This design comes from an exercise in tuning for small area on the open sky130 flow, not from production work. Only simulation tests tie the RTL to the original design; equivalence was not proved. The series may have gaps, and a smaller design here may also do less where the tests do not look. Power is estimated from default activity; no workload was simulated.

===== flow/constraint.sdc =====
create_clock -name core_clock -period 10.0 [get_ports {clk}]
set_input_delay 2.0000 -clock core_clock [delete_from_list [all_inputs] [get_ports {clk}]]
set_output_delay 2.0000 -clock core_clock [all_outputs]
set_load 0.01 [all_outputs]

===== flow/design.v =====
`timescale 1ns / 1ps
module ad_mux(D0, D1, D2, D3, D4, D5, D6, D7, select, Y);
input  [ 3:0] D0;
input  [ 3:0] D1;
input  [ 3:0] D2;
input  [ 3:0] D3;
input  [ 3:0] D4;
input  [ 3:0] D5;
input  [ 3:0] D6;
input  [ 3:0] D7;
input  [ 2:0] select;
output reg [ 3:0] Y;
always @ *
	case(select)
		3'b000:  Y = D0;
		3'b001:  Y = D1;
		3'b010:  Y = D2;
		3'b011:  Y = D3;
		3'b100:  Y = D4;
		3'b101:  Y = D5;
		3'b110:  Y = D6;
		3'b111:  Y = D7;
		default: Y = D0;
	endcase 
endmodule
`timescale 1ns / 1ps
module hex_to_7seg(state, hex_out);
	input      [3:0] state;
	output reg [6:0] hex_out;
	always @(*)
		case (state)
			4'h0: hex_out = 7'b0000001;
			4'h1: hex_out = 7'b1001111;
			4'h2: hex_out = 7'b0010010;
			4'h3: hex_out = 7'b0000110;
			4'h4: hex_out = 7'b1001100;
			4'h5: hex_out = 7'b0100100;
			4'h6: hex_out = 7'b0100000;
			4'h7: hex_out = 7'b0001111;
			4'h8: hex_out = 7'b0000000;
			4'h9: hex_out = 7'b0000100;
			4'hA: hex_out = 7'b0001000;
			4'hB: hex_out = 7'b1100000;
			4'hC: hex_out = 7'b0110001;
			4'hD: hex_out = 7'b1000010;
			4'hE: hex_out = 7'b0110000;
			default: hex_out = 7'b0111000;
		endcase
endmodule
`timescale 1ns / 1ps
module Pixel_clk(clk_in, reset, tick);
	input  clk_in, reset;
	output tick;
	reg [13:0] count;
	assign tick = (count == 14'd12499);
	always @(posedge clk_in, posedge reset)
		if (reset)     count <= 14'd0;
		else if (tick) count <= 14'd0;
		else           count <= count + 14'd1;
endmodule
`timescale 1ns / 1ps
module Pixel_controller(clk, reset, tick, anodes, select);
	input        clk, reset, tick;
	output reg [7:0] anodes;
	output reg [2:0] select;
	reg [2:0] state;
	always @(posedge clk, posedge reset)
		if (reset)     state <= 3'd0;
		else if (tick) state <= state + 3'd1;
	always @(*) begin
		select = state;
		case (state)
			3'd0: anodes = 8'b11111110;
			3'd1: anodes = 8'b11111101;
			3'd2: anodes = 8'b11111011;
			3'd3: anodes = 8'b11110111;
			3'd4: anodes = 8'b11101111;
			3'd5: anodes = 8'b11011111;
			3'd6: anodes = 8'b10111111;
			default: anodes = 8'b01111111;
		endcase
	end
endmodule
`timescale 1ns / 1ps
module Display_controller(clk, reset, d0, d1, d2, d3, d4, d5, d6, d7, anodes, 
								 hex_out);
		input clk, reset;
		input  [3:0] d0, d1, d2, d3, d4, d5, d6, d7;
		output [6:0] hex_out; 
		output [7:0] anodes;
		wire   [3:0] y; 
		wire		  ticking;
		wire [2:0] select;
		Pixel_clk	ld_clk(.clk_in(clk), .reset(reset),.tick(ticking));
		Pixel_controller led_controller(.clk(clk), .reset(reset), .anodes(anodes), 
												  .select(select),.tick (ticking));
		ad_mux     mux(.D0(d0), .D1(d1), .D2(d2), .D3(d3),.D4(d4), 
								.D5(d5), .D6(d6), .D7(d7), .select(select),  .Y(y));
		hex_to_7seg	seg(.state(y), .hex_out(hex_out));
endmodule
`timescale 1ns / 1ps
module vga_sync(clk, reset,
					 hsync, vsync
					, pixel_x, pixel_y, video_on
					 );
	input clk, reset;
	output reg  [9:0] pixel_x, pixel_y;
	output hsync, vsync, video_on;
	wire v_scan_on, h_scan_on;	
	reg [1:0] count;
	reg [1:0] n_count;
	wire tick;
	assign tick = (count == 3) ? 1'b1: 1'b0;  
	always @ (posedge clk, posedge reset)  
		if(reset) count <= 2'b0; 
		else 	    count <= n_count;
	always @(*)
		n_count = (tick) ? 2'b0: count + 2'b1;  
	reg [9:0] H_count, nH_count;
	reg [9:0] V_count, nV_count;
	reg H_sync, V_sync;
	wire nV_sync, nH_sync;
	reg [11:0] RGB;
	wire v_end, h_end, high_signal;
	always @(posedge clk, posedge reset)
		if(reset) begin
			 H_count <= 0;
			 V_count <= 0;
			 H_sync <= 0;
			 V_sync <= 0;
		end
	else
		begin
			 H_count <= nH_count;
			 V_count <= nV_count;
			 H_sync  <= nH_sync;
			 V_sync  <= nV_sync;
		end
	assign high_signal = tick;
	assign h_end = (H_count == 799) ? 1: 0;
	assign v_end = (V_count == 524) ? 1: 0;
	always @ (*)
		if(high_signal)  
			if (h_end) nH_count = 1'b0;
				else 	  nH_count = H_count + 1'b1;
		else 
			nH_count = H_count;
	always @ (*) 
		if(h_end & high_signal)  
			if (v_end) nV_count = 1'b0;
				else    nV_count = V_count + 1'b1;
		else
			nV_count = V_count;
	assign nH_sync = (H_count >= 656 && 
							H_count <= 751);
	assign nV_sync = (V_count >= 490 && 
							V_count <= 491);
	always @(posedge clk, posedge reset)
		if (reset) begin 
			pixel_x <= 10'b0;
			pixel_y <= 10'b0;
			end
		else begin
		pixel_x <= H_count;
		pixel_y <= V_count; 
		end
	assign h_scan_on = (0<= pixel_x &&  pixel_x < 640);
	assign v_scan_on = (0<= pixel_y &&  pixel_y < 480);
	assign video_on = h_scan_on && v_scan_on;
	assign hsync   = ~H_sync;
	assign vsync   = ~V_sync; 
endmodule
`timescale 1ns / 1ps
module pong_animated(clk, reset, sw, video_on, pixl_x, pixl_y, RGB,
							color_sw,  score1_counter, score2_counter,
							cheat, test_fast);
	input  clk, reset, video_on, cheat, test_fast;
	input [3:0] sw; 
	input [11:0] color_sw; 
	input [9:0] pixl_x, pixl_y;
	output [3:0] score1_counter, score2_counter;
	reg    [3:0] score1_counter, score2_counter;	
	output[11:0] RGB; 
	reg   [11:0] RGB;
	parameter velocityP = 3;
	wire restart, restart2; 
	wire tick_60Hz; 
	assign tick_60Hz = (pixl_x == 0 ) && ((pixl_y == 481) || test_fast);
	parameter top_boundary    = 1,
				 bottom_boundary = 480, 
				 right_boundary  = 640;
	parameter 	leftpaddle = 600,
					rightpaddle = 603,
					big_pad = 400;
	wire pad_on; 
	wire [11:0] pad_rgb;
	reg [9:0] paddle_top_reg, n_paddle_top_reg;
	wire [9:0] top_pad, bot_pad; 
	assign top_pad = paddle_top_reg; 
	assign bot_pad = top_pad + 71;
	assign pad_on = (leftpaddle <= pixl_x) && (pixl_x <= rightpaddle) &&
						 (top_pad <= pixl_y) && (pixl_y <= bot_pad);
	assign pad_rgb = 12'h0F0;  
	always @ (*)
	begin
		n_paddle_top_reg = paddle_top_reg; 
		if(tick_60Hz)
			if (sw[1] & (bot_pad < 480))   
				n_paddle_top_reg = paddle_top_reg + velocityP;
			else if (sw[0] & (top_pad > 1 )) 
				n_paddle_top_reg = paddle_top_reg - velocityP;
	end
	parameter left_paddle_2 = 40,		
				 right_paddle_2 = 43; 
	wire pad_on_2; 
	wire [11:0] pad_rgb_2; 
	reg [9:0] paddle_top_reg_2, n_paddle_top_reg_2; 
	wire [9:0] top_pad_2, bot_pad_2; 
	assign top_pad_2 = paddle_top_reg_2; 
	assign bot_pad_2 = (cheat)? (top_pad_2 + big_pad) :
										 (top_pad_2 + 72 ); 
	assign pad_on_2 = (left_paddle_2 <= pixl_x) && (pixl_x<= right_paddle_2) &&
							 (top_pad_2 <= pixl_y) && (pixl_y <= bot_pad_2); 
	assign pad_rgb_2 = 12'h0F0; 
	always @ (*)
	begin
		n_paddle_top_reg_2 = paddle_top_reg_2; 
		if(tick_60Hz)
			if (sw[3]  & (bot_pad_2 < 480))      
				n_paddle_top_reg_2 = paddle_top_reg_2 + velocityP;
			else if (sw[2] & (top_pad_2 > 1 ))  
				n_paddle_top_reg_2 = paddle_top_reg_2 - velocityP;
	end
	parameter 	ball_size =  8,
					pos_speed =  1,
					neg_speed = -1; 
	wire 			ball_on;
	wire [11:0] ball_rgb; 
	wire [9:0] top_ball, bot_ball;
	wire [9:0] left_ball, right_ball;
	reg  [9:0]  ball_x_reg, ball_y_reg;
	wire [9:0]  n_ball_x_reg, n_ball_y_reg;
	reg [9:0] delta_x,  delta_y; 
	reg [9:0] n_delta_x, n_delta_y; 
	assign top_ball = ball_y_reg; 
	assign bot_ball = top_ball + ball_size -1;
	assign left_ball = ball_x_reg;
	assign right_ball = left_ball + ball_size - 1; 
	assign ball_on = (top_ball <= pixl_y)  && (pixl_y <= bot_ball) &&
						  (left_ball <= pixl_x) && (pixl_x <= right_ball); 
	assign ball_rgb = 12'hF00;  
	assign n_ball_x_reg = (tick_60Hz) ? (ball_x_reg + delta_x) : ball_x_reg; 
	assign n_ball_y_reg = (tick_60Hz) ? (ball_y_reg + delta_y) : ball_y_reg; 
	always @ (*)  
		begin
			n_delta_x = delta_x;  
			n_delta_y = delta_y; 
			if (top_ball <= 1 )  
				n_delta_y = pos_speed;  
			else if (bot_ball >= 479)  
				n_delta_y = neg_speed;  
			else if ((right_paddle_2 > left_ball) && (left_ball> left_paddle_2) &&
						(top_pad_2 <= bot_ball) && (top_ball <= bot_pad_2))
				n_delta_x = pos_speed;
			else if ((600 <= right_ball)  && (right_ball <= 603) &&
						(top_pad <= bot_ball) && (top_ball <= bot_pad))
				n_delta_x = neg_speed; 	
			end
	assign restart  = (right_ball==639) ? 1'b1 : 1'b0;
	assign restart2 = (left_ball == 1 ) ? 1'b1 : 1'b0; 
 	always @(posedge clk)
		if (reset) 
			begin
					score1_counter <= 0; 
					score2_counter <= 0;
			end
		else if (restart) 
			score1_counter <= score1_counter + 1'b1; 
		else if (restart2)
			score2_counter <= score2_counter + 1'b1; 
	always @ ( posedge clk, posedge reset)
		if(reset)
			begin
				paddle_top_reg <= 220;
				paddle_top_reg_2 <= 220; 
				ball_x_reg 		<= 36;
				ball_y_reg 		<= 0;
				delta_x 			<= 1;
				delta_y 			<= 1;			
			end 	
	else if (restart)
		 begin
				paddle_top_reg <= n_paddle_top_reg;
				paddle_top_reg_2 <= n_paddle_top_reg_2;				
				ball_x_reg 		<= 36;
				ball_y_reg 		<= 0;
				delta_x 			<= 1;
				delta_y 			<= 1;			
			end
	else if (restart2)
		 begin
				paddle_top_reg <= n_paddle_top_reg;
				paddle_top_reg_2 <= n_paddle_top_reg_2;				
				ball_x_reg 		<= 444;
				ball_y_reg 		<= 0;
				delta_x 			<= -1;
				delta_y 			<= -1;			
			end
		else 
			begin
				paddle_top_reg <= n_paddle_top_reg;
				paddle_top_reg_2 <= n_paddle_top_reg_2;
				ball_x_reg 		<= n_ball_x_reg;
				ball_y_reg 		<= n_ball_y_reg;
				delta_x 		   <= n_delta_x;
				delta_y    		<= n_delta_y; 
			end 
	always @(*)
	if (~video_on)
		RGB = 12'h000;  
	else 
		if (pad_on_2)
			RGB = pad_rgb_2; 
		else if (pad_on)
			RGB = pad_rgb;
		else if (ball_on)
			RGB = ball_rgb; 
		else 
			RGB = color_sw; 
endmodule
`timescale 1ns / 1ps
module Pong_Finished(clk, reset, button,switch, hsync, vsync, RGB,
							D0, D1, D2, D3, D4, D5, D6, D7, anodes, 
							hex_out, cheat, test_fast);
	input 		  clk, reset,cheat, test_fast;
	input  [3:0]  button; 
	input  [11:0] switch;
	input 		  D0, D1, D2, D3, D4, D5, D6, D7; 
	output [7:0] anodes;
	output [6:0] hex_out; 
	output 		 hsync, vsync; 
	output [11:0] RGB;
	wire [9:0] pix_x, pix_y;
	wire on_vid;
	reg [11:0] ps_rgb;
   wire [11:0]	ns_rgb;
	wire [3:0] counter, counter2; 
	vga_sync syncrhonization(.clk(clk), .reset(reset),
									 .hsync(hsync), .vsync(vsync),
									 .pixel_x(pix_x), .pixel_y(pix_y), 
									 .video_on(on_vid)
									 );
    pong_animated animate_me (.clk(clk),  .reset(reset), 
									  .sw(button),.video_on(on_vid), 
									  .pixl_x(pix_x), .pixl_y(pix_y),
									  .RGB(ns_rgb),
									  .color_sw(switch),
									  .score1_counter(counter),
									  .score2_counter(counter2),
									  .cheat(cheat),
									  .test_fast(test_fast)
									  );					 
 Display_controller display (.clk(clk), .reset(reset), 
									 .d0(counter2), .d1(4'b0), .d2(4'b0), 
									 .d3(4'b0), .d4(counter),.d5(4'b0), 
									 .d6(4'b0), .d7(4'b0), 
									 .anodes(anodes), 
								    .hex_out(hex_out)
									 ); 
	always @(posedge clk, posedge reset)
		if (reset) ps_rgb <= 12'hFFF;
		else ps_rgb <= ns_rgb;
	 assign RGB = ps_rgb;
endmodule

===== flow/config.mk =====
export PLATFORM = sky130hd
export DESIGN_NAME = Pong_Finished
export DESIGN_NICKNAME = Pong_Finished
export VERILOG_FILES = /design/flow/design.v
export SDC_FILE = /design/flow/constraint.sdc
export NUM_CORES = 4
export LEC_CHECK = 0
export CAP_MARGIN = 20
export CORE_MARGIN = 2
export CORE_UTILIZATION = 40
export PLACE_DENSITY = 0.6
export SLEW_MARGIN = 20

===== flow/run.sh =====
#!/bin/bash
# synth_recipe.tcl (not shown) runs the flow's synth.tcl, then flattens the netlist and writes it again
# the make line also repeats each setting of config.mk as NAME=value (left out here)
make -C /OpenROAD-flow-scripts/flow DESIGN_CONFIG=/design/flow/config.mk WORK_HOME=/design/flow/orfs CLKGATE_MAP_FILE= SYNTH_SCRIPT=/design/flow/synth_recipe.tcl finish

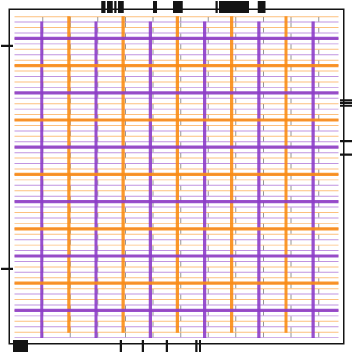
**Above:** run 1 (floorplan with the power grid).
Scale: 2 px per micron. Pins as bars on the die edge. Tap cells in gray.
- VDD: orange
- VSS: purple
- rows: 59
- tap cells: 335

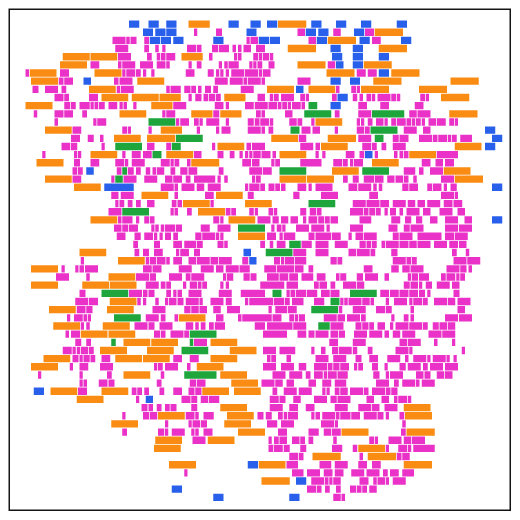
**Above:** run 1 (cell classes on the final placement).
Scale: 3 px per micron.
- clock drivers and dummy loads: green (cells 32)
- remaining buffers and delay cells: blue (cells 57)
- sequential cells: orange (cells 123)
- combinational and other logic: magenta (cells 990)

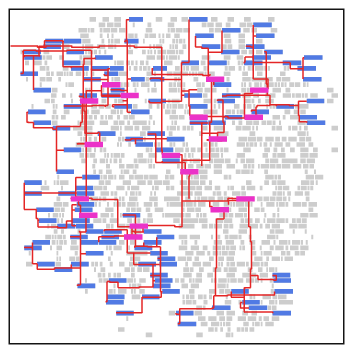
**Above:** run 1 (clock wires, drivers and flops).
Scale: 2 px per micron.
- clock drivers: magenta (count 17)
- clock wires: red (length 2,170 microns)
- flip-flops: blue (count 123)
- flops lie: all over the die

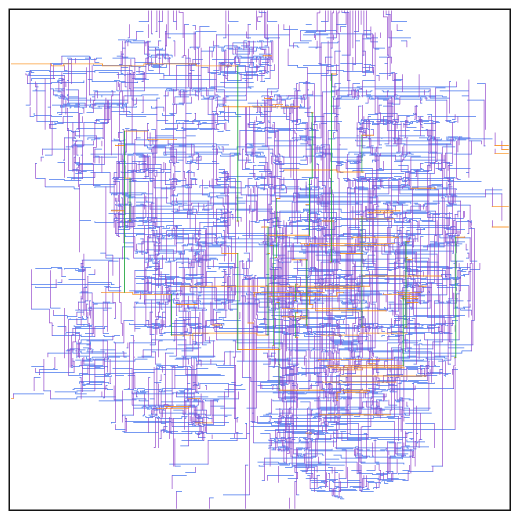
**Above:** run 1 (wiring by layer).
Scale: 3 px per micron.
- metal 1: blue (wire length 12,400 microns)
- metal 3: orange (wire length 947 microns)
- metal 2: purple (wire length 12,500 microns)
- metal 4: green (wire length 564 microns)

==> reports/metrics.yaml, run 1 <==
syn_nets: 1343
htree_levels: 4
fin_worst_skew_ps: 11.03
synth_edf_count: 0
fmax_mhz: 167.8
route.met3.wl_microns: 946
diodes: 0
design.portCount: 57
r2r-end: "animate_me.paddle_top_reg[9]"
hold_ws_ps: 414.6
routabilityCongestion: 0.8596
ys_seq_area_share_pct: 29.03
yosysWarnings: 7
cts_buffer_depth: 2
finalHoldViolations: 0
end_kind: "flop"
drive_gt1_share_pct: 8.735
route.detailed.drc: 0
drtAntennaViolNets: 0
hold_class: "flop to flop"
critical_path.startpoint_type: "primary input"
path_buf_inv: 2
dieWidth_microns: 166.5
synth_async_sr_flop_share_pct: 93.50
worst-path-max-fanout: 11
dp_slack_ps: 3563
syn-mean-instance-area_sq_um: 9.228
cap_violations: 0
syn2layout_area_growth_pct: 13.19
core_sq_um: 25980
grt_max_degree: 77
vias: 8495
grt_antenna_before_repair: 0
cpMaxStageDelayCell: "clkdlybuf4s50_1"
status: "finished clean"
min_period_ps: 5960
hold_start: "syncrhonization.H_count[3]"
ys_types: 99
wl_met1_microns: 12370
path_class: "primary input to flop"
==> run 1: cell usage in the layout, fill, tap and decap left out, types with 35 or more instances in the layout <==
master	Yosys	layout
a21o_1	39	39
a21oi_1	87	87
clkdlybuf4s50_1	0	48
dfrtp_1	91	91
ha_1	166	166
inv_1	79	78
nand2_1	95	95
nand4_1	35	35
nor2_1	68	68
o21ai_0	50	50
xnor2_1	65	65
xor2_1	37	37
==> run 1: per-stage QoR <==
stage          util (%)  power, mW
2_1_floorplan         -      2.546
3_3_place_gp      43.65      2.996
3_5_place_dp      43.65      3.037
4_1_cts           45.92      3.704
5_1_grt           46.03      4.039
6_report          46.03      3.698
==> run 1: logic make-up (layout without fill, tap and decap cells) <==
| family | Yosys count | count (layout) | synth area share (%) |
|---|---|---|---|
| flip-flops | 123 | 123 | 29.03 |
| XOR/XNOR | 111 | 111 | 10.31 |
| multiplexers | 12 | 12 | 1.196 |
| adder cells (fa/ha/maj) | 177 | 177 | 21.11 |
| AO/OA/AOI/OAI | 275 | 275 | 16.98 |
| AND/OR/NAND/NOR | 336 | 336 | 16.74 |
| buffers and inverters | 111 | 168 | 4.618 |
==> run 1: layout make-up <==
class                   count  area share (%)
repair buffers             57           4.749
inverters                  79           2.500
clock inverters            14           1.350
well taps                 335           3.505
flip-flops and latches    123           25.65
clock buffers              18           3.588
multi-input cells         911           58.66
==> run 1: report_power, final <==
group | total [mW] | switching [mW] | internal (mW)
logic | 2.13 | 1.10 | 1.03
clock network | 0.638 | 0.265 | 0.374
registers | 0.928 | 0.301 | 0.627
==> run 1: how the worst max path moves through the flow <==
stage / from / cells past startpoint / end / slack (ps)
2_1_floorplan: cheat / 15 / animate_me.paddle_top_reg_2[9] / 4610
3_3_place_gp: cheat / 16 / animate_me.paddle_top_reg_2[9] / 3570
3_5_place_dp: cheat / 16 / animate_me.paddle_top_reg_2[9] / 3560
4_1_cts: cheat / 16 / animate_me.paddle_top_reg_2[9] / 4040
5_1_grt: cheat / 16 / animate_me.paddle_top_reg_2[9] / 3690
6_report: cheat / 16 / animate_me.paddle_top_reg_2[9] / 4040
==> run 1: metal layers <==
| metal | GRT usage, % | up-vias |
|---|---|---|
| met5 | 0 | - |
| li1 | - | 4213 |
| met1 | 25.32 | 4080 |
| met2 | 32.88 | 156 |
| met3 | 2.994 | 46 |
| met4 | 5.885 | 0 |
**Run 1: cell outlines without signal wires**

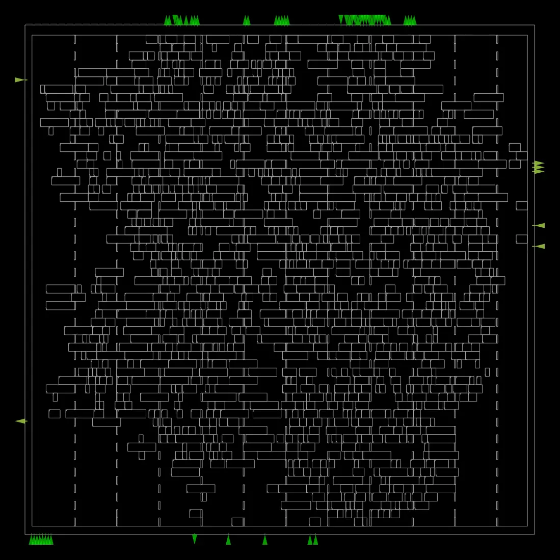

## Run 2: files that changed since run 1, shown whole
==> flow/design.v <==
`timescale 1ns / 1ps
module Pong_Finished(clk, reset, button, switch, hsync, vsync, RGB,
                     D0, D1, D2, D3, D4, D5, D6, D7, anodes,
                     hex_out, cheat, test_fast);
	input         clk, reset, cheat, test_fast;
	input  [3:0]  button;
	input  [11:0] switch;
	input         D0, D1, D2, D3, D4, D5, D6, D7;
	output [7:0]  anodes;
	output [6:0]  hex_out;
	output        hsync, vsync;
	output [11:0] RGB;
	function le10;
		input [9:0] a, b;
		integer i;
		reg g;
		begin
			g = 1'b1;
			for (i = 0; i < 10; i = i + 1)
				g = (~a[i] & b[i]) | (~a[i] & g) | (b[i] & g);
			le10 = g;
		end
	endfunction
	function [10:0] sub10;
		input [9:0] a, b;
		integer i;
		reg c;
		reg [9:0] s;
		begin
			c = 1'b1;
			for (i = 0; i < 10; i = i + 1) begin
				s[i] = a[i] ^ ~b[i] ^ c;
				c = (a[i] & ~b[i]) | (a[i] & c) | (~b[i] & c);
			end
			sub10 = {~c, s};
		end
	endfunction
	function [12:0] inc12;
		input [11:0] a;
		input en;
		integer i;
		reg c;
		begin
			c = en;
			for (i = 0; i < 12; i = i + 1) begin
				inc12[i] = a[i] ^ c;
				c = c & a[i];
			end
			inc12[12] = c;
		end
	endfunction
	function [9:0] step10;
		input [9:0] a;
		input en, up;
		integer i;
		reg c;
		begin
			c = en;
			for (i = 0; i < 10; i = i + 1) begin
				step10[i] = a[i] ^ c;
				c = c & ~(a[i] ^ up);
			end
		end
	endfunction
	function [8:0] step3;
		input [8:0] a;
		input dn, up;
		integer i;
		reg tu, td;
		begin
			step3[0] = a[0] ^ (dn | up);
			step3[1] = a[1] ^ ((dn | up) & (a[0] ^ dn));
			tu = dn & (a[1] | a[0]);
			td = up & ~(a[1] & a[0]);
			for (i = 2; i < 9; i = i + 1) begin
				step3[i] = a[i] ^ (tu | td);
				tu = tu & a[i];
				td = td & ~a[i];
			end
		end
	endfunction
	reg  [2:0] ph;
	reg  [9:0] px, py;
	wire px_step = (ph == 3'd0);
	wire px_end  = px[9] & px[8] & px[4] & px[3] & px[2] & px[1] & px[0];
	wire py_end  = py[9] & py[3] & py[2];
	wire [12:0] px_inc = inc12({2'b00, px}, px_step);
	wire [12:0] py_inc = inc12({2'b00, py}, px_step & px_end);
	always @(posedge clk, posedge reset)
		if (reset) ph <= 3'b100;
		else       ph <= {1'b0, ph[1] ^ ph[0], ~ph[0]};
	always @(posedge clk, posedge reset)
		if (reset) begin
			px <= 10'd0;
			py <= 10'd0;
		end else begin
			px <= px_inc[9:0] & ~({10'b1100100000} & {10{px_end & px_step}});
			py <= py_inc[9:0] & ~({10'b1000001101} & {10{py_end & px_end & px_step}});
		end
	assign hsync = ~(le10(10'd656, px) & le10(px, 10'd751));
	assign vsync = ~(py[9:1] == 9'd245);
	wire video_on = ~le10(10'd640, px) & ~le10(10'd480, py);
	wire tick = (px == 10'd0) && ((py == 10'd481) || test_fast);
	wire win  = (px[9:1] == 9'd0);
	reg  [8:0] pt1, pt2;        
	reg  [9:0] bx;              
	reg  [8:0] by;              
	reg        dx, dy;          
	reg  [3:0] score1, score2;
	reg        h2l_q;           
	wire restart  = (bx == 10'd632);
	wire restart2 = (bx == 10'd1);
	wire dn1 = tick & button[1] & ~le10(10'd409, {1'b0, pt1});
	wire up1 = tick & ~dn1 & button[0] & (pt1[8:1] != 8'd0);
	wire dn2 = tick & button[3] &
	           ~le10(cheat ? 10'd80 : 10'd408, {1'b0, pt2});
	wire up2 = tick & ~dn2 & button[2] & (pt2[8:1] != 8'd0);
	wire by_neg = &by;
	wire top_hit = (by[8:1] == 8'd0);
	wire bot_hit = (by[8:1] == 8'b11101100);      
	wire at2 = (bx == 10'd41) | (bx == 10'd42);
	wire at1 = (bx[9:2] == 8'd148) & (bx[1] | bx[0]) |           
	           (bx == 10'd596);
	wire       rside = win ? bx[9] : px[9];
	wire [8:0] sa = win ? by : py[8:0];
	wire [8:0] sb = rside ? pt1 : pt2;
	wire [10:0] sd = sub10({1'b0, sa}, {1'b0, sb});
	wire neg   = sd[10];
	wire le71  = ~neg & le10(sd[9:0], 10'd71);
	wire le72  = ~neg & le10(sd[9:0], 10'd72);
	wire le400 = ~neg & le10(sd[9:0], 10'd400);
	wire in_rng = rside ? le71 : (cheat ? le400 : le72);
	wire near  = neg & (sd[9:3] == 7'h7F) & (sd[2:0] != 3'd0);    
	wire h1   = ~by_neg & (in_rng | near);
	wire h2l  = ~by_neg & (le400 | near);
	wire hit2 = win ? h1 : (cheat & h2l_q);
	wire hit1 = win & h1;
	always @(posedge clk)
		if (win) h2l_q <= h2l;
	reg dxn, dyn;
	always @(*) begin
		dxn = dx;
		dyn = dy;
		if (top_hit)           dyn = 1'b1;
		else if (bot_hit)      dyn = 1'b0;
		else if (at2 & hit2)   dxn = 1'b1;
		else if (at1 & hit1)   dxn = 1'b0;
	end
	always @(posedge clk)
		if (reset) begin
			score1 <= 4'd0;
			score2 <= 4'd0;
		end else begin
			score1 <= inc12({8'd0, score1}, restart);
			score2 <= inc12({8'd0, score2}, restart2 & ~restart);
		end
	always @(posedge clk, posedge reset)
		if (reset) begin
			pt1 <= 9'd220;
			pt2 <= 9'd220;
			bx  <= 10'd36;
			by  <= 9'd0;
			dx  <= 1'b1;
			dy  <= 1'b1;
		end else begin
			pt1 <= step3(pt1, dn1, up1);
			pt2 <= step3(pt2, dn2, up2);
			if (restart) begin
				bx <= 10'd36;  by <= 9'd0;   dx <= 1'b1; dy <= 1'b1;
			end else if (restart2) begin
				bx <= 10'd444; by <= 9'd0;   dx <= 1'b0; dy <= 1'b0;
			end else begin
				bx <= step10(bx, tick, dx);
				by <= step10({1'b0, by}, tick, dy);
				dx <= dxn;
				dy <= dyn;
			end
		end
	wire [10:0] db = sub10({1'b0, py[8:0]}, {1'b0, by});
	wire [10:0] dbx = sub10(px, bx);
	wire pad_on = ((px[9:2] == 8'd150) | (px[9:2] == 8'd10)) & in_rng;
	wire ball_on = ~db[10] & (db[9:3] == 7'd0) &
	               ~dbx[10] & (dbx[9:3] == 7'd0);
	reg [11:0] rgb_n, rgb_q;
	always @(*)
		if (~video_on)      rgb_n = 12'h000;
		else if (pad_on)    rgb_n = 12'h0F0;
		else if (ball_on)   rgb_n = 12'hF00;
		else                rgb_n = switch;
	always @(posedge clk, posedge reset)
		if (reset) rgb_q <= 12'hFFF;
		else       rgb_q <= rgb_n;
	assign RGB = rgb_q;
	reg [11:0] rc;
	reg [2:0]  dig;
	wire q3     = ph[1] & ph[0];
	wire rc_end = rc[11] & rc[10] & rc[5] & rc[4] & rc[2];
	wire [12:0] rc_inc = inc12(rc, q3);
	always @(posedge clk, posedge reset)
		if (reset) begin
			rc  <= 12'd0;
			dig <= 3'd0;
		end else begin
			rc  <= rc_inc[11:0] & ~({12'b110000110101} & {12{rc_end & q3}});
			dig <= inc12({9'd0, dig}, rc_end & q3);
		end
	assign anodes = ~(8'd1 << dig);
	reg [3:0] digit;
	always @(*)
		case (dig)
			3'd0:    digit = score2;
			3'd4:    digit = score1;
			default: digit = 4'd0;
		endcase
	reg [6:0] seg;
	always @(*)
		case (digit)
			4'h0: seg = 7'b0000001;
			4'h1: seg = 7'b1001111;
			4'h2: seg = 7'b0010010;
			4'h3: seg = 7'b0000110;
			4'h4: seg = 7'b1001100;
			4'h5: seg = 7'b0100100;
			4'h6: seg = 7'b0100000;
			4'h7: seg = 7'b0001111;
			4'h8: seg = 7'b0000000;
			4'h9: seg = 7'b0000100;
			4'hA: seg = 7'b0001000;
			4'hB: seg = 7'b1100000;
			4'hC: seg = 7'b0110001;
			4'hD: seg = 7'b1000010;
			4'hE: seg = 7'b0110000;
			default: seg = 7'b0111000;
		endcase
	assign hex_out = seg;
endmodule
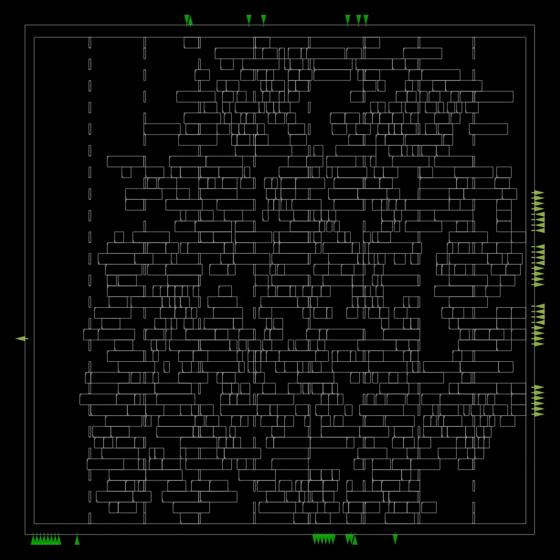
**Above:** run 2 (cell outlines without signal wires).
sequential cell area share: 34.42%
Filler cells: 1,376
final std cells w/o fill: 827
fin util: 47.02%

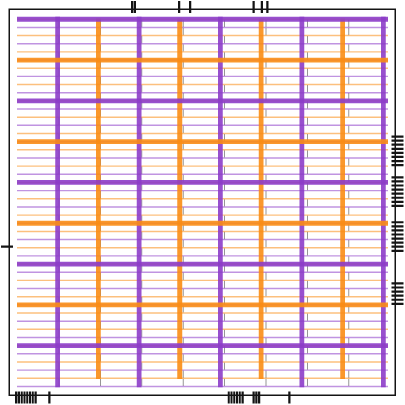
**Above:** run 2 (floorplan with the power grid).
Scale: 3 px per micron. Pins as bars on the die edge. Tap cells in gray.
- VDD: orange
- VSS: purple
- signal pins: 57
- met1 rails: 46
- tap cells: 188
- met5 straps: 9

==> reports/metrics.yaml, run 2 <==
cap_violations: 0  # unchanged
diodes: 0  # unchanged
yosysTopAreaCell: "dfrtp_1"  # unchanged
r2r-end: "rgb_q[4]"  # was animate_me.paddle_top_reg[9]
htree_levels: 3  # was 4
r2r_slack_ps: 3210  # was 5340 ps
design.portCount: 57  # unchanged
drive_gt1_share_pct: 11.74  # was 8.735%
vias: 4550  # was 8,495
end_kind: "flop"  # unchanged
synth_edf_count: 1  # was 0
hold_class: "flop to flop"  # unchanged
fmax_mhz: 147.3  # was 167.8 MHz
setup_violations: 0  # unchanged
status: "finished clean"  # unchanged
cts_buffer_depth: 2  # unchanged
syn_area_sq_um: 6171  # was 10,570 sq um
ys_types: 75  # was 99
routabilityCongestion: 0.8697  # was 0.8596
grt_pass1_wl_microns: 21600  # was 43,410 microns
critPathLaunch: "px[5]"  # was cheat
clock_latency_ps: 350  # was 430 ps
first_pass_iters: 4  # was 5
worst-path-max-fanout: 14  # was 11
final_cell_mix: "62 x dfrtp_1, 48 x clkdlybuf4s50_1, 46 x ha_1"  # was 166 x ha_1, 95 x nand2_1, 91 x dfrtp_1
critical_path.startpoint_type: "flop"  # was primary input
syn_nets: 692  # was 1,343
power.total_mw: 1.492  # was 3.698 mW
dp_slack_ps: 3326  # was 3563 ps
fin_worst_skew_ps: 10.93  # was 11.03 ps
cts_sinks: 98  # was 123
synth_async_sr_flop_share_pct: 90.82  # was 93.50%
finalHoldViolations: 0  # unchanged
hold_start: "ph[0]"  # was syncrhonization.H_count[3]
syn-mean-instance-area_sq_um: 10.34  # was 9.228 sq um
min_period_ps: 6789  # was 5960 ps
period_share_pct: 67.89  # was 59.60%
cts_root_buffer: "clkbuf_16"  # unchanged
grt_antenna_before_repair: 0  # unchanged
core_sq_um: 15150  # was 25,980 sq um
yosysWarnings: 1  # was 7
route.detailed.drc: 0  # unchanged
dieWidth_microns: 128.2  # was 166.5 microns
wirelength_microns: 12790  # was 26,350 microns
syn2layout_area_growth_pct: 15.41  # was 13.19%
final_common_cell: "dfrtp_1"  # was ha_1
ys_seq_area_share_pct: 39.72  # was 29.03%
path_class: "flop to flop"  # was primary input to flop
grt_max_degree: 61  # was 77
drtAntennaViolNets: 0  # unchanged
-- run 2: metrics by stage --
step	cell area [sq um]	hold WS (ps)	utilization [%]
floorplan	6171	418.2	-
CTS	7122	448.6	47.02
global route	7122	480.7	47.02
finish	7122	446.4	47.02
global placement	6799	431.9	44.89
detailed placement	6799	440.4	44.89
-- run 2: worst max path at each step --
stage	to
global placement	rgb_q[4]
CTS	rgb_q[4]
finish	rgb_q[4]
detailed placement	rgb_q[4]
global route	rgb_q[4]
floorplan	rgb_q[4]
-- run 2: routing by layer --
metal,track usage [%],vias to the layer above,wire [microns]
li1,-,2181,-
met1,22.33,2236,6055
met2,25.81,111,5847
met3,3.255,22,580
met4,7.563,0,309
met5,0,-,0
-- run 2: final cells by class --
class	instances	area, sq um
Fill cell	1376	8024
Multi-Input combinational cell	442	3488
Sequential cell	98	2451
Timing Repair Buffer	51	503.0
Clock buffer	12	246.5
Tap cell	188	235.2
Inverter	32	121.4
Clock inverter	4	76.32
-- run 2: logic make-up (layout without fill, tap and decap cells) --
family,Yosys count,count (layout),synth area share [%]
XOR/XNOR,48,48,6.813
multiplexers,19,19,3.366
flip-flops,98,98,39.72
buffers and inverters,57,99,3.751
other,1,1,0.06077
adder cells (fa/ha/maj),70,70,16.63
AO/OA/AOI/OAI,95,95,10.60
AND/OR/NAND/NOR,209,209,19.06
-- run 2: critical path, cell delays in order, from the launching register on --
cell and delay [ps]:
dfrtp_1 450, nor4_4 440, nand3_1 380, inv_1 400, mux2i_1 310, fa_1 230
fa_1 180, inv_1 50, fa_1 370, fa_1 400, fa_1 390, fa_1 400
fa_1 410, fa_1 480, or3b_2 490, a2111oi_0 420, a311oi_1 150, nor4_1 630
a21o_1 160
-- run 2: report_power, final --
| part | leakage [nW] | internal [mW] | total, mW | switching, mW |
|---|---|---|---|---|
| clock network | 0.153 | 0.227 | 0.373 | 0.147 |
| registers | 1.15 | 0.492 | 0.650 | 0.158 |
| logic | 1.70 | 0.225 | 0.469 | 0.244 |
**Run 2: wiring by layer**

Scale: 4 px per micron.
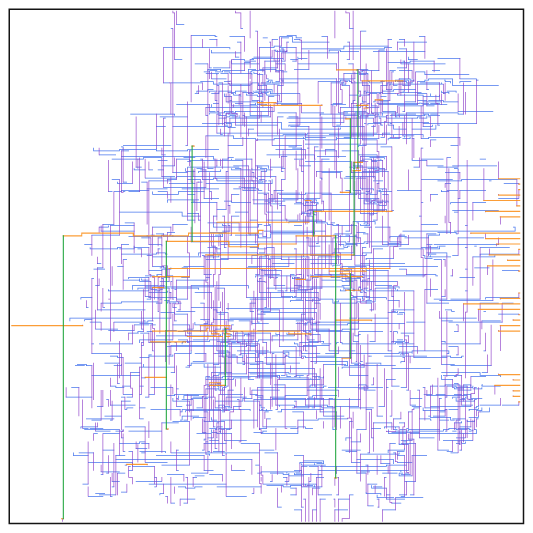

--- run 3 (diff from run 2) ---
--- a/flow/design.v
+++ b/flow/design.v
@@ -66,16 +66,14 @@
 		input [8:0] a;
 		input dn, up;
 		integer i;
-		reg tu, td;
+		reg t;
 		begin
 			step3[0] = a[0] ^ (dn | up);
 			step3[1] = a[1] ^ ((dn | up) & (a[0] ^ dn));
-			tu = dn & (a[1] | a[0]);
-			td = up & ~(a[1] & a[0]);
+			t = dn ? (a[1] | a[0]) : (up & ~(a[1] & a[0]));
 			for (i = 2; i < 9; i = i + 1) begin
-				step3[i] = a[i] ^ (tu | td);
-				tu = tu & a[i];
-				td = td & ~a[i];
+				step3[i] = a[i] ^ t;
+				t = t & ~(a[i] ^ dn);
 			end
 		end
 	endfunction
@@ -103,11 +101,10 @@
 	wire tick = (px == 10'd0) && ((py == 10'd481) || test_fast);
 	wire win  = (px[9:1] == 9'd0);
 	reg  [8:0] pt1, pt2;        
-	reg  [9:0] bx;              
-	reg  [8:0] by;              
+	reg  [9:0] bx, by;          
 	reg        dx, dy;          
 	reg  [3:0] score1, score2;
-	reg        h2l_q;           
+	reg        h2s_q, h2l_q;    
 	wire restart  = (bx == 10'd632);
 	wire restart2 = (bx == 10'd1);
 	wire dn1 = tick & button[1] & ~le10(10'd409, {1'b0, pt1});
@@ -115,14 +112,14 @@
 	wire dn2 = tick & button[3] &
 	           ~le10(cheat ? 10'd80 : 10'd408, {1'b0, pt2});
 	wire up2 = tick & ~dn2 & button[2] & (pt2[8:1] != 8'd0);
-	wire by_neg = &by;
-	wire top_hit = (by[8:1] == 8'd0);
-	wire bot_hit = (by[8:1] == 8'b11101100);      
+	wire by_neg = by[9];
+	wire top_hit = (by[9:1] == 9'd0);
+	wire bot_hit = ~by_neg & by[8] & by[7] & by[6] & (by[5] | (by[4] & by[3]));
 	wire at2 = (bx == 10'd41) | (bx == 10'd42);
 	wire at1 = (bx[9:2] == 8'd148) & (bx[1] | bx[0]) |           
 	           (bx == 10'd596);
 	wire       rside = win ? bx[9] : px[9];
-	wire [8:0] sa = win ? by : py[8:0];
+	wire [8:0] sa = win ? by[8:0] : py[8:0];
 	wire [8:0] sb = rside ? pt1 : pt2;
 	wire [10:0] sd = sub10({1'b0, sa}, {1'b0, sb});
 	wire neg   = sd[10];
@@ -132,11 +129,15 @@
 	wire in_rng = rside ? le71 : (cheat ? le400 : le72);
 	wire near  = neg & (sd[9:3] == 7'h7F) & (sd[2:0] != 3'd0);    
 	wire h1   = ~by_neg & (in_rng | near);
+	wire h2s  = ~by_neg & (le72 | near);
 	wire h2l  = ~by_neg & (le400 | near);
-	wire hit2 = win ? h1 : (cheat & h2l_q);
+	wire hit2 = win ? h1 : (cheat ? h2l_q : h2s_q);
 	wire hit1 = win & h1;
 	always @(posedge clk)
-		if (win) h2l_q <= h2l;
+		if (win) begin
+			h2s_q <= h2s;
+			h2l_q <= h2l;
+		end
 	reg dxn, dyn;
 	always @(*) begin
 		dxn = dx;
@@ -159,27 +160,27 @@
 			pt1 <= 9'd220;
 			pt2 <= 9'd220;
 			bx  <= 10'd36;
-			by  <= 9'd0;
+			by  <= 10'd0;
 			dx  <= 1'b1;
 			dy  <= 1'b1;
 		end else begin
 			pt1 <= step3(pt1, dn1, up1);
 			pt2 <= step3(pt2, dn2, up2);
 			if (restart) begin
-				bx <= 10'd36;  by <= 9'd0;   dx <= 1'b1; dy <= 1'b1;
+				bx <= 10'd36;  by <= 10'd0;  dx <= 1'b1; dy <= 1'b1;
 			end else if (restart2) begin
-				bx <= 10'd444; by <= 9'd0;   dx <= 1'b0; dy <= 1'b0;
+				bx <= 10'd444; by <= 10'd0;  dx <= 1'b0; dy <= 1'b0;
 			end else begin
 				bx <= step10(bx, tick, dx);
-				by <= step10({1'b0, by}, tick, dy);
+				by <= step10(by, tick, dy);
 				dx <= dxn;
 				dy <= dyn;
 			end
 		end
-	wire [10:0] db = sub10({1'b0, py[8:0]}, {1'b0, by});
+	wire [10:0] db = sub10({1'b0, py[8:0]}, {1'b0, by[8:0]});
 	wire [10:0] dbx = sub10(px, bx);
 	wire pad_on = ((px[9:2] == 8'd150) | (px[9:2] == 8'd10)) & in_rng;
-	wire ball_on = ~db[10] & (db[9:3] == 7'd0) &
+	wire ball_on = ~by_neg & ~db[10] & (db[9:3] == 7'd0) &
 	               ~dbx[10] & (dbx[9:3] == 7'd0);
 	reg [11:0] rgb_n, rgb_q;
 	always @(*)
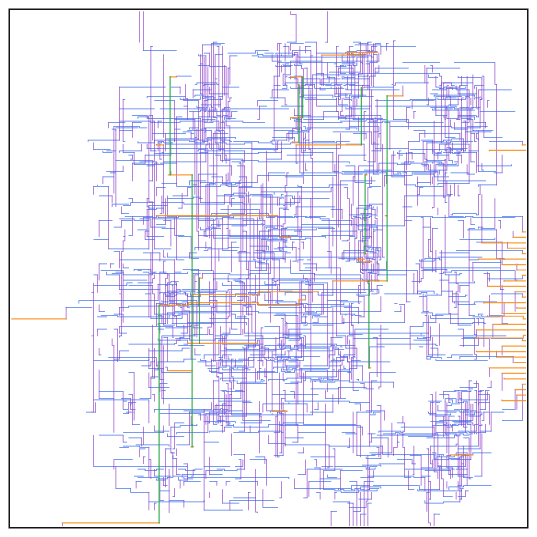
**Above:** run 3 (wiring by layer).
Scale: 4 px per micron.
- metal 4: green (wire length 290 microns)
- metal 2: purple (wire length 5,760 microns)
- metal 1: blue (wire length 6,380 microns)
- metal 3: orange (wire length 443 microns)

==> reports/metrics.yaml, run 3 <==
cap_violations: 0  # unchanged
grt_pass1_wl_microns: 22200  # was 21,600 microns
dieWidth_microns: 129.3  # was 128.2 microns
syn_nets: 703  # was 692
setup_violations: 0  # unchanged
cts_sinks: 100  # was 98
finalHoldViolations: 0  # unchanged
wirelength_microns: 12880  # was 12,790 microns
status: "finished clean"  # unchanged
cts_buffer_depth: 2  # unchanged
critical_path.startpoint_type: "flop"  # unchanged
grt_use_met2_pct: 25.91  # was 25.81%
clock_latency_ps: 350  # about the same
final_common_cell: "dfrtp_1"  # unchanged
met1_usage_pct: 23.44  # was 22.33%
end_kind: "flop"  # unchanged
first_pass_iters: 4  # unchanged
fin_cells: 864  # was 827
synth_edf_count: 2  # was 1
hold_class: "flop to flop"  # unchanged
r2r_slack_ps: 3750  # was 3210 ps
syn_area_sq_um: 6276  # was 6171 sq um
fin_worst_skew_ps: 7.173  # was 10.93 ps
ys_seq_area_share_pct: 39.93  # was 39.72%
worst-path-max-fanout: 11  # was 14
ys_types: 72  # was 75
hold_start: "ph[0]"  # unchanged
vias: 4570  # was 4,550
busiest_layer: "met2"  # unchanged
syn-mean-instance-area_sq_um: 10.32  # was 10.34 sq um
design_area_sq_um: 7247  # was 7122 sq um
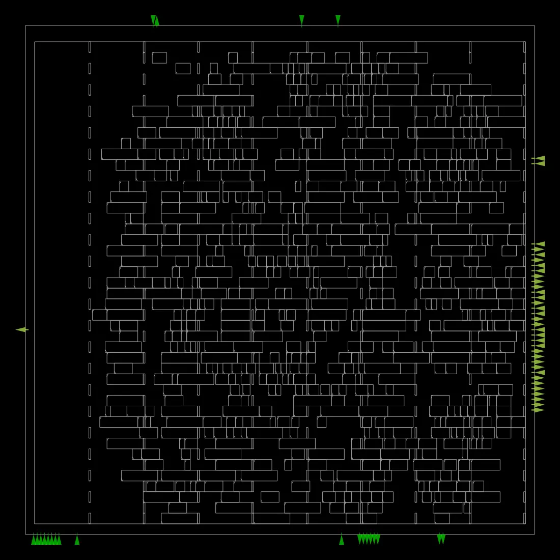
**Above:** run 3 (cell outlines without signal wires).
Filler cells: 1,402
core area: 15,260 sq um
fin util: 47.49%

-- run 3: cell type report --
| cell class | instances | area [sq um] | share of cell area, % |
|---|---|---|---|
| clock inverters | 5 | 51.30 | 0.7079 |
| flip-flops and latches | 100 | 2506 | 34.58 |
| repair buffers | 53 | 518.0 | 7.148 |
| inverters | 36 | 136.4 | 1.882 |
| well taps | 211 | 264.0 | 3.643 |
| multi-input cells | 448 | 3528 | 48.69 |
| clock buffers | 11 | 242.7 | 3.349 |
-- run 3: stage by stage --
step	power, mW	setup WS (ps)
6_report	1.558	3751
5_1_grt	1.687	3467
3_3_place_gp	1.180	3901
4_1_cts	1.568	3772
2_1_floorplan	1.073	4125
3_5_place_dp	1.211	3792
-- run 3: path summary, 6_finish.rpt --
path	to	cells past startpoint
max in group asynchronous	by[9]	3
min in group asynchronous	pt2[8]	2
hold / removal	ph[0]	1
setup / recovery	rgb_q[9]	19
hold reg to reg	ph[0]	1
setup reg to reg	rgb_q[9]	19
-- run 3: critical path: stages (launching register included) --
cell and delay, ps:
dfrtp_1 460, nor4_4 400, a31oi_1 140, buf_4 200, mux2_2 290, ha_1 210
fa_1 380, fa_1 390, fa_1 390, fa_1 400, fa_1 410, fa_1 390
fa_1 390, fa_1 480, and3b_1 210, a41o_1 240, a22o_1 230, and4_1 170
nor2_1 220, o21a_1 170
-- run 3: logic make-up (layout without fill, tap and decap cells) --
family,count (synthesis),after routing,share of synthesized area [%]
AOI/OAI and AO/OA,101,101,10.97
xor gates and xnor gates,49,49,6.838
adders and majority gates,69,69,16.19
buffers and inverters,60,105,3.848
DFF,100,100,39.93
muxes,20,20,3.389
other,1,1,0.05975
and+or+nand+nor,208,208,18.78
-- run 3: routing by layer --
metal	up-vias	share of wire (%)	wire, microns
li1	2225	-	-
met3	23	3.4	442
met5	-	0	0
met1	2244	50	6383
met2	78	45	5760
met4	0	2.2	289
-- run 3: power by group --
| part | leakage, nW | internal (mW) | switching (mW) | total, mW |
|---|---|---|---|---|
| logic | 1.76 | 0.258 | 0.273 | 0.530 |
| registers | 1.18 | 0.507 | 0.170 | 0.676 |
| clock network | 0.143 | 0.199 | 0.152 | 0.352 |
| total | 3.08 | 0.964 | 0.595 | 1.56 |
**Run 3: floorplan with the power grid**

Scale: 3 px per micron. Pins as bars on the die edge. Tap cells in gray.
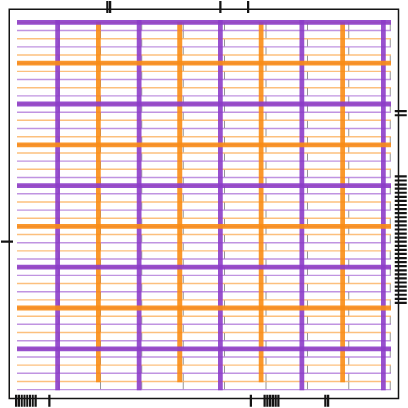

--- run 4 (diff from run 3) ---
--- a/flow/design.v
+++ b/flow/design.v
@@ -66,14 +66,16 @@
 		input [8:0] a;
 		input dn, up;
 		integer i;
-		reg t;
+		reg tu, td;
 		begin
 			step3[0] = a[0] ^ (dn | up);
 			step3[1] = a[1] ^ ((dn | up) & (a[0] ^ dn));
-			t = dn ? (a[1] | a[0]) : (up & ~(a[1] & a[0]));
+			tu = dn & (a[1] | a[0]);
+			td = up & ~(a[1] & a[0]);
 			for (i = 2; i < 9; i = i + 1) begin
-				step3[i] = a[i] ^ t;
-				t = t & ~(a[i] ^ dn);
+				step3[i] = a[i] ^ (tu | td);
+				tu = tu & a[i];
+				td = td & ~a[i];
 			end
 		end
 	endfunction
@@ -101,10 +103,11 @@
 	wire tick = (px == 10'd0) && ((py == 10'd481) || test_fast);
 	wire win  = (px[9:1] == 9'd0);
 	reg  [8:0] pt1, pt2;        
-	reg  [9:0] bx, by;          
+	reg  [9:0] bx;              
+	reg  [8:0] by;              
 	reg        dx, dy;          
 	reg  [3:0] score1, score2;
-	reg        h2s_q, h2l_q;    
+	reg        h2l_q;           
 	wire restart  = (bx == 10'd632);
 	wire restart2 = (bx == 10'd1);
 	wire dn1 = tick & button[1] & ~le10(10'd409, {1'b0, pt1});
@@ -112,14 +115,14 @@
 	wire dn2 = tick & button[3] &
 	           ~le10(cheat ? 10'd80 : 10'd408, {1'b0, pt2});
 	wire up2 = tick & ~dn2 & button[2] & (pt2[8:1] != 8'd0);
-	wire by_neg = by[9];
-	wire top_hit = (by[9:1] == 9'd0);
-	wire bot_hit = ~by_neg & by[8] & by[7] & by[6] & (by[5] | (by[4] & by[3]));
+	wire by_neg = &by;
+	wire top_hit = (by[8:1] == 8'd0);
+	wire bot_hit = (by[8:1] == 8'b11101100);      
 	wire at2 = (bx == 10'd41) | (bx == 10'd42);
 	wire at1 = (bx[9:2] == 8'd148) & (bx[1] | bx[0]) |           
 	           (bx == 10'd596);
 	wire       rside = win ? bx[9] : px[9];
-	wire [8:0] sa = win ? by[8:0] : py[8:0];
+	wire [8:0] sa = win ? by : py[8:0];
 	wire [8:0] sb = rside ? pt1 : pt2;
 	wire [10:0] sd = sub10({1'b0, sa}, {1'b0, sb});
 	wire neg   = sd[10];
@@ -129,15 +132,11 @@
 	wire in_rng = rside ? le71 : (cheat ? le400 : le72);
 	wire near  = neg & (sd[9:3] == 7'h7F) & (sd[2:0] != 3'd0);    
 	wire h1   = ~by_neg & (in_rng | near);
-	wire h2s  = ~by_neg & (le72 | near);
 	wire h2l  = ~by_neg & (le400 | near);
-	wire hit2 = win ? h1 : (cheat ? h2l_q : h2s_q);
+	wire hit2 = win ? h1 : (cheat & h2l_q);
 	wire hit1 = win & h1;
 	always @(posedge clk)
-		if (win) begin
-			h2s_q <= h2s;
-			h2l_q <= h2l;
-		end
+		if (win) h2l_q <= h2l;
 	reg dxn, dyn;
 	always @(*) begin
 		dxn = dx;
@@ -160,27 +159,27 @@
 			pt1 <= 9'd220;
 			pt2 <= 9'd220;
 			bx  <= 10'd36;
-			by  <= 10'd0;
+			by  <= 9'd0;
 			dx  <= 1'b1;
 			dy  <= 1'b1;
 		end else begin
 			pt1 <= step3(pt1, dn1, up1);
 			pt2 <= step3(pt2, dn2, up2);
 			if (restart) begin
-				bx <= 10'd36;  by <= 10'd0;  dx <= 1'b1; dy <= 1'b1;
+				bx <= 10'd36;  by <= 9'd0;   dx <= 1'b1; dy <= 1'b1;
 			end else if (restart2) begin
-				bx <= 10'd444; by <= 10'd0;  dx <= 1'b0; dy <= 1'b0;
+				bx <= 10'd444; by <= 9'd0;   dx <= 1'b0; dy <= 1'b0;
 			end else begin
 				bx <= step10(bx, tick, dx);
-				by <= step10(by, tick, dy);
+				by <= step10({1'b0, by}, tick, dy);
 				dx <= dxn;
 				dy <= dyn;
 			end
 		end
-	wire [10:0] db = sub10({1'b0, py[8:0]}, {1'b0, by[8:0]});
+	wire [10:0] db = sub10({1'b0, py[8:0]}, {1'b0, by});
 	wire [10:0] dbx = sub10(px, bx);
 	wire pad_on = ((px[9:2] == 8'd150) | (px[9:2] == 8'd10)) & in_rng;
-	wire ball_on = ~by_neg & ~db[10] & (db[9:3] == 7'd0) &
+	wire ball_on = ~db[10] & (db[9:3] == 7'd0) &
 	               ~dbx[10] & (dbx[9:3] == 7'd0);
 	reg [11:0] rgb_n, rgb_q;
 	always @(*)
==> flow/flow/run.sh (new file) <==
#!/bin/bash
# Own layout flow: the standard layout, with two changes.
#  1. Synthesis is the standard synthesis script, except that ABC maps the
#     logic with an area-oriented script (flow/area.abc) instead of ORFS's
#     delay-oriented one. Everything before ABC (and so every register, its
#     name and its cell type) is unchanged.
#  2. Ports are buffered with sky130_fd_sc_hd__buf_1 rather than the cell
#     buffer_ports picks by default.
# Each tool's output goes to a log file in the work folder.
set -euo pipefail
W=$(pwd)
F=$W/flow

# ORFS synth.tcl with only the ABC script replaced
sed 's|log_cmd abc {\*}\$abc_args|log_cmd abc {*}[lreplace $abc_args 1 1 '"$F"'/area.abc]|' \
    "$FLOW_HOME/scripts/synth.tcl" > "$W/synth_area_orfs.tcl"
grep -q "area.abc" "$W/synth_area_orfs.tcl"
# The standard flow's synthesis script, sourcing that copy instead of ORFS's synth.tcl
sed 's|source \$::env(SCRIPTS_DIR)/synth.tcl|source '"$W"'/synth_area_orfs.tcl|' \
    "$W/synth_recipe.tcl" > "$W/synth_area.tcl"
grep -q "synth_area_orfs.tcl" "$W/synth_area.tcl"
# standard.sh with that synthesis script
sed 's|SYNTH_SCRIPT=[^ ]*|SYNTH_SCRIPT='"$W"'/synth_area.tcl|' "$W/standard.sh" > "$W/standard_area.sh"
grep -q "synth_area.tcl" "$W/standard_area.sh"

bash "$W/standard_area.sh" synth > "$W/synth.log" 2>&1
export BUFFER_PORTS_ARGS="-buffer_cell sky130_fd_sc_hd__buf_1"
bash "$W/standard.sh" > "$W/layout.log" 2>&1
test -f "$W/out/final.def"
==> flow/flow/area.abc (new file) <==
strash
&get -n
&fraig -x
&put
scorr
dc2
strash
&get -n
&deepsyn -T 20
&put
strash
&get -n
&dch -f
&nf -R 1000
&put
==> flow/standard.sh (new file) <==
#!/bin/bash
# synth_recipe.tcl (not shown) runs the flow's synth.tcl, then flattens the netlist and writes it again
# the make line also repeats each setting of config.mk as NAME=value (left out here)
make -C /OpenROAD-flow-scripts/flow DESIGN_CONFIG=/design/flow/config.mk WORK_HOME=/design/flow/orfs CLKGATE_MAP_FILE= SYNTH_SCRIPT=/design/flow/synth_recipe.tcl "${@:-finish}"
removed: flow/run.sh
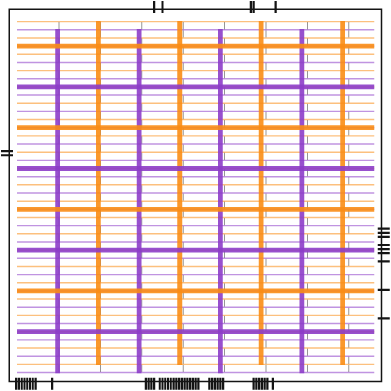
**Above:** run 4 (floorplan with the power grid).
Scale: 3 px per micron. Pins as bars on the die edge. Tap cells in gray.
- VSS: purple
- VDD: orange
- signal pins: 57
- met4 straps: 8
- tap cells: 180
- rows: 43
- met1 rails: 44

==> reports/metrics.yaml, run 4 <==
status: "finished clean"  # unchanged
syn-mean-instance-area_sq_um: 10.36  # was 10.32 sq um
synth_top_family_by_area: "simple AND/OR/NAND/NOR gates"  # unchanged
muxShareOfSynthArea_pct: 3.063  # was 3.389%
clock_latency_ps: 360  # was 350 ps
synth_fa_ha_area_share_pct: 18.12  # was 16.19%
route.detailed.drc: 0  # unchanged
worst-path-max-fanout: 19  # was 11
grt_pass1_wl_microns: 20300  # was 22,200 microns
vias: 4248  # was 4,570
grt_antenna_before_repair: 0  # unchanged
slowest_delay_ps: 470  # was 480 ps
core_sq_um: 13930  # was 15,260 sq um
first_pass_iters: 5  # was 4
r2r_slack_ps: 4110  # was 3750 ps
wirelength_microns: 12000  # was 12,880 microns
hold_start: "ph[0]"  # unchanged
synth_async_sr_flop_share_pct: 90.82  # was 90.00%
seq_power_share_pct: 46.3  # was 43.4%
period_share_pct: 58.90  # was 62.49%
swShare_pct: 38.08  # was 38.16%
end_kind: "flop"  # unchanged
cts_sinks: 98  # was 100
yosysWarnings: 1  # unchanged
final_cell_mix: "62 x nor2_1, 62 x dfrtp_1, 48 x buf_1"  # was 63 x dfrtp_1, 48 x nor2_1, 48 x clkdlybuf4s50_1
path_class: "flop to flop"  # unchanged
setup_violations: 0  # unchanged
syn_nets: 647  # was 703
ys_seq_area_share_pct: 42.87  # was 39.93%
power.total_mw: 1.409  # was 1.558 mW
design.portCount: 57  # unchanged
r2r-end: "rgb_q[4]"  # was rgb_q[9]
grt_max_degree: 57  # was 67
cts_root_buffer: "clkbuf_16"  # unchanged
synth-simple-area-share_pct: 18.23  # was 18.78%
endpoint: "rgb_q[4]"  # was rgb_q[9]
cts_buffer_depth: 2  # unchanged
drtAntennaViolNets: 0  # unchanged
p_int_mw: 0.8722  # was 0.9636 mW
dieWidth_microns: 123.6  # was 129.3 microns
hold_class: "flop to flop"  # unchanged
synth_xor_area_share_pct: 5.667  # was 6.838%
min_period_ps: 5890  # was 6249 ps
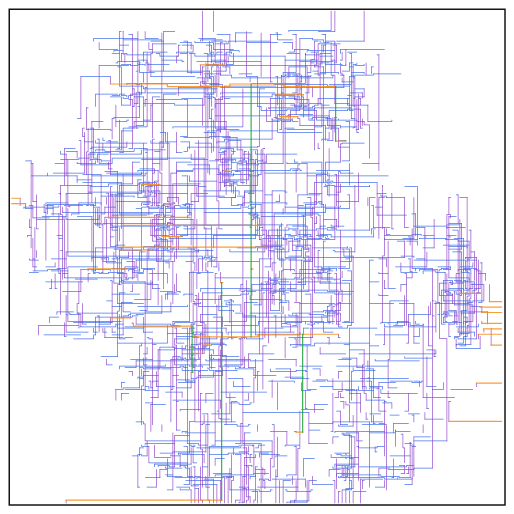
**Above:** run 4 (wiring by layer).
Scale: 4 px per micron.
- metal 4: green (wire length 167 microns)
- metal 1: blue (wire length 5,610 microns)
- metal 3: orange (wire length 371 microns)
- metal 2: purple (wire length 5,850 microns)

[run 4: through the flow]
step,area (sq um),instances,util [%],hold WS [ps],setup WS [ps]
finish,6461,803,46.37,479.3,4110
global route,6461,803,46.37,495.3,3744
CTS,6454,802,46.31,485.4,4080
detailed placement,6170,786,44.28,467.4,4123
global placement,6170,786,44.28,459.0,4217
floorplan,5718,552,-,448.4,4256
[run 4: metal layers]
layer,vias up,track usage (%),wire length (microns)
met5,-,0,0
met4,0,5.114,167
met3,12,2.952,370
met2,59,28.13,5847
met1,2090,23.15,5614
li1,2087,-,-
[run 4: worst min-delay path by stage]
stage                 end  cells past startpoint
global placement    ph[0]                      1
CTS                 ph[0]                      1
finish              ph[0]                      1
floorplan           ph[0]                      1
detailed placement  ph[0]                      1
global route        rc[7]                      1
[run 4: cell families (layout without fill, tap and decap cells)]
family	after synthesis	in the layout
flip-flops	98	98
buffers and inverters	30	101
AND/OR/NAND/NOR	207	207
other	1	1
adder cells (fa/ha/maj)	71	71
XOR/XNOR	37	37
AO/OA/AOI/OAI	91	91
multiplexers	17	17
[run 4: power groups by stage]
stage / logic [mW] / registers, mW / clock network [mW]
floorplan: 0.333 / 0.612 / 0
global placement: 0.400 / 0.650 / 0
detailed placement: 0.421 / 0.656 / 0
CTS: 0.424 / 0.650 / 0.346
global route: 0.484 / 0.672 / 0.362
finish: 0.423 / 0.652 / 0.334
[run 4: cell type report]
class	count	area [sq um]	area share (%)
repair buffers	55	232.7	3.602
flip-flops and latches	98	2451	37.94
clock inverters	7	58.81	0.9101
clock buffers	9	225.2	3.486
multi-input cells	424	3154	48.82
well taps	180	225.2	3.486
inverters	30	113.9	1.762
[run 4: worst max-delay path, delay by kind of cell (launching register included)]
kind                     cells  cell delay (ps)
flip-flops                   1              420
AO/OA/AOI/OAI                2              200
adder cells (fa/ha/maj)      9             2970
multiplexers                 1              240
AND/OR/NAND/NOR              7             1660
buffers and inverters        2              320
--- run 5 (diff from run 4) ---
--- a/flow/config.mk
+++ b/flow/config.mk
@@ -8,5 +8,7 @@
 export CAP_MARGIN = 20
 export CORE_MARGIN = 2
 export CORE_UTILIZATION = 40
+export CTS_CLUSTER_DIAMETER = 500
+export CTS_CLUSTER_SIZE = 50
 export PLACE_DENSITY = 0.6
 export SLEW_MARGIN = 20
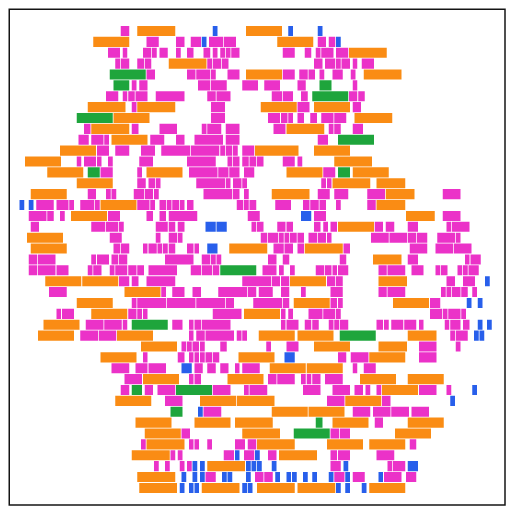
**Above:** run 5 (cell classes on the final placement).
Scale: 4 px per micron.
- combinational and other logic: magenta (cells 454)
- sequential cells: orange (cells 98)
- clock drivers and dummy loads: green (cells 16)
- remaining buffers and delay cells: blue (cells 55)

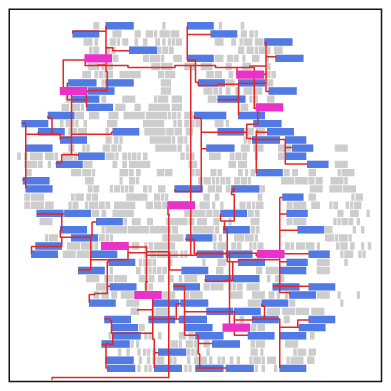
**Above:** run 5 (clock wires, drivers and flops).
Scale: 3 px per micron.
- clock drivers: magenta (count 9)
- flip-flops: blue (count 98)
- clock wires: red (length 1,260 microns)
- routed clock nets: 10
- flops lie: all over the die

==> reports/metrics.yaml, run 5 <==
cts_buffer_depth: 2  # unchanged
route.detailed.drc: 0  # unchanged
highest_layer: "met4"  # unchanged
cap_violations: 0  # unchanged
critical_path.startpoint_type: "flop"  # unchanged
min_period_ps: 5890  # unchanged
path_buf_inv: 2  # unchanged
drive_gt1_share_pct: 8.186  # unchanged
rr_worst_depth: 21  # unchanged
final_cell_mix: "62 x nor2_1, 62 x dfrtp_1, 48 x buf_1"  # unchanged
fin_cells: 803  # unchanged
finalHoldViolations: 0  # unchanged
syn_nets: 647  # unchanged
synth_async_sr_flop_share_pct: 90.82  # unchanged
slowest_delay_ps: 470  # about the same
ys_types: 54  # unchanged
grt_max_degree: 57  # unchanged
status: "finished clean"  # unchanged
vias: 4248  # unchanged
cts_sinks: 98  # unchanged
r2r-end: "rgb_q[4]"  # unchanged
grt_antenna_before_repair: 0  # unchanged
syn_area_sq_um: 5718  # unchanged
synth_edf_count: 1  # unchanged
r2r_slack_ps: 4110  # about the same
path_delay_family: "adder cells"  # unchanged
yosysTopAreaCell: "dfrtp_1"  # unchanged
worst-path-stages: 21  # unchanged
wl_met1_microns: 5614  # unchanged
holdPathEnd: "ph[0]"  # unchanged
wl_met2_microns: 5847  # unchanged
diodes: 0  # unchanged
fillers: 1281  # unchanged
end_kind: "flop"  # unchanged
path_class: "flop to flop"  # unchanged
routabilityCongestion: 0.8539  # unchanged
hold_depth: 1  # unchanged
run 5: cell counts in the layout (fill, tap and decap cells not counted):
Identical to the previous run, type by type.
run 5: worst max-delay path by stage:
| stage | from | end |
|---|---|---|
| 2_1_floorplan | px[6] | dx |
| 3_3_place_gp | px[6] | rgb_q[5] |
| 3_5_place_dp | px[6] | rgb_q[4] |
| 4_1_cts | px[5] | rgb_q[4] |
| 5_1_grt | px[6] | rgb_q[4] |
| 6_report | px[5] | rgb_q[4] |
run 5: cells by family after synthesis:
logic type      share of synthesized area [%]
compound gates                          10.02
xor+xnor                                5.667
flops                                   42.87
buf+inv                                 1.969
simple gates                            18.23
other cells                           0.06558
mux                                     3.063
fa+ha+maj                               18.12
run 5: layout make-up:
type	count	share of cell area [%]
timing repair buffer	55	3.602
multi-input combinational	424	48.82
clock inverter	7	0.9101
tap	180	3.486
sequential	98	37.94
inverter	30	1.762
clock buffer	9	3.486
run 5: layer usage:
metal / vias to the layer above / global-route usage, %
met5: - / 0
met4: 0 / 5.114
met3: 12 / 2.952
met2: 59 / 28.13
met1: 2090 / 23.15
li1: 2087 / -
run 5: metrics by stage:
stage               utilization, %  setup WS (ps)  hold slack, ps  instance area [sq um]  power [mW]
floorplan                        -           4256           448.4                   5718      0.9449
global placement             44.28           4217           459.0                   6170       1.050
detailed placement           44.28           4123           467.4                   6170       1.076
CTS                          46.31           4080           485.4                   6454       1.420
global route                 46.37           3744           495.3                   6461       1.517
finish                       46.37           4110           479.3                   6461       1.409
run 5: where the power goes:
part	switching, mW	internal (mW)	leakage [nW]	total [mW]
Combinational	0.221	0.201	1.54	0.423
Sequential	0.154	0.498	1.15	0.652
Clock	0.161	0.173	0.138	0.334
run 5: worst reg2reg max path, cell delays in order (launching register included):
cell      delay, ps
dfrtp_1         420
nor3_1          240
nand3_1         190
nor2_1          130
buf_4           240
mux2i_1         240
ha_1            190
fa_1            190
fa_1            190
clkinv_1         80
fa_1            380
fa_1            390
fa_1            390
fa_1            390
fa_1            390
fa_1            470
nor4b_1         320
a21oi_1          80
nor2_1          210
nand4_1         270
nor2_1          310
a21o_1          120
**Run 5: cell outlines without signal wires**

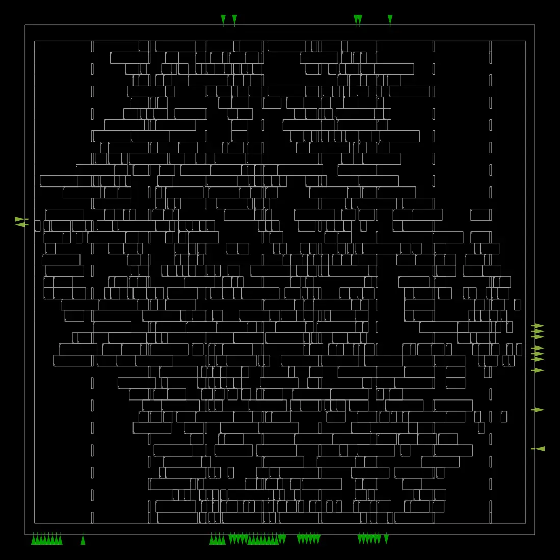

--- run 6 (diff from run 5) ---
--- a/flow/design.v
+++ b/flow/design.v
@@ -121,9 +121,12 @@
 	wire at2 = (bx == 10'd41) | (bx == 10'd42);
 	wire at1 = (bx[9:2] == 8'd148) & (bx[1] | bx[0]) |           
 	           (bx == 10'd596);
+	wire       padcol = (px[9:2] == 8'd150) | (px[9:2] == 8'd10);
+	wire       coll   = win & (bx[9:2] != 8'd0);
+	wire       bmode  = ~padcol & ~coll;
 	wire       rside = win ? bx[9] : px[9];
-	wire [8:0] sa = win ? by : py[8:0];
-	wire [8:0] sb = rside ? pt1 : pt2;
+	wire [8:0] sa = coll ? by : py[8:0];
+	wire [8:0] sb = bmode ? by : rside ? pt1 : pt2;
 	wire [10:0] sd = sub10({1'b0, sa}, {1'b0, sb});
 	wire neg   = sd[10];
 	wire le71  = ~neg & le10(sd[9:0], 10'd71);
@@ -176,10 +179,12 @@
 				dy <= dyn;
 			end
 		end
-	wire [10:0] db = sub10({1'b0, py[8:0]}, {1'b0, by});
+	reg ball_row_q;
+	wire ball_row = bmode ? (~neg & (sd[9:3] == 7'd0)) : ball_row_q;
+	always @(posedge clk) ball_row_q <= ball_row;
 	wire [10:0] dbx = sub10(px, bx);
-	wire pad_on = ((px[9:2] == 8'd150) | (px[9:2] == 8'd10)) & in_rng;
-	wire ball_on = ~db[10] & (db[9:3] == 7'd0) &
+	wire pad_on = padcol & in_rng;
+	wire ball_on = ball_row &
 	               ~dbx[10] & (dbx[9:3] == 7'd0);
 	reg [11:0] rgb_n, rgb_q;
 	always @(*)
--- a/flow/flow/run.sh
+++ b/flow/flow/run.sh
@@ -25,5 +25,6 @@
 
 bash "$W/standard_area.sh" synth > "$W/synth.log" 2>&1
 export BUFFER_PORTS_ARGS="-buffer_cell sky130_fd_sc_hd__buf_1"
+export CTS_ARGS="-sink_clustering_enable -repair_clock_nets -dont_use_dummy_load -sink_clustering_size 30 -sink_clustering_max_diameter 300 -buf_list sky130_fd_sc_hd__clkbuf_8"
 bash "$W/standard.sh" > "$W/layout.log" 2>&1
 test -f "$W/out/final.def"
--- a/flow/config.mk
+++ b/flow/config.mk
@@ -8,7 +8,5 @@
 export CAP_MARGIN = 20
 export CORE_MARGIN = 2
 export CORE_UTILIZATION = 40
-export CTS_CLUSTER_DIAMETER = 500
-export CTS_CLUSTER_SIZE = 50
 export PLACE_DENSITY = 0.6
 export SLEW_MARGIN = 20
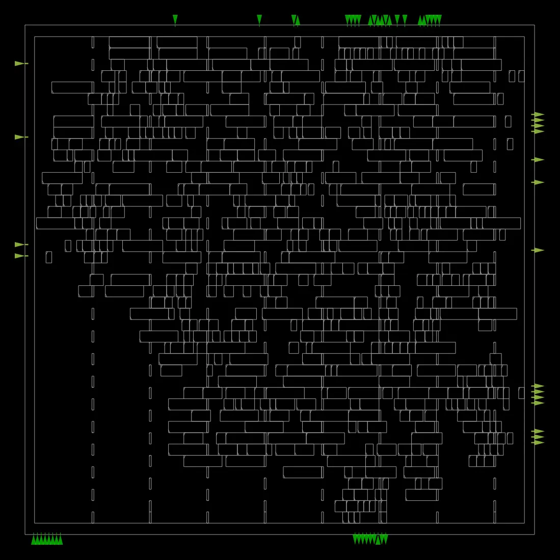
**Above:** run 6 (cell outlines without signal wires).
Filler cells: 1,328
sequential cell area share: 39.92%
core area: 13,770 sq um
fin util: 44.95%

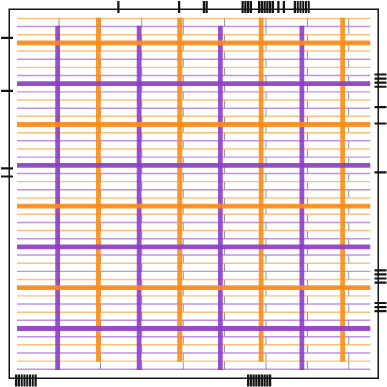
**Above:** run 6 (floorplan with the power grid).
Scale: 3 px per micron. Pins as bars on the die edge. Tap cells in gray.
- VSS: purple
- VDD: orange
- met4 straps: 8
- signal pins: 57
- tap cells: 180
- met1 rails: 44
- met5 straps: 8

==> reports/metrics.yaml, run 6 <==
wl_met2_microns: 5535  # was 5847 microns
syn-mean-instance-area_sq_um: 10.40  # was 10.36 sq um
final_common_cell: "dfrtp_1"
diodes: 0  # unchanged
design_area_sq_um: 6191  # was 6461 sq um
ys_types: 53  # was 54
hold_ws_ps: 478.7  # was 479.3 ps
fmax_mhz: 147.3  # was 169.8 MHz
cts_buffer_depth: 2  # unchanged
grt_max_degree: 53  # was 57
r2r-end: "rgb_q[2]"  # was rgb_q[4]
dieWidth_microns: 122.5  # was 123.6 microns
status: "finished clean"  # unchanged
critical_path.startpoint_type: "flop"  # unchanged
synth_async_sr_flop_share_pct: 89.90  # was 90.82%
placedCellCount: 774  # was 786
fin_worst_skew_ps: 25.40  # was 9.235 ps
vias: 4174  # was 4,248
use_met3_pct: 4.229  # was 2.952%
hold_class: "flop to flop"  # unchanged
yosysWarnings: 1  # unchanged
yosysTopAreaCell: "dfrtp_1"  # unchanged
critPathLaunch: "bx[6]"  # was px[5]
route.met3.wl_microns: 472  # was 370 microns
setup_slack_ps: 3212  # was 4110 ps
fin_cells: 783  # was 803
run 6: changes by cell type in the layout (fill, tap and decap cells not counted), sizes merged, moves of 5 or more:
| cell | delta |
|---|---|
| xor2 | -5 |
| and2 | +6 |
| mux2 | +5 |
| a21oi | +12 |
| nor3 | +5 |
| nor2 | -15 |
| clkinv | -5 |
| and3 | -6 |
| fa | -6 |
| a222oi | +9 |
| nor2b | +5 |
| mux2i | -8 |
run 6: logic make-up (layout without fill, tap and decap cells):
| family | Yosys count | count (layout) | synth area share [%] |
|---|---|---|---|
| AO/OA/AOI/OAI | 104 | 104 | 11.85 |
| flip-flops | 99 | 99 | 44.01 |
| adder cells (fa/ha/maj) | 63 | 63 | 15.95 |
| buffers and inverters | 28 | 91 | 1.872 |
| multiplexers | 14 | 14 | 2.696 |
| other | 1 | 1 | 0.06678 |
| AND/OR/NAND/NOR | 196 | 196 | 18.09 |
| XOR/XNOR | 35 | 35 | 5.459 |
run 6: layout make-up:
type	instances	share of cell area, %
multi-input combinational	413	49.09
timing repair buffer	54	3.638
clock buffer	9	2.001
tap	180	3.638
inverter	28	1.718
sequential	99	39.92
run 6: metrics by stage:
step	total power, mW	util [%]
floorplan	1.109	-
global placement	1.247	44.05
detailed placement	1.281	44.05
CTS	1.490	44.95
global route	1.614	44.95
finish	1.478	44.95
run 6: how the worst min path moves through the flow:
| stage | from | endpoint | slack [ps] | depth (start not counted) |
|---|---|---|---|---|
| after floorplan | ph[0] | ph[0] | 450 | 1 |
| after global placement | ph[0] | ph[0] | 460 | 1 |
| after detailed placement | rc[7] | rc[7] | 470 | 1 |
| after CTS | rc[7] | rc[7] | 490 | 1 |
| after global routing | rc[8] | rc[8] | 490 | 1 |
| final | rc[7] | rc[7] | 480 | 1 |
run 6: worst max-delay path, cell delays in order, from the launching register on:
cell      delay [ps]
dfrtp_1          500
nor3_1           210
nand2_1          100
or4_1            480
a21oi_1          160
buf_4            200
nor2b_1          150
a222oi_1         370
ha_1             230
fa_1             180
fa_1             180
clkinv_1          80
fa_1             390
fa_1             390
fa_1             390
fa_1             390
fa_1             390
fa_1             550
nand2_1           60
o31ai_1          300
o22ai_1          220
a21oi_1          380
nor2b_1          270
and2_0           160
run 6: power by group:
part           internal, mW  total [mW]  switching [mW]
combinational         0.279       0.590           0.310
sequential            0.516       0.686           0.170
clock                0.0809       0.203           0.122
**Run 6: clock wires, drivers and flops**

Scale: 3 px per micron.
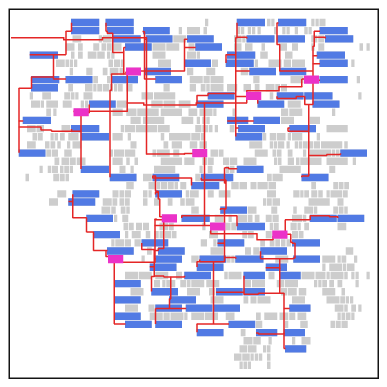

--- run 7 (diff from run 6) ---
--- a/flow/flow/run.sh
+++ b/flow/flow/run.sh
@@ -1,20 +1,26 @@
 #!/bin/bash
-# Own layout flow: the standard layout, with two changes.
-#  1. Synthesis is the standard synthesis script, except that ABC maps the
-#     logic with an area-oriented script (flow/area.abc) instead of ORFS's
-#     delay-oriented one. Everything before ABC (and so every register, its
-#     name and its cell type) is unchanged.
+# Own layout flow: the standard layout (standard.sh), with these changes.
+#  1. Synthesis is the standard synthesis script, except that
+#     - ABC maps the logic with an area-oriented script (flow/area.abc)
+#       instead of ORFS's delay-oriented one, and
+#     - Yosys's extract_fa (half/full adder cell extraction) is skipped, so
+#       ABC sees that logic too.
+#     Everything that decides the registers (their names and cell types) is
+#     unchanged.
 #  2. Ports are buffered with sky130_fd_sc_hd__buf_1 rather than the cell
 #     buffer_ports picks by default.
+#  3. Clock tree synthesis uses clkbuf_8 and inserts no dummy loads.
 # Each tool's output goes to a log file in the work folder.
 set -euo pipefail
 W=$(pwd)
 F=$W/flow
 
-# ORFS synth.tcl with only the ABC script replaced
-sed 's|log_cmd abc {\*}\$abc_args|log_cmd abc {*}[lreplace $abc_args 1 1 '"$F"'/area.abc]|' \
+# ORFS synth.tcl with the ABC script replaced and extract_fa skipped
+sed -e 's|log_cmd abc {\*}\$abc_args|log_cmd abc {*}[lreplace $abc_args 1 1 '"$F"'/area.abc]|' \
+    -e 's|^\(\s*\)extract_fa {\*}\[dont_use_extract_fa_args\]|\1# extract_fa skipped|' \
     "$FLOW_HOME/scripts/synth.tcl" > "$W/synth_area_orfs.tcl"
 grep -q "area.abc" "$W/synth_area_orfs.tcl"
+grep -q "# extract_fa skipped" "$W/synth_area_orfs.tcl"
 # The standard flow's synthesis script, sourcing that copy instead of ORFS's synth.tcl
 sed 's|source \$::env(SCRIPTS_DIR)/synth.tcl|source '"$W"'/synth_area_orfs.tcl|' \
     "$W/synth_recipe.tcl" > "$W/synth_area.tcl"
==> flow/flow/area.abc (replaced) <==
strash
&get -n
&fraig -x
&put
scorr
dc2
strash
&get -n
&deepsyn -T 120
&put
strash
&get -n
&dch -f
&nf -R 1000
&put
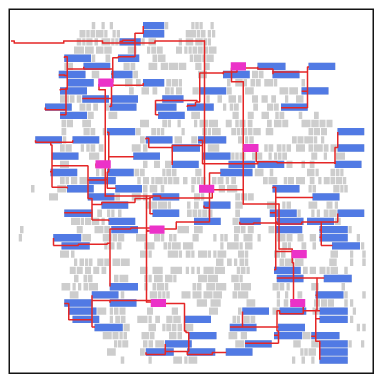
**Above:** run 7 (clock wires, drivers and flops).
Scale: 3 px per micron.
- clock wires: red (length 1,240 microns)
- flip-flops: blue (count 99)
- clock drivers: magenta (count 9)
- flops lie: all over the die
- routed clock nets: 10

==> reports/metrics.yaml, run 7 <==
status: "finished clean"  # unchanged
hold_class: "flop to flop"  # unchanged
cts_sinks: 99  # unchanged
cts_buffer_depth: 2  # unchanged
final_cell_mix: "75 x nor2_1, 62 x dfrtp_1, 59 x nand2_1"  # was 62 x dfrtp_1, 48 x buf_1, 47 x nor2_1
period_share_pct: 71.38  # was 67.88%
end_kind: "flop"  # unchanged
seq_power_share_pct: 47.2  # was 46.4%
p_comb_share_pct: 38.4  # was 39.9%
wirelength_microns: 12130  # was 11,350 microns
path_cells: "or3_1 -> or4_1 -> nor3_1 -> or2_0 -> and2_0 -> nor2_1 -> a222oi_1 -> nor2_1 -> a221oi_1 -> o21ai_0 -> nand2_1 -> o21ai_0 -> maj3_1 -> maj3_1 -> o21ai_0 -> o21ai_0 -> nand2_1 -> a21oi_1 -> o21ai_0 -> a21oi_1 -> a41o_1 -> a21oi_1 -> mux2_1"  # was nor3_1 -> nand2_1 -> or4_1 -> a21oi_1 -> buf_4 -> nor2b_1 -> a222oi_1 -> ha_1 -> fa_1 -> fa_1 -> clkinv_1 -> fa_1 -> fa_1 -> fa_1 -> fa_1 -> fa_1 -> fa_1 -> nand2_1 -> o31ai_1 -> o22ai_1 -> a21oi_1 -> nor2b_1 -> and2_0
p_int_mw: 0.8381  # was 0.8762 mW
placedCellCount: 835  # was 774
htree_levels: 3  # unchanged
utilization_pct: 45.16  # was 44.95%
first_pass_iters: 5  # unchanged
drive_gt1_share_pct: 5.988  # was 7.131%
comb_power_mw: 0.548  # was 0.590 mW
yosysWarnings: 1  # unchanged
final_common_cell: "nor2_1"  # was dfrtp_1
pg_clk_mw: 0.204  # was 0.203 mW
routabilityCongestion: 0.8877  # was 0.8129
placed_area_sq_um: 5881  # was 6067 sq um
maxPowerGroup: "registers"  # unchanged
cpMaxStageDelayCell: "or2_0"  # was fa_1
min_period_ps: 7138  # was 6788 ps
hold_ws_ps: 479.0  # was 478.7 ps
fin_cells: 844  # was 783
path_delay_family: "simple AND/OR/NAND/NOR gates"  # was adder cells
design_area_sq_um: 6005  # was 6191 sq um
ys_types: 54  # was 53
syn_nets: 636  # was 629
regArea_sq_um: 2471  # unchanged
grt_pass1_wl_microns: 20560  # was 19,370 microns
grt_antenna_before_repair: 0  # unchanged
synth_edf_count: 1  # unchanged
setup_violations: 0  # unchanged
syn_area_sq_um: 5456  # was 5615 sq um
p_clk_share_pct: 14.3  # was 13.7%
dieWidth_microns: 120.8  # was 122.5 microns
swShare_pct: 41.23  # was 40.72%
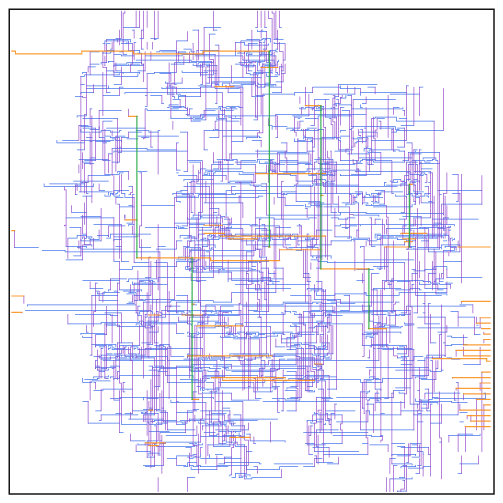
**Above:** run 7 (wiring by layer).
Scale: 4 px per micron.
- metal 4: green (wire length 191 microns)
- metal 3: orange (wire length 455 microns)
- metal 1: blue (wire length 5,890 microns)
- metal 2: purple (wire length 5,590 microns)

==> run 7: cell count changes in the layout (fill, tap and decap cells not counted), moves of 12 or more <==
cell and change:
and3_1 +18, clkinv_1 -14, fa_1 -15, ha_1 -46
nand2_1 +26, nor2_1 +28, nor2b_1 -12, xnor2_1 +14
==> run 7: worst reg2reg max path, stage by stage (launching register included) <==
cell and delay (ps):
dfrtp_1 520, or3_1 440, or4_1 440, nor3_1 280, or2_0 720, and2_0 690, nor2_1 310, a222oi_1 510
nor2_1 90, a221oi_1 370, o21ai_0 140, nand2_1 120, o21ai_0 140, maj3_1 420, maj3_1 410, o21ai_0 120
o21ai_0 120, nand2_1 110, a21oi_1 40, o21ai_0 240, a21oi_1 110, a41o_1 210, a21oi_1 170, mux2_1 330
==> run 7: cell type report <==
type / instances / area share (%)
multi-input cells: 495 / 48.84
inverters: 14 / 0.8960
repair buffers: 51 / 3.376
well taps: 176 / 3.667
flip-flops and latches: 99 / 41.15
clock buffers: 9 / 2.063
==> run 7: worst paths after layout <==
| path | depth (start not counted) | slack (ps) | end | startpoint |
|---|---|---|---|---|
| hold / removal | 1 | 480 | rc[8] | rc[8] |
| hold reg to reg | 1 | 480 | rc[8] | rc[8] |
| setup / recovery | 23 | 2860 | dx | bx[4] |
| max in group asynchronous | 3 | 7050 | pt2[8] | reset |
| min in group asynchronous | 2 | 1710 | rc[11] | reset |
| setup reg to reg | 23 | 2860 | dx | bx[4] |
==> run 7: metrics by stage <==
stage                     setup slack (ps)  power (mW)
after global routing                  2339       1.544
after floorplan                       3947       1.083
final                                 2862       1.426
after global placement                3072       1.198
after CTS                             2894       1.429
after detailed placement              2929       1.219
==> run 7: cells by family after synthesis <==
family | count (synthesis) | synth area share, %
multiplexers | 12 | 2.270
flip-flops | 99 | 45.29
buffers and inverters | 14 | 0.9631
XOR/XNOR | 57 | 9.149
adder cells (fa/ha/maj) | 3 | 0.5504
other | 1 | 0.06873
AND/OR/NAND/NOR | 282 | 25.57
AO/OA/AOI/OAI | 140 | 16.14
==> run 7: metal layers <==
metal	global-route usage, %	vias to the layer above	share of wire (%)
met3	2.783	16	3.7
met2	28.11	82	46
met5	0	-	0
met4	6.613	0	1.6
li1	-	2310	-
met1	23.74	2209	49
**Run 7: floorplan with the power grid**

Scale: 3 px per micron. Pins as bars on the die edge. Tap cells in gray.
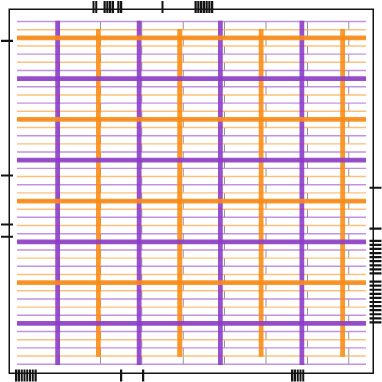

--- run 8 (diff from run 7) ---
--- a/flow/flow/run.sh
+++ b/flow/flow/run.sh
@@ -31,6 +31,6 @@
 
 bash "$W/standard_area.sh" synth > "$W/synth.log" 2>&1
 export BUFFER_PORTS_ARGS="-buffer_cell sky130_fd_sc_hd__buf_1"
-export CTS_ARGS="-sink_clustering_enable -repair_clock_nets -dont_use_dummy_load -sink_clustering_size 30 -sink_clustering_max_diameter 300 -buf_list sky130_fd_sc_hd__clkbuf_8"
+export CTS_ARGS="-sink_clustering_enable -repair_clock_nets -dont_use_dummy_load -sink_clustering_size 30 -sink_clustering_max_diameter 300 -buf_list {sky130_fd_sc_hd__clkbuf_4 sky130_fd_sc_hd__clkbuf_8}"
 bash "$W/standard.sh" > "$W/layout.log" 2>&1
 test -f "$W/out/final.def"
==> flow/flow/area.abc (replaced) <==
strash
&get -n
&fraig -x
&put
scorr
dc2
strash
&get -n
&deepsyn -T 20
&put
strash
&get -n
&dch -f
&nf -R 1000
&put
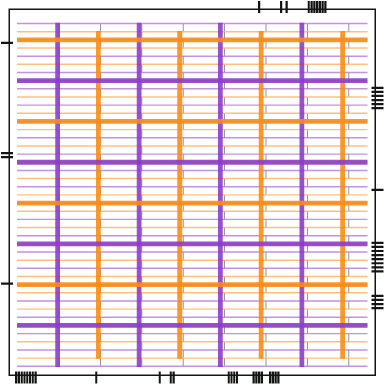
**Above:** run 8 (floorplan with the power grid).
Scale: 3 px per micron. Pins as bars on the die edge. Tap cells in gray.
- VSS: purple
- VDD: orange
- signal pins: 57
- met1 rails: 43
- met5 straps: 8
- rows: 42
- met4 straps: 8

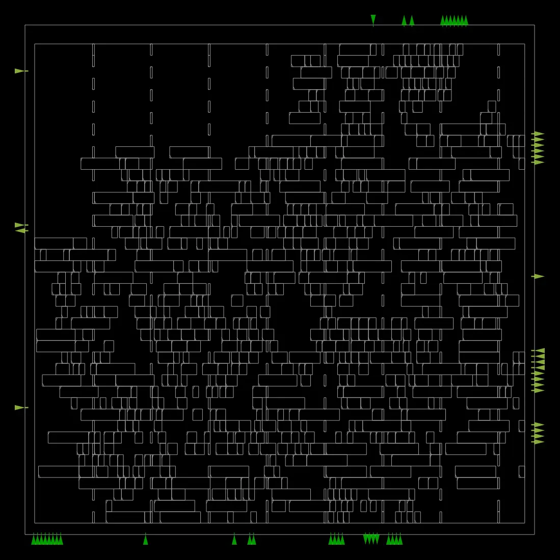
**Above:** run 8 (cell outlines without signal wires).
fin util: 45.49%
final std cells w/o fill: 870
Filler cells: 1,345
sequential cell area share: 40.70%

==> reports/metrics.yaml, run 8 <==
status: "finished clean"  # unchanged
p_clk_share_pct: 14.7  # was 14.3%
core_sq_um: 13350  # was 13,300 sq um
ys_types: 50  # was 54
first_pass_iters: 5  # unchanged
critical_path.startpoint_type: "flop"  # unchanged
placedCellCount: 861  # was 835
diodes: 0  # unchanged
period_share_pct: 72.10  # was 71.38%
fin_worst_skew_ps: 17.27  # was 30.21 ps
syn_area_sq_um: 5520  # was 5456 sq um
cts_sinks: 99  # unchanged
end_kind: "flop"  # unchanged
yosysTopAreaCell: "dfrtp_1"  # unchanged
cpMaxStageDelayCell: "or2_0"  # unchanged
placed_area_sq_um: 5944  # was 5881 sq um
p_comb_share_pct: 38.2  # was 38.4%
p_int_mw: 0.8230  # was 0.8381 mW
htree_levels: 3  # unchanged
wirelength_microns: 12440  # was 12,130 microns
path_common_cell: "maj3_1"  # was o21ai_0
dieWidth_microns: 121.5  # was 120.8 microns
hold_class: "flop to flop"  # unchanged
path_class: "flop to flop"  # unchanged
synth_edf_count: 1  # unchanged
-- run 8: changes by cell type after synthesis, sizes merged, moves of 6 or more --
cell and delta:
o22ai +13, and3 -6, xor2 +8, nor3 +12
a21oi -15, nor2 +26, a21o -6
-- run 8: path summary, 6_finish.rpt --
path / to / slack, ps
min in group asynchronous: rc[1] / 1650
hold / removal: rc[9] / 490
max in group asynchronous: by[7] / 7380
hold reg to reg: rc[9] / 490
setup / recovery: dx / 2790
setup reg to reg: dx / 2790
-- run 8: cells by family (layout without fill, tap and decap cells) --
logic type / count (synthesis) / after routing / share of synthesized area, %
DFF: 99 / 99 / 44.76
buffers and inverters: 19 / 79 / 1.292
muxes: 15 / 15 / 2.742
xor gates and xnor gates: 60 / 60 / 9.520
and+or+nand+nor: 312 / 312 / 27.06
AOI/OAI and AO/OA: 124 / 124 / 13.83
adders and majority gates: 4 / 4 / 0.7253
other: 1 / 1 / 0.06793
-- run 8: cell type report --
class	instances	area, sq um	share of cell area [%]
inverter	19	72.57	1.195
sequential	99	2471	40.70
tap	176	220.2	3.627
multi-input combinational	516	2978	49.04
clock buffer	9	123.9	2.040
timing repair buffer	51	206.4	3.400
-- run 8: routing by layer --
metal	GRT usage, %	up-vias	routed length (microns)
met4	5.316	0	240
met3	4.041	21	420
met2	29.21	81	5771
met1	23.72	2236	6005
met5	0	-	0
li1	-	2371	-
-- run 8: critical path, delay by kind of cell, from the launching register on --
kind / cells / cell delay, ps
compound gates: 10 / 1910
fa+ha+maj: 4 / 1580
buf+inv: 1 / 250
flops: 1 / 500
simple gates: 10 / 2910
-- run 8: power by group through the flow --
stage	logic [mW]	registers, mW	clock network (mW)
after global routing	0.616	0.680	0.232
after floorplan	0.446	0.616	0
after detailed placement	0.538	0.665	0
after global placement	0.523	0.664	0
final	0.537	0.661	0.206
after CTS	0.539	0.659	0.215
-- run 8: metrics by stage --
| step | utilization, % | hold WS [ps] |
|---|---|---|
| 5_1_grt | 45.49 | 510.2 |
| 6_report | 45.49 | 490.9 |
| 3_3_place_gp | 44.54 | 462.6 |
| 3_5_place_dp | 44.54 | 466.5 |
| 4_1_cts | 45.46 | 491.3 |
| 2_1_floorplan | - | 436.0 |
**Run 8: clock wires, drivers and flops**

Scale: 3 px per micron.
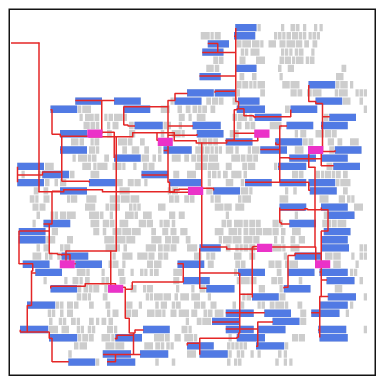

--- run 9 (diff from run 8) ---
--- a/flow/design.v
+++ b/flow/design.v
@@ -108,7 +108,7 @@
 	reg        dx, dy;          
 	reg  [3:0] score1, score2;
 	reg        h2l_q;           
-	wire restart  = (bx == 10'd632);
+	wire restart  = bx[9] & bx[6] & bx[5] & bx[4] & bx[3];    
 	wire restart2 = (bx == 10'd1);
 	wire dn1 = tick & button[1] & ~le10(10'd409, {1'b0, pt1});
 	wire up1 = tick & ~dn1 & button[0] & (pt1[8:1] != 8'd0);
@@ -182,10 +182,15 @@
 	reg ball_row_q;
 	wire ball_row = bmode ? (~neg & (sd[9:3] == 7'd0)) : ball_row_q;
 	always @(posedge clk) ball_row_q <= ball_row;
-	wire [10:0] dbx = sub10(px, bx);
+	reg  bx_prev_q;
+	wire bx_hi_eq = (px[9:3] == bx[9:3]);
+	wire p_lt_b   = ~le10({7'd0, bx[2:0]}, {7'd0, px[2:0]});
+	always @(posedge clk, posedge reset)
+		if (reset)                              bx_prev_q <= 1'b0;
+		else if (px_step & (px[2:0] == 3'd7))   bx_prev_q <= bx_hi_eq;
+	wire ball_x = (bx_hi_eq & ~p_lt_b) | (bx_prev_q & p_lt_b);
 	wire pad_on = padcol & in_rng;
-	wire ball_on = ball_row &
-	               ~dbx[10] & (dbx[9:3] == 7'd0);
+	wire ball_on = ball_row & ball_x;
 	reg [11:0] rgb_n, rgb_q;
 	always @(*)
 		if (~video_on)      rgb_n = 12'h000;
--- a/flow/flow/run.sh
+++ b/flow/flow/run.sh
@@ -31,6 +31,6 @@
 
 bash "$W/standard_area.sh" synth > "$W/synth.log" 2>&1
 export BUFFER_PORTS_ARGS="-buffer_cell sky130_fd_sc_hd__buf_1"
-export CTS_ARGS="-sink_clustering_enable -repair_clock_nets -dont_use_dummy_load -sink_clustering_size 30 -sink_clustering_max_diameter 300 -buf_list {sky130_fd_sc_hd__clkbuf_4 sky130_fd_sc_hd__clkbuf_8}"
+export CTS_ARGS="-sink_clustering_enable -repair_clock_nets -dont_use_dummy_load -sink_clustering_size 30 -sink_clustering_max_diameter 300 -buf_list sky130_fd_sc_hd__clkbuf_8"
 bash "$W/standard.sh" > "$W/layout.log" 2>&1
 test -f "$W/out/final.def"
==> flow/flow/area.abc (replaced) <==
strash
&get -n
&fraig -x
&put
scorr
dc2
strash
&get -n
&deepsyn -T 120
&put
strash
&get -n
&dch -f
&nf -R 1000
&put
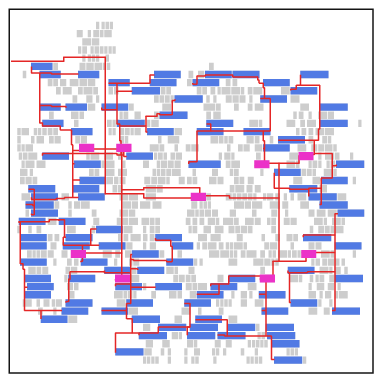
**Above:** run 9 (clock wires, drivers and flops).
Scale: 3 px per micron.
- clock wires: red (length 1,210 microns)
- flip-flops: blue (count 100)
- clock drivers: magenta (count 9)
- flops lie: all over the die
- routed clock nets: 10

==> reports/metrics.yaml, run 9 <==
vias: 4655  # was 4,709
status: "finished clean"  # unchanged
yosysWarnings: 1  # unchanged
hold_depth: 1  # unchanged
syn-mean-instance-area_sq_um: 8.941  # was 8.707 sq um
holdPathEnd: "rc[6]"  # was rc[9]
synth_top_family_by_area: "simple AND/OR/NAND/NOR gates"  # unchanged
diodes: 0  # unchanged
syn_nets: 638  # was 662
end_kind: "flop"  # unchanged
grt_pass1_wl_microns: 21000  # was 21,020 microns
hold_start: "rc[6]"  # was rc[9]
ys_seq_area_share_pct: 45.77  # was 44.76%
design_area_sq_um: 6002  # was 6072 sq um
cts_sinks: 100  # was 99
r2r-end: "rgb_q[2]"  # was dx
placed_area_sq_um: 5878  # was 5944 sq um
first_pass_iters: 4  # was 5
worst-path-max-fanout: 14  # was 13
hold_ws_ps: 491.9  # was 490.9 ps
cts_buffer_depth: 2  # unchanged
synth_edf_count: 1  # unchanged
critical_path.startpoint_type: "flop"  # unchanged
synth_xor_area_share_pct: 9.475  # was 9.519%
design.portCount: 57  # unchanged
final_common_cell: "nor2_1"  # unchanged
fin_cells: 846  # was 870
htree_levels: 3  # unchanged
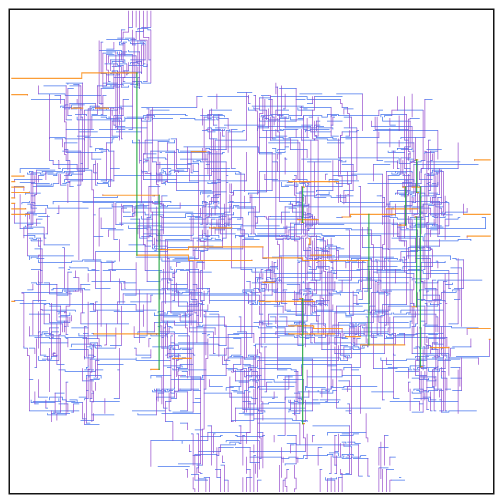
**Above:** run 9 (wiring by layer).
Scale: 4 px per micron.
- metal 4: green (wire length 247 microns)
- metal 3: orange (wire length 331 microns)
- metal 2: purple (wire length 5,920 microns)
- metal 1: blue (wire length 5,730 microns)

## run 9: changes by cell type after synthesis, sizes merged, moves of 7 or more
cell | previous run | this run
a21oi | 30 | 61
nor2 | 101 | 80
nor3 | 42 | 26
nand2 | 61 | 47
and3 | 18 | 27
nand3 | 16 | 25
mux2i | 14 | 7
## run 9: metal layers
metal / global-route usage, % / up-vias
li1: - / 2320
met1: 22.10 / 2241
met2: 30.16 / 73
met3: 3.585 / 21
met4: 6.250 / 0
met5: 0 / -
## run 9: worst max-delay path, cell delays in order (launching register included)
cell	delay, ps
dfrtp_1	520
nor4_1	380
and3_1	280
or2_0	570
o21ai_0	190
buf_4	230
nand2b_1	260
nor2_1	70
nor2_1	150
nor2_1	80
o21ai_0	220
o21ai_0	190
o21ai_0	320
xnor2_1	200
xor2_1	320
maj3_1	280
clkinv_1	70
a21o_1	200
o21ai_0	240
nand2b_1	160
nor2b_1	130
a21oi_1	70
or4b_1	520
o21ai_0	230
nor2b_1	380
nor2_1	190
and3_1	220
## run 9: how the worst max path moves through the flow
stage                     start       end  slack (ps)  depth (start not counted)
after CTS                 bx[4]  rgb_q[2]        3270                         26
after global routing      bx[4]  rgb_q[2]        2420                         26
final                     bx[4]  rgb_q[2]        3250                         26
after floorplan           bx[4]  rgb_q[0]        4100                         25
after global placement    bx[4]  rgb_q[2]        3480                         26
after detailed placement  bx[4]  rgb_q[1]        3330                         26
## run 9: layout make-up
cell class                 count  area, sq um  share of cell area (%)
sequential                   100         2496                   41.59
multi-input combinational    494         2898                   48.28
clock buffer                   9        123.9                   2.064
tap                          176        220.2                   3.669
timing repair buffer          51        202.7                   3.377
inverter                      16        61.31                   1.021
## run 9: report_power, final
part / total (mW) / internal (mW) / switching (mW) / leakage, nW
sequential: 0.691 / 0.518 / 0.173 / 1.18
combinational: 0.509 / 0.233 / 0.276 / 1.27
clock: 0.205 / 0.0810 / 0.124 / 0.0647
## run 9: logic make-up (layout without fill, tap and decap cells)
logic type / Yosys count / in the layout
xor+xnor: 59 / 59
other cells: 1 / 1
fa+ha+maj: 3 / 3
compound gates: 153 / 153
flops: 100 / 100
buf+inv: 16 / 76
mux: 10 / 10
simple gates: 268 / 268
## run 9: per-stage QoR
step                      setup slack, ps  utilization [%]
after floorplan                      4100                -
after global placement               3476            44.21
after detailed placement             3334            44.21
after CTS                            3266            45.14
after global routing                 2421            45.14
final                                3252            45.14

## re-timing with driven ports
In the flow no input, the clock included, has a driving cell. The finished layouts below were timed again as built, in two steps. Step 1 assumes that a clkbuf_16 drives the clock port and a buf_2 every other input. Step 2 times the ports against the registers' clock, not the clock port: input delays grow and output delays shrink by t, the midpoint of the rising clock arrivals with the driver on. Slacks: ideal / step 1 / step 2; pairs: ideal / step 1.
run | t (ns) | setup slack, ns | hold WS [ns] | worst setup path at the end
run 1 | 0.471 | 4.040 / 4.056 / 3.586 | 0.415 / 0.415 / 0.415 | input to register
run 2 | 0.387 | 3.211 / 3.211 / 3.211 | 0.446 / 0.446 / 0.446 | register to register
run 3 | 0.391 | 3.751 / 3.751 / 3.751 | 0.452 / 0.452 / 0.452 | register to register
run 4 | 0.389 | 4.110 / 4.110 / 4.110 | 0.479 / 0.479 / 0.479 | register to register
run 5 | 0.389 | 4.110 / 4.110 / 4.110 | 0.479 / 0.479 / 0.479 | register to register
run 6 | 0.392 | 3.212 / 3.212 / 3.212 | 0.479 / 0.479 / 0.479 | register to register
run 7 | 0.406 | 2.862 / 2.862 / 2.862 | 0.479 / 0.479 / 0.479 | register to register
run 8 | 0.410 | 2.790 / 2.790 / 2.790 | 0.491 / 0.491 / 0.491 | register to register
run 9 | 0.402 | 3.252 / 3.252 / 3.252 | 0.492 / 0.492 / 0.492 | register to register
After both steps every run listed still meets setup and hold. The setup slack of run 1, which loses most, moves by +0.016 ns with the drivers and by -0.454 ns with both steps.
